From an optimization exercise on the open Yosys and OpenROAD flow, aimed at small area; shortcuts taken in it are not production practice.
Function was checked by simulation only, so behaviour that the tests miss may differ from the original.
Some runs may be left out. An edit can pass the tests and still lose a function that they never use.
Power and IR drop assume default switching activity.

[flow/design.v]
module gba_gpu_colorshade
(
   input             clk100,
   input             reset,
   input      [2:0]  shade_mode,       
   input      [7:0]  pixel_in_x,
   input      [7:0]  pixel_in_y,
   input      [15:0] pixel_in_addr,
   input      [14:0] pixel_in_data,
   input             pixel_in_we,
   output reg [7:0]  pixel_out_x,
   output reg [7:0]  pixel_out_y,
   output reg [15:0] pixel_out_addr,
   output reg [17:0] pixel_out_data,
   output reg        pixel_out_we
);
   function signed [12:0] div1024;
      input signed [23:0] v;
      reg   signed [23:0] t;
      begin
         t       = (v < 0) ? (v + 24'sd1023) : v;
         div1024 = t[22:10];
      end
   endfunction
   function [9:0] rom_linear;
      input [6:0] a;
      begin
         case (a)
            7'd0: rom_linear = 10'd0;
            7'd1: rom_linear = 10'd1;
            7'd2: rom_linear = 10'd2;
            7'd3: rom_linear = 10'd6;
            7'd4: rom_linear = 10'd11;
            7'd5: rom_linear = 10'd17;
            7'd6: rom_linear = 10'd26;
            7'd7: rom_linear = 10'd36;
            7'd8: rom_linear = 10'd49;
            7'd9: rom_linear = 10'd63;
            7'd10: rom_linear = 10'd79;
            7'd11: rom_linear = 10'd98;
            7'd12: rom_linear = 10'd118;
            7'd13: rom_linear = 10'd141;
            7'd14: rom_linear = 10'd166;
            7'd15: rom_linear = 10'd193;
            7'd16: rom_linear = 10'd223;
            7'd17: rom_linear = 10'd255;
            7'd18: rom_linear = 10'd289;
            7'd19: rom_linear = 10'd325;
            7'd20: rom_linear = 10'd364;
            7'd21: rom_linear = 10'd405;
            7'd22: rom_linear = 10'd449;
            7'd23: rom_linear = 10'd495;
            7'd24: rom_linear = 10'd544;
            7'd25: rom_linear = 10'd595;
            7'd26: rom_linear = 10'd649;
            7'd27: rom_linear = 10'd705;
            7'd28: rom_linear = 10'd763;
            7'd29: rom_linear = 10'd825;
            7'd30: rom_linear = 10'd888;
            7'd31: rom_linear = 10'd955;
            7'd32: rom_linear = 10'd0;
            7'd33: rom_linear = 10'd4;
            7'd34: rom_linear = 10'd12;
            7'd35: rom_linear = 10'd23;
            7'd36: rom_linear = 10'd37;
            7'd37: rom_linear = 10'd53;
            7'd38: rom_linear = 10'd70;
            7'd39: rom_linear = 10'd90;
            7'd40: rom_linear = 10'd111;
            7'd41: rom_linear = 10'd135;
            7'd42: rom_linear = 10'd159;
            7'd43: rom_linear = 10'd185;
            7'd44: rom_linear = 10'd213;
            7'd45: rom_linear = 10'd242;
            7'd46: rom_linear = 10'd273;
            7'd47: rom_linear = 10'd305;
            7'd48: rom_linear = 10'd338;
            7'd49: rom_linear = 10'd372;
            7'd50: rom_linear = 10'd408;
            7'd51: rom_linear = 10'd445;
            7'd52: rom_linear = 10'd483;
            7'd53: rom_linear = 10'd522;
            7'd54: rom_linear = 10'd562;
            7'd55: rom_linear = 10'd604;
            7'd56: rom_linear = 10'd646;
            7'd57: rom_linear = 10'd690;
            7'd58: rom_linear = 10'd735;
            7'd59: rom_linear = 10'd780;
            7'd60: rom_linear = 10'd827;
            7'd61: rom_linear = 10'd875;
            7'd62: rom_linear = 10'd924;
            7'd63: rom_linear = 10'd973;
            7'd64: rom_linear = 10'd0;
            7'd65: rom_linear = 10'd4;
            7'd66: rom_linear = 10'd12;
            7'd67: rom_linear = 10'd23;
            7'd68: rom_linear = 10'd37;
            7'd69: rom_linear = 10'd53;
            7'd70: rom_linear = 10'd70;
            7'd71: rom_linear = 10'd90;
            7'd72: rom_linear = 10'd111;
            7'd73: rom_linear = 10'd135;
            7'd74: rom_linear = 10'd159;
            7'd75: rom_linear = 10'd185;
            7'd76: rom_linear = 10'd213;
            7'd77: rom_linear = 10'd242;
            7'd78: rom_linear = 10'd273;
            7'd79: rom_linear = 10'd305;
            7'd80: rom_linear = 10'd338;
            7'd81: rom_linear = 10'd372;
            7'd82: rom_linear = 10'd408;
            7'd83: rom_linear = 10'd445;
            7'd84: rom_linear = 10'd483;
            7'd85: rom_linear = 10'd522;
            7'd86: rom_linear = 10'd562;
            7'd87: rom_linear = 10'd604;
            7'd88: rom_linear = 10'd646;
            7'd89: rom_linear = 10'd690;
            7'd90: rom_linear = 10'd735;
            7'd91: rom_linear = 10'd780;
            7'd92: rom_linear = 10'd827;
            7'd93: rom_linear = 10'd875;
            7'd94: rom_linear = 10'd924;
            7'd95: rom_linear = 10'd973;
            7'd96: rom_linear = 10'd0;
            7'd97: rom_linear = 10'd8;
            7'd98: rom_linear = 10'd21;
            7'd99: rom_linear = 10'd37;
            7'd100: rom_linear = 10'd56;
            7'd101: rom_linear = 10'd76;
            7'd102: rom_linear = 10'd98;
            7'd103: rom_linear = 10'd122;
            7'd104: rom_linear = 10'd147;
            7'd105: rom_linear = 10'd173;
            7'd106: rom_linear = 10'd201;
            7'd107: rom_linear = 10'd230;
            7'd108: rom_linear = 10'd259;
            7'd109: rom_linear = 10'd290;
            7'd110: rom_linear = 10'd322;
            7'd111: rom_linear = 10'd355;
            7'd112: rom_linear = 10'd388;
            7'd113: rom_linear = 10'd422;
            7'd114: rom_linear = 10'd458;
            7'd115: rom_linear = 10'd494;
            7'd116: rom_linear = 10'd530;
            7'd117: rom_linear = 10'd568;
            7'd118: rom_linear = 10'd606;
            7'd119: rom_linear = 10'd645;
            7'd120: rom_linear = 10'd685;
            7'd121: rom_linear = 10'd725;
            7'd122: rom_linear = 10'd766;
            7'd123: rom_linear = 10'd807;
            7'd124: rom_linear = 10'd849;
            7'd125: rom_linear = 10'd892;
            7'd126: rom_linear = 10'd936;
            7'd127: rom_linear = 10'd979;
            default: rom_linear = 10'd0;
         endcase
      end
   endfunction
   function signed [10:0] rom_mult;
      input [5:0] a;
      begin
         case (a)
            6'd0: rom_mult = 11'sd865;
            6'd1: rom_mult = 11'sd174;
            6'd2: rom_mult = -11'sd15;
            6'd3: rom_mult = 11'sd92;
            6'd4: rom_mult = 11'sd696;
            6'd5: rom_mult = 11'sd236;
            6'd6: rom_mult = 11'sd164;
            6'd7: rom_mult = 11'sd87;
            6'd8: rom_mult = 11'sd773;
            6'd9: rom_mult = 11'sd865;
            6'd10: rom_mult = 11'sd174;
            6'd11: rom_mult = -11'sd15;
            6'd12: rom_mult = 11'sd92;
            6'd13: rom_mult = 11'sd696;
            6'd14: rom_mult = 11'sd236;
            6'd15: rom_mult = 11'sd164;
            6'd16: rom_mult = 11'sd87;
            6'd17: rom_mult = 11'sd773;
            6'd18: rom_mult = 11'sd850;
            6'd19: rom_mult = 11'sd205;
            6'd20: rom_mult = -11'sd31;
            6'd21: rom_mult = 11'sd107;
            6'd22: rom_mult = 11'sd666;
            6'd23: rom_mult = 11'sd251;
            6'd24: rom_mult = 11'sd107;
            6'd25: rom_mult = 11'sd134;
            6'd26: rom_mult = 11'sd783;
            6'd27: rom_mult = 11'sd758;
            6'd28: rom_mult = 11'sd266;
            6'd29: rom_mult = 11'sd0;
            6'd30: rom_mult = 11'sd82;
            6'd31: rom_mult = 11'sd696;
            6'd32: rom_mult = 11'sd246;
            6'd33: rom_mult = 11'sd82;
            6'd34: rom_mult = 11'sd246;
            6'd35: rom_mult = 11'sd696;
            default: rom_mult = 11'd0;
         endcase
      end
   endfunction
   function [9:0] rom_rgb_border;
      input [7:0] a;
      begin
         case (a)
            8'd0: rom_rgb_border = 10'd0;
            8'd1: rom_rgb_border = 10'd1;
            8'd2: rom_rgb_border = 10'd2;
            8'd3: rom_rgb_border = 10'd3;
            8'd4: rom_rgb_border = 10'd4;
            8'd5: rom_rgb_border = 10'd5;
            8'd6: rom_rgb_border = 10'd6;
            8'd7: rom_rgb_border = 10'd8;
            8'd8: rom_rgb_border = 10'd11;
            8'd9: rom_rgb_border = 10'd14;
            8'd10: rom_rgb_border = 10'd17;
            8'd11: rom_rgb_border = 10'd21;
            8'd12: rom_rgb_border = 10'd26;
            8'd13: rom_rgb_border = 10'd31;
            8'd14: rom_rgb_border = 10'd36;
            8'd15: rom_rgb_border = 10'd42;
            8'd16: rom_rgb_border = 10'd49;
            8'd17: rom_rgb_border = 10'd55;
            8'd18: rom_rgb_border = 10'd63;
            8'd19: rom_rgb_border = 10'd71;
            8'd20: rom_rgb_border = 10'd79;
            8'd21: rom_rgb_border = 10'd88;
            8'd22: rom_rgb_border = 10'd98;
            8'd23: rom_rgb_border = 10'd108;
            8'd24: rom_rgb_border = 10'd118;
            8'd25: rom_rgb_border = 10'd129;
            8'd26: rom_rgb_border = 10'd141;
            8'd27: rom_rgb_border = 10'd153;
            8'd28: rom_rgb_border = 10'd166;
            8'd29: rom_rgb_border = 10'd179;
            8'd30: rom_rgb_border = 10'd193;
            8'd31: rom_rgb_border = 10'd208;
            8'd32: rom_rgb_border = 10'd223;
            8'd33: rom_rgb_border = 10'd238;
            8'd34: rom_rgb_border = 10'd255;
            8'd35: rom_rgb_border = 10'd271;
            8'd36: rom_rgb_border = 10'd289;
            8'd37: rom_rgb_border = 10'd307;
            8'd38: rom_rgb_border = 10'd325;
            8'd39: rom_rgb_border = 10'd344;
            8'd40: rom_rgb_border = 10'd364;
            8'd41: rom_rgb_border = 10'd384;
            8'd42: rom_rgb_border = 10'd405;
            8'd43: rom_rgb_border = 10'd427;
            8'd44: rom_rgb_border = 10'd449;
            8'd45: rom_rgb_border = 10'd472;
            8'd46: rom_rgb_border = 10'd495;
            8'd47: rom_rgb_border = 10'd519;
            8'd48: rom_rgb_border = 10'd544;
            8'd49: rom_rgb_border = 10'd569;
            8'd50: rom_rgb_border = 10'd595;
            8'd51: rom_rgb_border = 10'd621;
            8'd52: rom_rgb_border = 10'd649;
            8'd53: rom_rgb_border = 10'd676;
            8'd54: rom_rgb_border = 10'd705;
            8'd55: rom_rgb_border = 10'd734;
            8'd56: rom_rgb_border = 10'd763;
            8'd57: rom_rgb_border = 10'd794;
            8'd58: rom_rgb_border = 10'd825;
            8'd59: rom_rgb_border = 10'd856;
            8'd60: rom_rgb_border = 10'd888;
            8'd61: rom_rgb_border = 10'd921;
            8'd62: rom_rgb_border = 10'd955;
            8'd63: rom_rgb_border = 10'd989;
            8'd64: rom_rgb_border = 10'd0;
            8'd65: rom_rgb_border = 10'd1;
            8'd66: rom_rgb_border = 10'd4;
            8'd67: rom_rgb_border = 10'd8;
            8'd68: rom_rgb_border = 10'd12;
            8'd69: rom_rgb_border = 10'd17;
            8'd70: rom_rgb_border = 10'd23;
            8'd71: rom_rgb_border = 10'd30;
            8'd72: rom_rgb_border = 10'd37;
            8'd73: rom_rgb_border = 10'd44;
            8'd74: rom_rgb_border = 10'd53;
            8'd75: rom_rgb_border = 10'd61;
            8'd76: rom_rgb_border = 10'd70;
            8'd77: rom_rgb_border = 10'd80;
            8'd78: rom_rgb_border = 10'd90;
            8'd79: rom_rgb_border = 10'd100;
            8'd80: rom_rgb_border = 10'd111;
            8'd81: rom_rgb_border = 10'd123;
            8'd82: rom_rgb_border = 10'd135;
            8'd83: rom_rgb_border = 10'd147;
            8'd84: rom_rgb_border = 10'd159;
            8'd85: rom_rgb_border = 10'd172;
            8'd86: rom_rgb_border = 10'd185;
            8'd87: rom_rgb_border = 10'd199;
            8'd88: rom_rgb_border = 10'd213;
            8'd89: rom_rgb_border = 10'd228;
            8'd90: rom_rgb_border = 10'd242;
            8'd91: rom_rgb_border = 10'd257;
            8'd92: rom_rgb_border = 10'd273;
            8'd93: rom_rgb_border = 10'd289;
            8'd94: rom_rgb_border = 10'd305;
            8'd95: rom_rgb_border = 10'd321;
            8'd96: rom_rgb_border = 10'd338;
            8'd97: rom_rgb_border = 10'd355;
            8'd98: rom_rgb_border = 10'd372;
            8'd99: rom_rgb_border = 10'd390;
            8'd100: rom_rgb_border = 10'd408;
            8'd101: rom_rgb_border = 10'd426;
            8'd102: rom_rgb_border = 10'd445;
            8'd103: rom_rgb_border = 10'd464;
            8'd104: rom_rgb_border = 10'd483;
            8'd105: rom_rgb_border = 10'd502;
            8'd106: rom_rgb_border = 10'd522;
            8'd107: rom_rgb_border = 10'd542;
            8'd108: rom_rgb_border = 10'd562;
            8'd109: rom_rgb_border = 10'd583;
            8'd110: rom_rgb_border = 10'd604;
            8'd111: rom_rgb_border = 10'd625;
            8'd112: rom_rgb_border = 10'd646;
            8'd113: rom_rgb_border = 10'd668;
            8'd114: rom_rgb_border = 10'd690;
            8'd115: rom_rgb_border = 10'd712;
            8'd116: rom_rgb_border = 10'd735;
            8'd117: rom_rgb_border = 10'd757;
            8'd118: rom_rgb_border = 10'd780;
            8'd119: rom_rgb_border = 10'd804;
            8'd120: rom_rgb_border = 10'd827;
            8'd121: rom_rgb_border = 10'd851;
            8'd122: rom_rgb_border = 10'd875;
            8'd123: rom_rgb_border = 10'd899;
            8'd124: rom_rgb_border = 10'd924;
            8'd125: rom_rgb_border = 10'd948;
            8'd126: rom_rgb_border = 10'd973;
            8'd127: rom_rgb_border = 10'd999;
            8'd128: rom_rgb_border = 10'd0;
            8'd129: rom_rgb_border = 10'd1;
            8'd130: rom_rgb_border = 10'd4;
            8'd131: rom_rgb_border = 10'd8;
            8'd132: rom_rgb_border = 10'd12;
            8'd133: rom_rgb_border = 10'd17;
            8'd134: rom_rgb_border = 10'd23;
            8'd135: rom_rgb_border = 10'd30;
            8'd136: rom_rgb_border = 10'd37;
            8'd137: rom_rgb_border = 10'd44;
            8'd138: rom_rgb_border = 10'd53;
            8'd139: rom_rgb_border = 10'd61;
            8'd140: rom_rgb_border = 10'd70;
            8'd141: rom_rgb_border = 10'd80;
            8'd142: rom_rgb_border = 10'd90;
            8'd143: rom_rgb_border = 10'd100;
            8'd144: rom_rgb_border = 10'd111;
            8'd145: rom_rgb_border = 10'd123;
            8'd146: rom_rgb_border = 10'd135;
            8'd147: rom_rgb_border = 10'd147;
            8'd148: rom_rgb_border = 10'd159;
            8'd149: rom_rgb_border = 10'd172;
            8'd150: rom_rgb_border = 10'd185;
            8'd151: rom_rgb_border = 10'd199;
            8'd152: rom_rgb_border = 10'd213;
            8'd153: rom_rgb_border = 10'd228;
            8'd154: rom_rgb_border = 10'd242;
            8'd155: rom_rgb_border = 10'd257;
            8'd156: rom_rgb_border = 10'd273;
            8'd157: rom_rgb_border = 10'd289;
            8'd158: rom_rgb_border = 10'd305;
            8'd159: rom_rgb_border = 10'd321;
            8'd160: rom_rgb_border = 10'd338;
            8'd161: rom_rgb_border = 10'd355;
            8'd162: rom_rgb_border = 10'd372;
            8'd163: rom_rgb_border = 10'd390;
            8'd164: rom_rgb_border = 10'd408;
            8'd165: rom_rgb_border = 10'd426;
            8'd166: rom_rgb_border = 10'd445;
            8'd167: rom_rgb_border = 10'd464;
            8'd168: rom_rgb_border = 10'd483;
            8'd169: rom_rgb_border = 10'd502;
            8'd170: rom_rgb_border = 10'd522;
            8'd171: rom_rgb_border = 10'd542;
            8'd172: rom_rgb_border = 10'd562;
            8'd173: rom_rgb_border = 10'd583;
            8'd174: rom_rgb_border = 10'd604;
            8'd175: rom_rgb_border = 10'd625;
            8'd176: rom_rgb_border = 10'd646;
            8'd177: rom_rgb_border = 10'd668;
            8'd178: rom_rgb_border = 10'd690;
            8'd179: rom_rgb_border = 10'd712;
            8'd180: rom_rgb_border = 10'd735;
            8'd181: rom_rgb_border = 10'd757;
            8'd182: rom_rgb_border = 10'd780;
            8'd183: rom_rgb_border = 10'd804;
            8'd184: rom_rgb_border = 10'd827;
            8'd185: rom_rgb_border = 10'd851;
            8'd186: rom_rgb_border = 10'd875;
            8'd187: rom_rgb_border = 10'd899;
            8'd188: rom_rgb_border = 10'd924;
            8'd189: rom_rgb_border = 10'd948;
            8'd190: rom_rgb_border = 10'd973;
            8'd191: rom_rgb_border = 10'd999;
            8'd192: rom_rgb_border = 10'd0;
            8'd193: rom_rgb_border = 10'd3;
            8'd194: rom_rgb_border = 10'd8;
            8'd195: rom_rgb_border = 10'd14;
            8'd196: rom_rgb_border = 10'd21;
            8'd197: rom_rgb_border = 10'd29;
            8'd198: rom_rgb_border = 10'd37;
            8'd199: rom_rgb_border = 10'd46;
            8'd200: rom_rgb_border = 10'd56;
            8'd201: rom_rgb_border = 10'd66;
            8'd202: rom_rgb_border = 10'd76;
            8'd203: rom_rgb_border = 10'd87;
            8'd204: rom_rgb_border = 10'd98;
            8'd205: rom_rgb_border = 10'd110;
            8'd206: rom_rgb_border = 10'd122;
            8'd207: rom_rgb_border = 10'd134;
            8'd208: rom_rgb_border = 10'd147;
            8'd209: rom_rgb_border = 10'd160;
            8'd210: rom_rgb_border = 10'd173;
            8'd211: rom_rgb_border = 10'd187;
            8'd212: rom_rgb_border = 10'd201;
            8'd213: rom_rgb_border = 10'd215;
            8'd214: rom_rgb_border = 10'd230;
            8'd215: rom_rgb_border = 10'd244;
            8'd216: rom_rgb_border = 10'd259;
            8'd217: rom_rgb_border = 10'd275;
            8'd218: rom_rgb_border = 10'd290;
            8'd219: rom_rgb_border = 10'd306;
            8'd220: rom_rgb_border = 10'd322;
            8'd221: rom_rgb_border = 10'd338;
            8'd222: rom_rgb_border = 10'd355;
            8'd223: rom_rgb_border = 10'd371;
            8'd224: rom_rgb_border = 10'd388;
            8'd225: rom_rgb_border = 10'd405;
            8'd226: rom_rgb_border = 10'd422;
            8'd227: rom_rgb_border = 10'd440;
            8'd228: rom_rgb_border = 10'd458;
            8'd229: rom_rgb_border = 10'd475;
            8'd230: rom_rgb_border = 10'd494;
            8'd231: rom_rgb_border = 10'd512;
            8'd232: rom_rgb_border = 10'd530;
            8'd233: rom_rgb_border = 10'd549;
            8'd234: rom_rgb_border = 10'd568;
            8'd235: rom_rgb_border = 10'd587;
            8'd236: rom_rgb_border = 10'd606;
            8'd237: rom_rgb_border = 10'd625;
            8'd238: rom_rgb_border = 10'd645;
            8'd239: rom_rgb_border = 10'd665;
            8'd240: rom_rgb_border = 10'd685;
            8'd241: rom_rgb_border = 10'd705;
            8'd242: rom_rgb_border = 10'd725;
            8'd243: rom_rgb_border = 10'd745;
            8'd244: rom_rgb_border = 10'd766;
            8'd245: rom_rgb_border = 10'd786;
            8'd246: rom_rgb_border = 10'd807;
            8'd247: rom_rgb_border = 10'd828;
            8'd248: rom_rgb_border = 10'd849;
            8'd249: rom_rgb_border = 10'd871;
            8'd250: rom_rgb_border = 10'd892;
            8'd251: rom_rgb_border = 10'd914;
            8'd252: rom_rgb_border = 10'd936;
            8'd253: rom_rgb_border = 10'd957;
            8'd254: rom_rgb_border = 10'd979;
            8'd255: rom_rgb_border = 10'd1002;
            default: rom_rgb_border = 10'd0;
         endcase
      end
   endfunction
   localparam [1:0] IDLE        = 2'd0;
   localparam [1:0] READ_VALUE  = 2'd1;
   localparam [1:0] WRITE_VALUE = 2'd2;
   reg        [9:0]  shade_lookup_linear     [0:31];
   reg signed [10:0] shade_mult              [0:8];
   reg        [9:0]  shade_lookup_rgb_border [0:63];
   reg               shade_on;
   reg        [2:0]  shade_mode_act;
   reg        [1:0]  state;
   reg        [4:0]  linear_count;
   reg        [3:0]  mult_count;
   reg        [5:0]  rgb_count;
   reg        [6:0]  linear_address;
   reg        [5:0]  mult_address;
   reg        [7:0]  rgb_address;
   reg        [9:0]  linear_value;
   reg signed [10:0] mult_value;
   reg        [9:0]  rgb_value;
   reg        [7:0]  pixel_1_x;
   reg        [7:0]  pixel_1_y;
   reg        [15:0] pixel_1_addr;
   reg               pixel_1_we;
   reg        [9:0]  color_linear_1;
   reg        [9:0]  color_linear_2;
   reg        [9:0]  color_linear_3;
   reg        [7:0]  pixel_2_x;
   reg        [7:0]  pixel_2_y;
   reg        [15:0] pixel_2_addr;
   reg               pixel_2_we;
   reg signed [21:0] shade_precalc [0:8];    
   reg        [7:0]  pixel_3_x;
   reg        [7:0]  pixel_3_y;
   reg        [15:0] pixel_3_addr;
   reg               pixel_3_we;
   reg signed [12:0] shade_linear [1:3];
   reg        [7:0]  pixel_4_x;
   reg        [7:0]  pixel_4_y;
   reg        [15:0] pixel_4_addr;
   reg               pixel_4_we;
   reg        [9:0]  clip_linear [1:3];
   reg        [7:0]  pixel_5_x;
   reg        [7:0]  pixel_5_y;
   reg        [15:0] pixel_5_addr;
   reg               pixel_5_we;
   reg        [9:0]  clip_linear_1 [1:3];
   reg        [2:0]  color_upper [1:3];
   reg        [9:0]  colorlimitnext [1:3][1:7];
   integer c, i, j;
   always @(posedge clk100) begin
      shade_on <= (shade_mode != 3'd0);
      case (state)
         IDLE: begin
            if (shade_mode_act != shade_mode) begin
               shade_mode_act <= shade_mode;
               if (shade_mode != 3'd0) begin
                  state          <= READ_VALUE;
                  linear_count   <= 5'd0;
                  mult_count     <= 4'd0;
                  rgb_count      <= 6'd0;
                  linear_address <= ({4'd0, shade_mode} - 7'd1) * 7'd32;
                  mult_address   <= ({3'd0, shade_mode} - 6'd1) * 6'd9;
                  rgb_address    <= ({5'd0, shade_mode} - 8'd1) * 8'd64;
               end
            end
         end
         READ_VALUE: begin
            state        <= WRITE_VALUE;
            linear_value <= rom_linear(linear_address);
            mult_value   <= rom_mult(mult_address);
            rgb_value    <= rom_rgb_border(rgb_address);
         end
         WRITE_VALUE: begin
            shade_lookup_linear[linear_count] <= linear_value;
            shade_mult[mult_count]            <= mult_value;
            shade_lookup_rgb_border[rgb_count] <= rgb_value;
            if (rgb_count < 6'd63) begin
               state <= READ_VALUE;
               if (linear_count < 5'd31) begin
                  linear_count   <= linear_count + 5'd1;
                  linear_address <= linear_address + 7'd1;
               end
               if (mult_count < 4'd8) begin
                  mult_count   <= mult_count + 4'd1;
                  mult_address <= mult_address + 6'd1;
               end
               rgb_address <= rgb_address + 8'd1;
               rgb_count   <= rgb_count + 6'd1;
            end else begin
               state <= IDLE;
            end
         end
         default: state <= IDLE;
      endcase
      if (reset) begin
         shade_on       <= 1'b0;
         shade_mode_act <= 3'd0;
         state          <= IDLE;
      end
   end
   always @(posedge clk100) begin
      pixel_1_x    <= pixel_in_x;
      pixel_1_y    <= pixel_in_y;
      pixel_1_addr <= pixel_in_addr;
      pixel_1_we   <= pixel_in_we;
      color_linear_1 <= shade_lookup_linear[pixel_in_data[14:10]];
      color_linear_2 <= shade_lookup_linear[pixel_in_data[ 9: 5]];
      color_linear_3 <= shade_lookup_linear[pixel_in_data[ 4: 0]];
      pixel_2_x    <= pixel_1_x;
      pixel_2_y    <= pixel_1_y;
      pixel_2_addr <= pixel_1_addr;
      pixel_2_we   <= pixel_1_we;
      shade_precalc[0] <= shade_mult[0] * $signed({1'b0, color_linear_1});
      shade_precalc[1] <= shade_mult[1] * $signed({1'b0, color_linear_2});
      shade_precalc[2] <= shade_mult[2] * $signed({1'b0, color_linear_3});
      shade_precalc[3] <= shade_mult[3] * $signed({1'b0, color_linear_1});
      shade_precalc[4] <= shade_mult[4] * $signed({1'b0, color_linear_2});
      shade_precalc[5] <= shade_mult[5] * $signed({1'b0, color_linear_3});
      shade_precalc[6] <= shade_mult[6] * $signed({1'b0, color_linear_1});
      shade_precalc[7] <= shade_mult[7] * $signed({1'b0, color_linear_2});
      shade_precalc[8] <= shade_mult[8] * $signed({1'b0, color_linear_3});
      pixel_3_x    <= pixel_2_x;
      pixel_3_y    <= pixel_2_y;
      pixel_3_addr <= pixel_2_addr;
      pixel_3_we   <= pixel_2_we;
      shade_linear[1] <= div1024(shade_precalc[0] + shade_precalc[1] + shade_precalc[2]);
      shade_linear[2] <= div1024(shade_precalc[3] + shade_precalc[4] + shade_precalc[5]);
      shade_linear[3] <= div1024(shade_precalc[6] + shade_precalc[7] + shade_precalc[8]);
      pixel_4_x    <= pixel_3_x;
      pixel_4_y    <= pixel_3_y;
      pixel_4_addr <= pixel_3_addr;
      pixel_4_we   <= pixel_3_we;
      for (c = 1; c <= 3; c = c + 1) begin
         if (shade_linear[c] < 0)
            clip_linear[c] <= 10'd0;
         else if (shade_linear[c] > 13'sd1023)
            clip_linear[c] <= 10'd1023;
         else
            clip_linear[c] <= shade_linear[c][9:0];
      end
      pixel_5_x    <= pixel_4_x;
      pixel_5_y    <= pixel_4_y;
      pixel_5_addr <= pixel_4_addr;
      pixel_5_we   <= pixel_4_we;
      for (c = 1; c <= 3; c = c + 1) begin
         clip_linear_1[c] <= clip_linear[c];
         color_upper[c]   <= 3'd0;
         for (j = 1; j <= 7; j = j + 1)
            colorlimitnext[c][j] <= shade_lookup_rgb_border[j];
         for (i = 1; i <= 7; i = i + 1) begin
            if (clip_linear[c] > shade_lookup_rgb_border[i * 8]) begin
               color_upper[c] <= i[2:0];
               for (j = 1; j <= 7; j = j + 1)
                  colorlimitnext[c][j] <= shade_lookup_rgb_border[i * 8 + j];
            end
         end
      end
      if (shade_on) begin
         pixel_out_x    <= pixel_5_x;
         pixel_out_y    <= pixel_5_y;
         pixel_out_addr <= pixel_5_addr;
         pixel_out_we   <= pixel_5_we;
         pixel_out_data[17:12] <= {color_upper[1], 3'b000};
         pixel_out_data[11: 6] <= {color_upper[2], 3'b000};
         pixel_out_data[ 5: 0] <= {color_upper[3], 3'b000};
         for (c = 1; c <= 3; c = c + 1) begin
            for (i = 1; i <= 7; i = i + 1) begin
               if (clip_linear_1[c] > colorlimitnext[c][i])
                  pixel_out_data[(3 - c) * 6 +: 3] <= i[2:0];
            end
         end
      end else begin
         pixel_out_x    <= pixel_in_x;
         pixel_out_y    <= pixel_in_y;
         pixel_out_addr <= pixel_in_addr;
         pixel_out_we   <= pixel_in_we;
         pixel_out_data <= {pixel_in_data[14:10], pixel_in_data[14],
                            pixel_in_data[ 9: 5], pixel_in_data[ 9],
                            pixel_in_data[ 4: 0], pixel_in_data[ 4]};
      end
      if (reset) begin
         pixel_1_we   <= 1'b0;
         pixel_2_we   <= 1'b0;
         pixel_3_we   <= 1'b0;
         pixel_4_we   <= 1'b0;
         pixel_5_we   <= 1'b0;
         pixel_out_we <= 1'b0;
      end
   end
endmodule
[flow/run.sh]
#!/bin/bash
# synth_recipe.tcl (not shown) runs the flow's synth.tcl, then flattens the netlist and writes it again
# the make line also repeats each setting of config.mk as NAME=value (left out here)
make -C /OpenROAD-flow-scripts/flow DESIGN_CONFIG=/design/flow/config.mk WORK_HOME=/design/flow/orfs CLKGATE_MAP_FILE= SYNTH_SCRIPT=/design/flow/synth_recipe.tcl finish
[flow/config.mk]
export PLATFORM = sky130hd
export DESIGN_NAME = gba_gpu_colorshade
export DESIGN_NICKNAME = gba_gpu_colorshade
export VERILOG_FILES = /design/flow/design.v
export SDC_FILE = /design/flow/constraint.sdc
export NUM_CORES = 4
export LEC_CHECK = 0
export CAP_MARGIN = 20
export CORE_MARGIN = 2
export CORE_UTILIZATION = 40
export SLEW_MARGIN = 20
[flow/constraint.sdc]
create_clock -name core_clock -period 10.0 [get_ports {clk100}]
set_input_delay 2.0000 -clock core_clock [delete_from_list [all_inputs] [get_ports {clk100}]]
set_output_delay 2.0000 -clock core_clock [all_outputs]
set_load 0.01 [all_outputs]
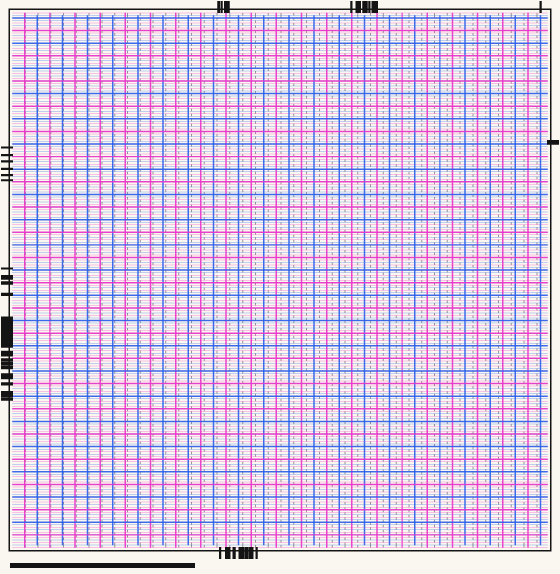
run_1/pdn.png
Bar = 200 µm. Pins as bars on the die edge. Tap cells in gray.
legend:
  VSS:
    color: magenta
  VDD:
    color: blue
met5 straps: 42
met4 straps: 42
tap cells: 4387
met1 rails: 213
rows: 212

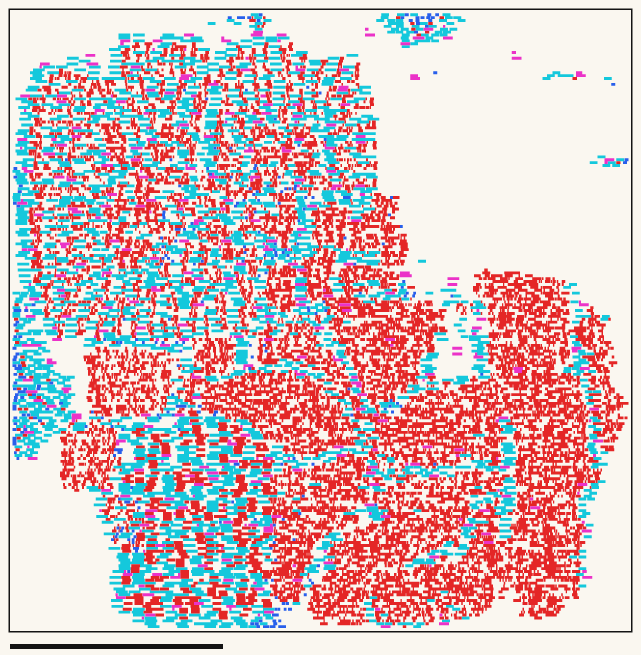
run_1/cell_classes.png
Bar = 200 µm.
legend:
  other buffers and delay cells:
    color: blue
    cells: 286
  clock drivers and dummy loads:
    color: magenta
    cells: 395
  all other logic:
    color: red
    cells: 10380
  flip-flops:
    color: cyan
    cells: 1884
core area: 0.333 mm²
post-route cell area: 0.147 mm²
Seq/total area: 33.3%

==> impl_metrics.tcl, run 1 <==
set metrics [dict create \
    peakVddDrop_mv 0.332 \
    antenna_left 0 \
    rsz0062_at_grt "false" \
    switching_power_mw 26.3 \
    worst_ep_arrival_time_ns 6.81 \
    post_drt_wl_per_cell_um 22.1 \
    endpoint "shade_precalc[6][21]" \
    ios 104 \
    end_kind "flop" \
    synth_fa_ha_area_share_pct 24.5 \
    nClkBuffers 285 \
    viasPerCell 5.46 \
    cts_tree "done" \
    use_met1_pct 30.4 \
    start_kind "flop" \
    holdPathEnd "pixel_5_addr[0]" \
    hp-start "pixel_4_addr[0]" \
    use_met2_pct 35.6 \
    multi_input_area_share_pct 51.6 \
    yosysSeqAreaShare_pct 36.5 \
    path_max_fanout 33 \
    wl_met1_um 161000 \
    n_all_buffers 286 \
    crit-reg2reg-launch "color_linear_1[2]" \
    hpwl_um 260000 \
    tns_ns 0 \
    mostFrequentLayoutCells "1863 x inv_1, 1365 x nand2_1, 1116 x edfxtp_1, 1014 x fa_1, 1002 x ha_1" \
    place_ws_ns 4.00 \
    path_cells "buf_4 -> nand2_1 -> fa_1 -> inv_1 -> fa_1 -> inv_1 -> fa_1 -> inv_1 -> fa_1 -> inv_1 -> fa_1 -> inv_1 -> ha_1 -> or3_1 -> o21ai_0 -> a21oi_1 -> a211oi_1 -> nor3_1 -> a2111oi_0 -> a21oi_1 -> xnor2_1" \
    num-fill-cells 31400 \
    nets 14800 \
    synth_xor_area_share_pct 1.88 \
    antenna_found_initial 35 \
    power.internal_mw 29.1 \
    drive_gt1_share_pct 8.57 \
    period_share_pct 60.2 \
    ff2ff_setup_slack_ns 3.98 \
    grtUsageMet3_pct 3.31 \
    power-top-group "combinational cells" \
    hold_depth 0 \
    r2r-end "shade_precalc[6][21]" \
    hold_viol_final 0 \
    h-tree-depth 4 \
    swShare_pct 47.4 \
    overflow 0 \
    num_rows 212 \
    reg2reg_depth 21 \
    seqPwrFrac_pct 20.6 \
    netlist_instances 12900 \
    synth_top_family_by_area "adder cells" \
    die_area_mm2 0.339 \
    synthFlopType "edfxtp_1" \
    min_path_type "reg2reg" \
    synth-simple-area-share_pct 11.8 \
    placed_cells_incl_taps 16900 \
    fp.dieH_um 582 \
    buffer_area_share_pct 1.66 \
    routed.top_layer "met5" \
    avgSynthCellArea_um2 10.4 \
    area_growth_pct 9.78 \
    crit_start "color_linear_1[2]" \
    status "timing/DRC/antenna clean" \
    firstDrtPassIters 8 \
    crit_family "adder cells" \
    top_register "shade_lookup_rgb_border" \
    worstPathRequired_ns 10.79 \
    yosys-top-cells-count "1863 x inv_1, 1367 x nand2_1, 1116 x edfxtp_1" \
    async_flop_share_pct 0 \
    post_synth_num_cell_types 97 \
    ctsResizeCount 0 \
    layout_setup_ws_ns 3.98 \
    relSlewSlack_pct 19.4 \
    initial_core_util_pct 40.2 \
    largest_register_ffs 630 \
    cts_buffer_depth 4 \
    path_depth 21 \
    die_w_um 582 \
    maxCapViolations 0 \
    yosys.area.top_type "edfxtp_1" \
    drc 0 \
    utilization_pct 44.1 \
    ys_seq_elements 1884 \
    grt_pass1_wl_um 583000 \
    vias 94700 \
    top_regs "shade_lookup_rgb_border: 630 flops, shade_lookup_linear: 320 flops, colorlimitnext: 210 flops" \
    placed_area_mm2 0.140 \
    max_freq_mhz 166 \
    pwr-share-comb_pct 64.6 \
    path_class "reg2reg" \
    powerComb_mw 35.8 \
    seq_cell_count 1884 \
    clkTransAtPathRegs_ns 0.06 \
    grt_max_degree 93 \
    clock_area_share_pct 4.97 \
    multiInputGateArea_mm2 0.0758 \
    syn_nets 15000 \
    synthesis.area_mm2 0.134 \
    p_leak_nw 62.2 \
    portBuffers 103 \
    grt_usage_pct 22.5 \
    max_stage_delay_ns 0.63 \
    wl_um 383000 \
    final_common_cell "inv_1" \
    nWellTaps 4387 \
    worst-path-buf-inv 6 \
    pg_seq_mw 11.4 \
    tightest_slew_ns 1.21 \
    fin_crit_ns 6.02 \
    first_global_vias 94300 \
    n_antenna_cell 14 \
    dominant_cells "multi-input gates" \
    cts_buffers 213 \
    gp_congestion 0.892 \
    synth.most_common_cell "inv_1" \
    totalPowerFinal_mw 55.4 \
    finalMaxSlewViolations 0 \
    drtIter0Drc 8775 \
    multi_input_cells 8514 \
    fin_cells 17300 \
    cts_setup_buffers 0 \
    slowest_stage "a2111oi_0" \
    nNonClkInverters 1866 \
    cellPowerDensity_mw_per_mm2 377 \
    muxShareOfSynthArea_pct 8.08 \
    ctsHoldBuffers 0 \
    synth_edf_count 1116 \
    setup_viol 0 \
    yosys_warnings 7 \
    cts_root_buf "clkbuf_16" \
    regArea_mm2 0.0489 \
    synth_top_area_share_pct 25.0 \
    dr_wl_met2_um 173000 \
    synth_compound_area_share_pct 10.0 \
    clock_sink_count 1884 \
    hold_ws_ns 0.279 \
    synth_area_leaders "edfxtp_1 25%, fa_1 15%, dfxtp_1 11%" \
    met3WireLength_um 29100 \
    busiest_layer "met2" \
]
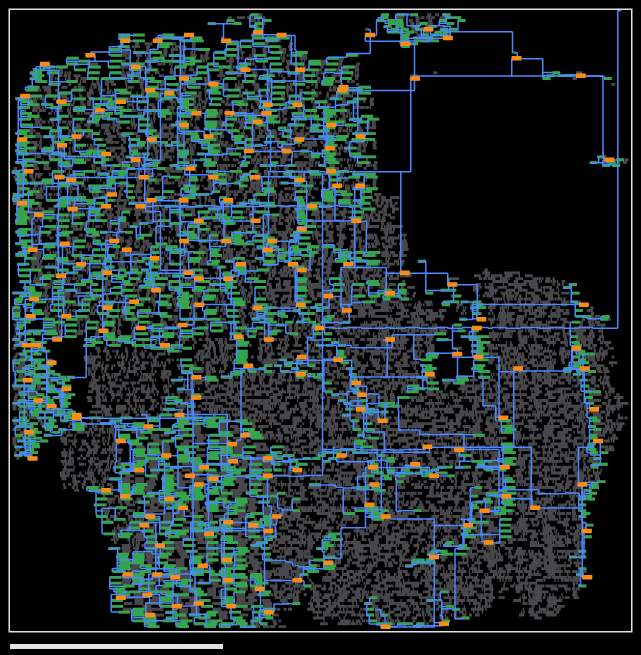
run_1/clock_map.png
Bar = 200 µm.
legend:
  clock wires:
    color: blue
    length: 27.2 mm
  flip-flops:
    color: green
    count: 1884
  cells driving clock nets:
    color: orange
    count: 213
flops lie: spread over the die
Clk. pwr: 8.19 mW
Clk network pwr share: 14.8%
clk_skew: 0.152 ns
clock latency on the worst-skew pair: 1.00 ns

run_1/cts_layout.png
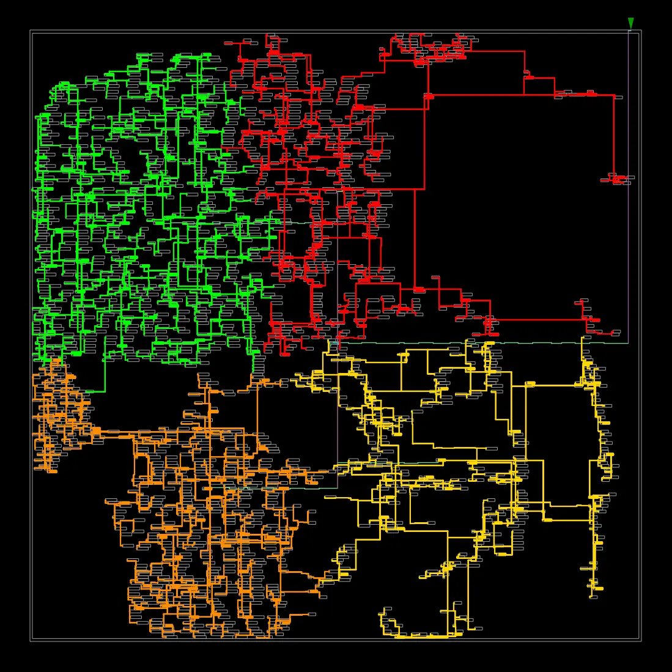

--- run 2: outline of the changes from run 1 ---
flow/design.v: 657 -> 34979 lines; modules unchanged: 0
  shade_sum: new, 22599 lines
  shade_quant: new, 12336 lines
  gba_gpu_colorshade: edited, 657 -> 44 lines
==> module gba_gpu_colorshade as of run 2 <==
module gba_gpu_colorshade
(
   input             clk100,
   input             reset,
   input      [2:0]  shade_mode,
   input      [7:0]  pixel_in_x,
   input      [7:0]  pixel_in_y,
   input      [15:0] pixel_in_addr,
   input      [14:0] pixel_in_data,
   input             pixel_in_we,
   output reg [7:0]  pixel_out_x,
   output reg [7:0]  pixel_out_y,
   output reg [15:0] pixel_out_addr,
   output     [17:0] pixel_out_data,
   output reg        pixel_out_we
);
   reg        on_q;
   reg [1:0]  sel_q;      
   reg [7:0]  x_1, y_1;
   reg [15:0] addr_1;
   reg [14:0] d_1;
   reg        we_1;
   reg [30:0] q_2;        
   wire [30:0] q_sum;
   always @(posedge clk100) begin
      on_q   <= (shade_mode != 3'd0);
      sel_q  <= {shade_mode[2] | (shade_mode[1] & shade_mode[0]), ~shade_mode[2] & shade_mode[1]};
      x_1    <= pixel_in_x;
      y_1    <= pixel_in_y;
      addr_1 <= pixel_in_addr;
      d_1    <= pixel_in_data;
      we_1   <= pixel_in_we & ~reset;
      pixel_out_x    <= x_1;
      pixel_out_y    <= y_1;
      pixel_out_addr <= addr_1;
      pixel_out_we   <= we_1 & ~reset;
      q_2 <= {q_sum[30:25], on_q ? q_sum[24:20] : d_1[14:10], q_sum[19:15], on_q ? q_sum[14:10] : d_1[9:5], q_sum[9:5], on_q ? q_sum[4:0] : d_1[4:0]};
   end
   shade_sum sum (.sel(sel_q), .d(d_1), .q(q_sum));
   wire [17:0] shaded;
   shade_quant quant (.sel(sel_q), .q(q_2), .o(shaded));
   assign pixel_out_data = on_q ? shaded :
                           {q_2[24:20], q_2[24], q_2[14:10], q_2[14], q_2[4:0], q_2[4]};
endmodule
==> flow/flow/run.sh (new file) <==
#!/bin/bash
# Standard synthesis, then the combinational logic re-mapped with a stronger ABC script
# (registers untouched), then the standard layout flow from floorplan on, with the
# port buffers made of the smallest buffer cell.
set -euo pipefail
WORK=$(pwd)
R=$WORK/orfs/results/$FLOW_PLATFORM/gba_gpu_colorshade/base
YOSYS=$(command -v yosys || echo "$FLOW_HOME/../tools/install/yosys/bin/yosys")
bash standard.sh synth > $WORK/synth_standard.log 2>&1
cp $R/1_2_yosys.v $WORK/standard_1_2_yosys.v
LIBFILE=$FLOW_HOME/platforms/sky130hd/lib/sky130_fd_sc_hd__tt_025C_1v80.lib \
IN_NETLIST=$WORK/standard_1_2_yosys.v OUT_NETLIST=$WORK/reopt_1_2_yosys.v \
ABC_SCRIPT=$WORK/flow/reopt.abc \
  "$YOSYS" -c $WORK/flow/reopt.tcl > $WORK/reopt.log 2>&1
cp $WORK/reopt_1_2_yosys.v $R/1_2_yosys.v
rm -f $R/1_synth.odb $R/1_synth.sdc
bash standard.sh finish "BUFFER_PORTS_ARGS=-inputs -outputs -buffer_cell sky130_fd_sc_hd__buf_1" > $WORK/layout.log 2>&1
==> flow/flow/reopt.abc (new file) <==
strash
&get -n
&deepsyn -T 300
&put
balance -l; resub -K 6 -l; rewrite -l; resub -K 6 -N 2 -l; refactor -l; resub -K 8 -l; balance -l; resub -K 8 -N 2 -l; rewrite -l; resub -K 10 -l; rewrite -z -l; resub -K 10 -N 2 -l; balance -l; resub -K 12 -l; refactor -z -l; resub -K 12 -N 2 -l; rewrite -z -l; balance -l
dch -f
map -a
topo
==> flow/flow/reopt.tcl (new file) <==
# Re-map the combinational logic of the standard synthesis netlist with a stronger ABC
# script. Flip-flops (and tie cells) stay as they are, with their instance names.
yosys -import
set lib    $::env(LIBFILE)
set in     $::env(IN_NETLIST)
set out    $::env(OUT_NETLIST)
set script $::env(ABC_SCRIPT)
read_verilog $in
read_liberty -ignore_miss_func $lib
hierarchy -top $::env(FLOW_TOP)
foreach m [list sky130_fd_sc_hd__dfxtp_1 sky130_fd_sc_hd__dfxtp_2 sky130_fd_sc_hd__dfxtp_4 sky130_fd_sc_hd__conb_1] {
  catch { setattr -mod -set keep_hierarchy 1 $m }
}
flatten
opt_clean -purge
tee -o $out.before.stat stat -liberty $lib
# the platform's don't-use cells (probe and lpflow cells) stay out of the mapping
set dont_use_args {}
set fh [open $lib r]
while {[gets $fh line] >= 0} {
  if {[regexp {^\s*cell\s*\(\s*"?([A-Za-z0-9_]+)"?\s*\)} $line -> cname]} {
    if {[string match *lpflow* $cname] || [string match *probe* $cname]} {
      lappend dont_use_args -dont_use $cname
    }
  }
}
close $fh
abc -liberty $lib -script $script {*}$dont_use_args
opt_clean -purge
hilomap -singleton -hicell sky130_fd_sc_hd__conb_1 HI -locell sky130_fd_sc_hd__conb_1 LO
tee -o $out.after.stat stat -liberty $lib
select -module $::env(FLOW_TOP)
write_verilog -noattr -noexpr -nohex -nodec -selected $out
==> flow/standard.sh (new file) <==
#!/bin/bash
# synth_recipe.tcl (not shown) runs the flow's synth.tcl, then flattens the netlist and writes it again
# the make line also repeats each setting of config.mk as NAME=value (left out here)
make -C /OpenROAD-flow-scripts/flow DESIGN_CONFIG=/design/flow/config.mk WORK_HOME=/design/flow/orfs CLKGATE_MAP_FILE= SYNTH_SCRIPT=/design/flow/synth_recipe.tcl "${@:-finish}"
--- a/flow/config.mk
+++ b/flow/config.mk
@@ -6,6 +6,11 @@
 export NUM_CORES = 4
 export LEC_CHECK = 0
+export ABC_AREA = 1
 export CAP_MARGIN = 20
+export CELL_PAD_IN_SITES_DETAIL_PLACEMENT = 1
 export CORE_MARGIN = 2
-export CORE_UTILIZATION = 40
+export CORE_UTILIZATION = 30
+export GPL_TIMING_DRIVEN = 0
+export PLACE_DENSITY = 0.38
+export SETUP_SLACK_MARGIN = 0.6
 export SLEW_MARGIN = 20
removed: flow/run.sh
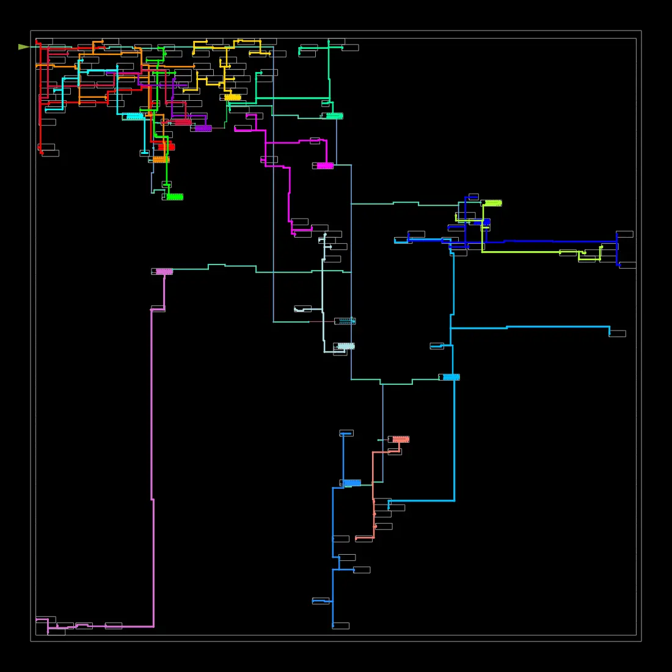
run_2/cts_layout.png
cts bufs inserted: 17
sequential cells: 115

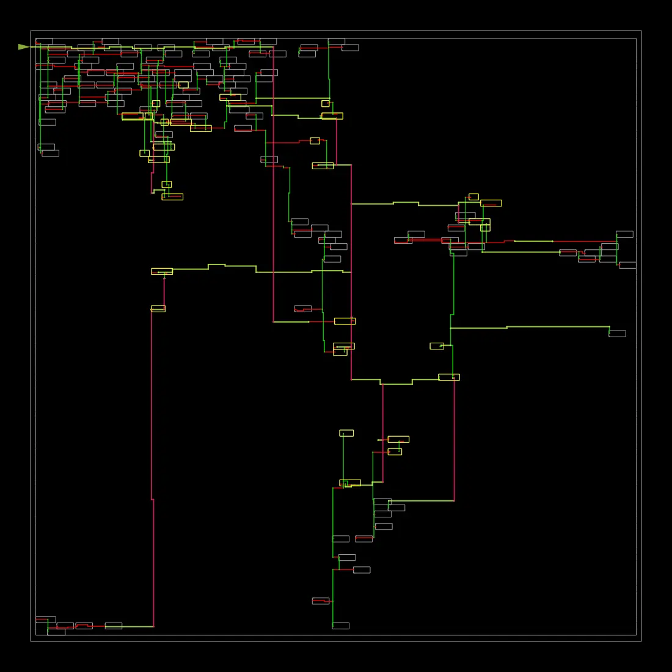
run_2/final_clocks.png
clock latency on the worst-skew pair: 0.50 ns
clk sink count: 115
clk_buf instances: 17
Clk. pwr: 0.680 mW
clk_skew: 0.0307 ns

==> run 2 against run 1 <==
Effect of this change: maximum frequency shrank 37%; still clean; sequential cell count down 1769; clock skew decreased by 0.12 ns; total power decreased by 88%; critical path type unchanged.
==> impl_metrics.tcl, run 2 <==
set metrics [dict create \
    multiInputGateArea_mm2 0.0166 \
    h-tree-depth 4 \
    top_register "q_2" \
    endpoint "q_2[29]" \
    slowest_stage "dfxtp_1" \
    fp.dieH_um 267 \
    routed.top_layer "met5" \
    vias 34300 \
    buffer_area_share_pct 3.39 \
    min_path_type "reg2reg" \
    overflow 0 \
    relSlewSlack_pct 18.4 \
    worst_ep_arrival_time_ns 9.90 \
    top_regs "q_2: 31 flops, addr_1: 16 flops, pixel_out_addr: 16 flops" \
    hold_viol_final 0 \
    cts_root_buf "clkbuf_16" \
    grt_max_degree 72 \
    setup_viol 0 \
    crit_start "d_1[2]" \
    utilization_pct 34.3 \
    ctsHoldBuffers 0 \
    firstDrtPassIters 6 \
    drive_gt1_share_pct 3.53 \
    worst-path-buf-inv 5 \
    coreArea_mm2 0.0686 \
    pwr-share-comb_pct 76.8 \
    nets 4092 \
    period_share_pct 95.5 \
    p_leak_nw 8.27 \
    cts_setup_buffers 0 \
    placed_area_mm2 0.0228 \
    multi_input_area_share_pct 70.6 \
    powerComb_mw 5.20 \
    num-fill-cells 9556 \
    worstPathRequired_ns 10.35 \
    grtUsageMet3_pct 18.0 \
    tns_ns 0 \
    dr_wl_met2_um 65000 \
    totalPowerFinal_mw 6.77 \
    clockPowerShare_pct 10.0 \
    met3WireLength_um 25700 \
    wl_um 168000 \
    portBuffers 103 \
    largest_register_ffs 31 \
    post_drt_wl_per_cell_um 33.6 \
    hold_depth 0 \
    status "timing/DRC/antenna clean" \
    reg2reg_depth 37 \
    regArea_mm2 0.00233 \
    max_stage_delay_ns 1.03 \
    r2r-end "q_2[29]" \
    power-top-group "combinational cells" \
    num_rows 96 \
    power.internal_mw 2.22 \
    drc 0 \
    dominant_cells "multi-input gates" \
    grt_usage_pct 45.5 \
    clock_area_share_pct 2.59 \
    fin_crit_ns 9.55 \
    n_all_buffers 123 \
    swShare_pct 67.3 \
    placed_cells_incl_taps 4950 \
    finalMaxSlewViolations 0 \
    syn_nets 3950 \
    crit-reg2reg-launch "d_1[2]" \
    max_freq_mhz 105 \
    design_area_mm2 0.0235 \
    peakVddDrop_mv 0.0960 \
    mostFrequentLayoutCells "880 x nor2_1, 580 x nand2_1, 509 x clkinv_1, 376 x o21ai_0, 336 x a21oi_1" \
    synthesis.area_mm2 0.0208 \
    seq_area_share_pct 9.91 \
    nNonClkInverters 524 \
    layout_setup_ws_ns 0.450 \
    crit_family "simple AND/OR/NAND/NOR gates" \
    seqPwrFrac_pct 13.2 \
    netlist_instances 3897 \
    cts_buffer_depth 2 \
    path_max_fanout 15 \
    place_ws_ns 0.879 \
    pg_seq_mw 0.895 \
    switching_power_mw 4.56 \
]
run_2/pdn.png
Bar = 100 µm. Pins as bars on the die edge. Tap cells in gray.
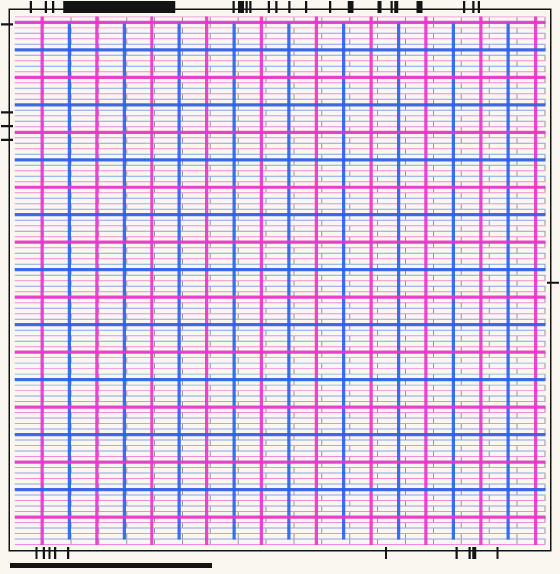

--- run 3 (diff from run 2) ---
--- a/flow/config.mk
+++ b/flow/config.mk
@@ -10,7 +10,7 @@
 export CELL_PAD_IN_SITES_DETAIL_PLACEMENT = 1
 export CORE_MARGIN = 2
-export CORE_UTILIZATION = 30
+export CORE_UTILIZATION = 40
 export GPL_TIMING_DRIVEN = 0
-export PLACE_DENSITY = 0.38
-export SETUP_SLACK_MARGIN = 0.6
+export PLACE_DENSITY = 0.5
+export SETUP_SLACK_MARGIN = 0.5
 export SLEW_MARGIN = 20
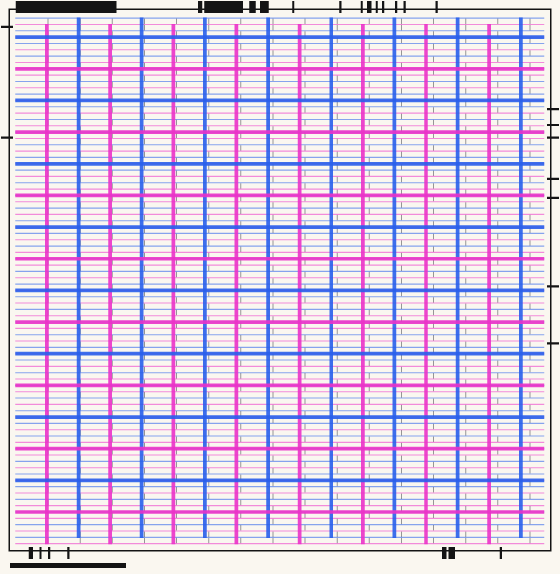
run_3/pdn.png
Bar = 50 µm. Pins as bars on the die edge. Tap cells in gray.
legend:
  VSS:
    color: magenta
  VDD:
    color: blue
met5 straps: 16
tap cells: 680
met4 straps: 16
met1 rails: 84

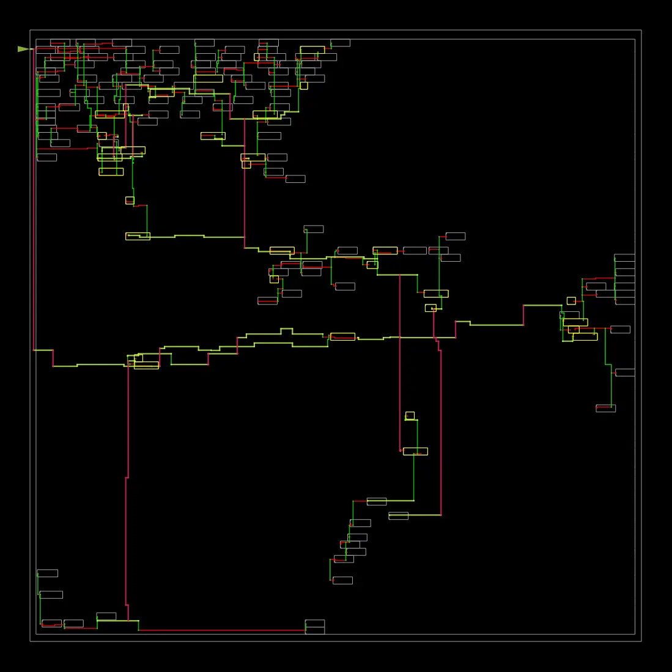
run_3/final_clocks.png
clock latency on the worst-skew pair: 0.51 ns
Clk. pwr: 0.676 mW
clk_skew: 0.0233 ns

==> run 3 against run 2 <==
Effect of this change: routed wire length decreased by 2.3%; core utilization grew 11 points; sequential power increased by 0.6%; clock skew fell by 0.0075 ns; synthesized area unchanged; hold slack improved by 0.0078 ns; die area decreased by 25%; critical path depth fell by 6; register-to-register slack worse by 0.14 ns; critical endpoint unchanged; largest power group unchanged.
==> impl_metrics.tcl, run 3 <==
set metrics [dict create \
    status "timing/DRC/antenna clean" \
    max_stage_delay_ns 1.03 \
    r2r-end "q_2[29]" \
    num_rows 83 \
    grt_usage_pct 58.9 \
    fp.dieH_um 232 \
    n_antenna_cell 9 \
    multiInputGateArea_mm2 0.0166 \
    powerComb_mw 5.28 \
    design_area_mm2 0.0233 \
    tightest_slew_ns 1.35 \
    clock_sink_count 115 \
    drive_gt1_share_pct 3.55 \
    grtUsageMet3_pct 34.8 \
    tns_ns 0 \
    setup_viol 0 \
    ff2ff_setup_slack_ns 0.31 \
    worst_ep_arrival_time_ns 10.10 \
    nNonClkInverters 524 \
    placed_cells_incl_taps 4699 \
    end_kind "flop" \
    switching_power_mw 4.60 \
    layout_setup_ws_ns 0.311 \
    max_freq_mhz 103 \
    die_area_mm2 0.0538 \
    power-top-group "combinational cells" \
    crit-reg2reg-launch "d_1[7]" \
    hold_viol_final 0 \
    hp-start "addr_1[5]" \
    cellPowerDensity_mw_per_mm2 294 \
    overflow 0 \
    holdPathEnd "pixel_out_addr[5]" \
    cts_root_buf "clkbuf_16" \
    firstDrtPassIters 13 \
    cts_buffer_depth 2 \
    p_leak_nw 8.32 \
    syn_nets 3950 \
    seqPwrFrac_pct 13.1 \
    power.internal_mw 2.26 \
    yosys_warnings 1 \
    regArea_mm2 0.00233 \
    wl_met1_um 56100 \
    drtIter0Drc 7877 \
    peakVddDrop_mv 0.150 \
    n_all_buffers 127 \
    crit_start "d_1[7]" \
    buffer_area_share_pct 3.90 \
    finalMaxSlewViolations 0 \
    top_register "q_2" \
    ctsHoldBuffers 0 \
    reg2reg_depth 31 \
    post_drt_wl_per_cell_um 34.5 \
    grt_max_degree 72 \
    clockPowerShare_pct 9.9 \
    swShare_pct 67.1 \
    clkTransAtPathRegs_ns 0.09 \
    clock_area_share_pct 2.57 \
    wl_um 164000 \
    fin_crit_ns 9.69 \
    seq_cell_count 115 \
    use_met2_pct 78.8 \
    busiest_layer "met2" \
    hold_ws_ns 0.328 \
    die_w_um 232 \
    antenna_left 0 \
    grt_pass1_wl_um 234000 \
    totalPowerFinal_mw 6.86 \
    top_regs "q_2: 31 flops, addr_1: 16 flops, pixel_out_addr: 16 flops" \
    portBuffers 103 \
    dr_wl_met2_um 60600 \
    rsz0062_at_grt "true" \
    crit_family "simple AND/OR/NAND/NOR gates" \
    slowest_stage "dfxtp_1" \
    use_met1_pct 67.5 \
    pg_seq_mw 0.900 \
    nClkBuffers 17 \
    worstPathRequired_ns 10.42 \
    utilization_pct 45.4 \
    mostFrequentLayoutCells "880 x nor2_1, 580 x nand2_1, 514 x clkinv_1, 375 x o21ai_0, 336 x a21oi_1" \
    vias 36100 \
    nWellTaps 680 \
    start_kind "flop" \
    gp_congestion 1.23 \
    path_max_fanout 18 \
    largest_register_ffs 31 \
    ios 104 \
    min_path_type "reg2reg" \
    seq_area_share_pct 10.0 \
    netlist_instances 3897 \
    dominant_cells "multi-input gates" \
    ctsResizeCount 0 \
    cts_buffers 17 \
    drc 0 \
    viasPerCell 7.62 \
    cts_tree "done" \
    avgSynthCellArea_um2 5.33 \
    multi_input_area_share_pct 71.2 \
    first_global_vias 34500 \
    multi_input_cells 3258 \
    hold_depth 0 \
    path_class "reg2reg" \
    synthesis.area_mm2 0.0208 \
    maxCapViolations 0 \
    nets 4096 \
    final_common_cell "nor2_1" \
    pwr-share-comb_pct 77.0 \
    period_share_pct 96.9 \
    area_growth_pct 12.0 \
    h-tree-depth 4 \
    cts_setup_buffers 0 \
    fin_cells 4745 \
    routed.top_layer "met5" \
    hpwl_um 121000 \
    path_depth 31 \
    met3WireLength_um 29600 \
    antenna_found_initial 10 \
    endpoint "q_2[29]" \
    worst-path-buf-inv 5 \
    placed_area_mm2 0.0226 \
    relSlewSlack_pct 8.80 \
    place_ws_ns 0.856 \
    coreArea_mm2 0.0513 \
]
run_3/cts_layout.png
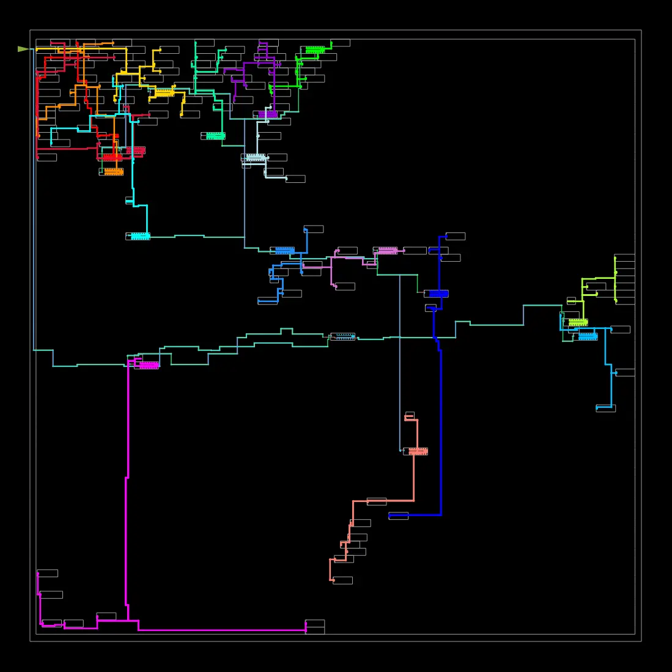

==> run 4: too many edits to list; what changed since run 3 <==
flow/design.v: 34979 -> 34673 lines; modules unchanged: 2
  shade_sum: edited, 22599 -> 22293 lines
==> flow/flow/reopt.abc (replaced) <==
strash
&get -n
&deepsyn -T 600
&put
balance -l; resub -K 6 -l; rewrite -l; resub -K 6 -N 2 -l; refactor -l; resub -K 8 -l; balance -l; resub -K 8 -N 2 -l; rewrite -l; resub -K 10 -l; rewrite -z -l; resub -K 10 -N 2 -l; balance -l; resub -K 12 -l; refactor -z -l; resub -K 12 -N 2 -l; rewrite -z -l; balance -l
dch -f
map -a
topo
--- a/flow/config.mk
+++ b/flow/config.mk
@@ -10,7 +10,7 @@
 export CELL_PAD_IN_SITES_DETAIL_PLACEMENT = 1
 export CORE_MARGIN = 2
-export CORE_UTILIZATION = 40
+export CORE_UTILIZATION = 30
 export GPL_TIMING_DRIVEN = 0
-export PLACE_DENSITY = 0.5
-export SETUP_SLACK_MARGIN = 0.5
+export PLACE_DENSITY = 0.38
+export SETUP_SLACK_MARGIN = 0.6
 export SLEW_MARGIN = 20
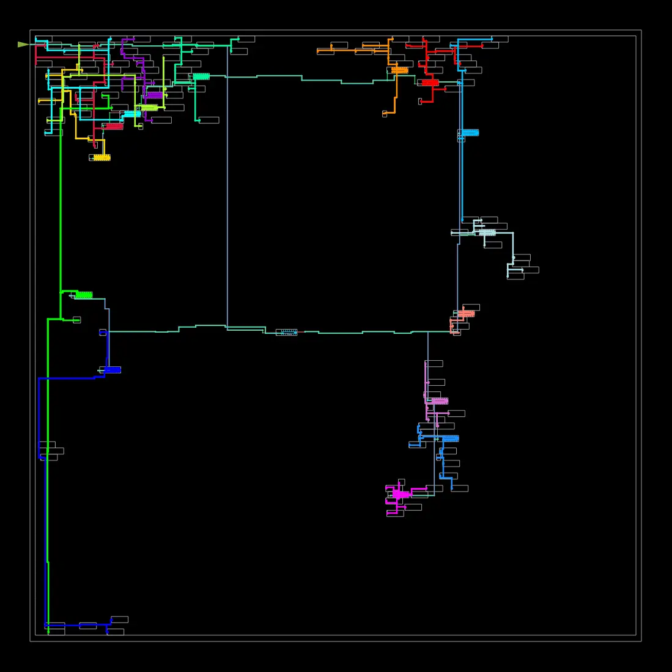
run_4/cts_layout.png
H-tree lvl count: 4
Root Buffer: clkbuf_16

==> run 4 against run 3 <==
Effect of this change: clock power decreased by 11%; clock-buffer cell count grew 2; highest routed layer unchanged; still clean; total power decreased by 3.3%; die area increased by 32%; clock skew up 0.0068 ns; largest power group unchanged; critical path type unchanged; register-to-register slack better by 0.48 ns.
==> impl_metrics.tcl, run 4 <==
set metrics [dict create \
    seqPwrFrac_pct 13.8 \
    min_path_type "reg2reg" \
    crit_family "simple AND/OR/NAND/NOR gates" \
    first_global_vias 33300 \
    hold_viol_final 0 \
    tns_ns 0 \
    layout_setup_ws_ns 0.792 \
    ctsResizeCount 0 \
    max_freq_mhz 109 \
    multiInputGateArea_mm2 0.0164 \
    placed_area_mm2 0.0227 \
    initial_core_util_pct 30.2 \
    cts_setup_buffers 0 \
    wl_met1_um 63500 \
    coreArea_mm2 0.0683 \
    peakVddDrop_mv 0.123 \
    seq_area_share_pct 10.0 \
    hold_depth 0 \
    max_stage_delay_ns 1.17 \
    fin_cells 4941 \
    cts_tree "done" \
    fp.dieH_um 266 \
    met3WireLength_um 24700 \
    viasPerCell 7.01 \
    status "timing/DRC/antenna clean" \
    path_depth 33 \
    yosys_warnings 1 \
    hpwl_um 130000 \
    drtIter0Drc 6108 \
    nets 4091 \
    antenna_left 0 \
    totalPowerFinal_mw 6.63 \
    relSlewSlack_pct 16.5 \
    swShare_pct 66.8 \
    clock_area_share_pct 2.33 \
    worstPathRequired_ns 10.38 \
    die_w_um 266 \
    ff2ff_setup_slack_ns 0.79 \
    routed.top_layer "met5" \
    power-top-group "combinational cells" \
    drc 0 \
    path_max_fanout 21 \
    cts_buffers 17 \
    nWellTaps 882 \
    final_common_cell "nor2_1" \
    grt_max_degree 59 \
    n_all_buffers 127 \
    worst_ep_arrival_time_ns 9.58 \
    utilization_pct 34.1 \
    power.internal_mw 2.20 \
    clkTransAtPathRegs_ns 0.07 \
    top_regs "q_2: 31 flops, addr_1: 16 flops, pixel_out_addr: 16 flops" \
    dr_wl_met2_um 68000 \
    worst-path-buf-inv 7 \
    switching_power_mw 4.43 \
    gp_congestion 1.18 \
    drive_gt1_share_pct 3.46 \
    seq_cell_count 115 \
    overflow 0 \
    start_kind "flop" \
    design_area_mm2 0.0233 \
    end_kind "flop" \
    netlist_instances 3892 \
    use_met1_pct 57.1 \
    grt_pass1_wl_um 241000 \
    grt_usage_pct 46.9 \
    cts_buffer_depth 2 \
    endpoint "q_2[19]" \
    multi_input_cells 3232 \
    finalMaxSlewViolations 0 \
    n_antenna_cell 8 \
    slowest_stage "clkinv_1" \
    period_share_pct 92.1 \
    dominant_cells "multi-input gates" \
    pwr-share-comb_pct 77.2 \
    multi_input_area_share_pct 70.3 \
    path_class "reg2reg" \
    mostFrequentLayoutCells "844 x nor2_1, 582 x nand2_1, 535 x clkinv_1, 411 x o21ai_0, 353 x a21oi_1" \
    buffer_area_share_pct 3.69 \
    top_register "q_2" \
    cellPowerDensity_mw_per_mm2 285 \
    hp-start "addr_1[4]" \
    hold_ws_ns 0.320 \
    antenna_found_initial 9 \
    busiest_layer "met2" \
    grtUsageMet3_pct 18.5 \
    wl_um 171000 \
    clockPowerShare_pct 9.0 \
    syn_nets 3945 \
    fin_crit_ns 9.21 \
    firstDrtPassIters 8 \
    holdPathEnd "pixel_out_addr[4]" \
    vias 34600 \
    largest_register_ffs 31 \
    num_rows 96 \
    place_ws_ns 0.941 \
    r2r-end "q_2[19]" \
    ctsHoldBuffers 0 \
    maxCapViolations 0 \
    clock_sink_count 115 \
    num-fill-cells 9429 \
    portBuffers 103 \
    powerComb_mw 5.12 \
    regArea_mm2 0.00233 \
    avgSynthCellArea_um2 5.31 \
    crit-reg2reg-launch "d_1[3]" \
    post_drt_wl_per_cell_um 34.7 \
    reg2reg_depth 33 \
    rsz0062_at_grt "false" \
    nNonClkInverters 545 \
    pg_seq_mw 0.913 \
    use_met2_pct 66.9 \
    area_growth_pct 12.7 \
    synthesis.area_mm2 0.0207 \
    crit_start "d_1[3]" \
    tightest_slew_ns 1.25 \
    ios 104 \
    placed_cells_incl_taps 4898 \
    p_leak_nw 8.21 \
    die_area_mm2 0.0710 \
    setup_viol 0 \
]
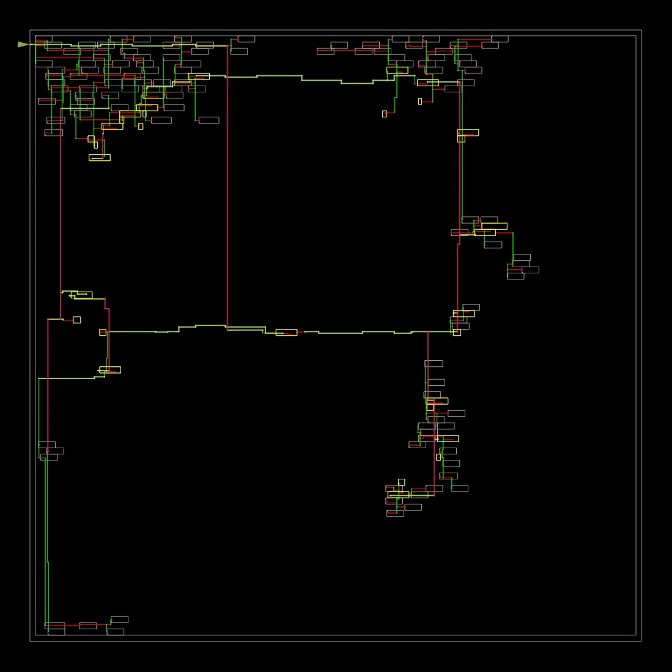
run_4/final_clocks.png
clock latency on the worst-skew pair: 0.49 ns
clk_skew: 0.0301 ns
Clk. pwr: 0.599 mW
clk_buf instances: 19

what the ideal ports hide:
How much do the figures lean on ideal ports? The routed layouts below were timed once more, with nothing changed but the port constraints. Step 1 assumes that a clkbuf_16 drives the clock port and a buf_2 every other input. Step 2 moves the port delays by t, midway between the first and last clock arrival at a register: inputs arrive t later, outputs are due t later. That takes back most of the time a late clock gives input paths. a / b / c = no drivers / after step 1 / after step 2; a / b = the first two.
run	t (ns)	setup WS [ns]	pins driven straight from the clock port
run 1	1.034	3.980 / 3.980 / 3.980	1
run 2	0.546	0.450 / 0.450 / 0.450	1
run 3	0.567	0.311 / 0.311 / 0.311	1
run 4	0.535	0.792 / 0.792 / 0.792	1
After both steps setup and hold are still met in every run listed.
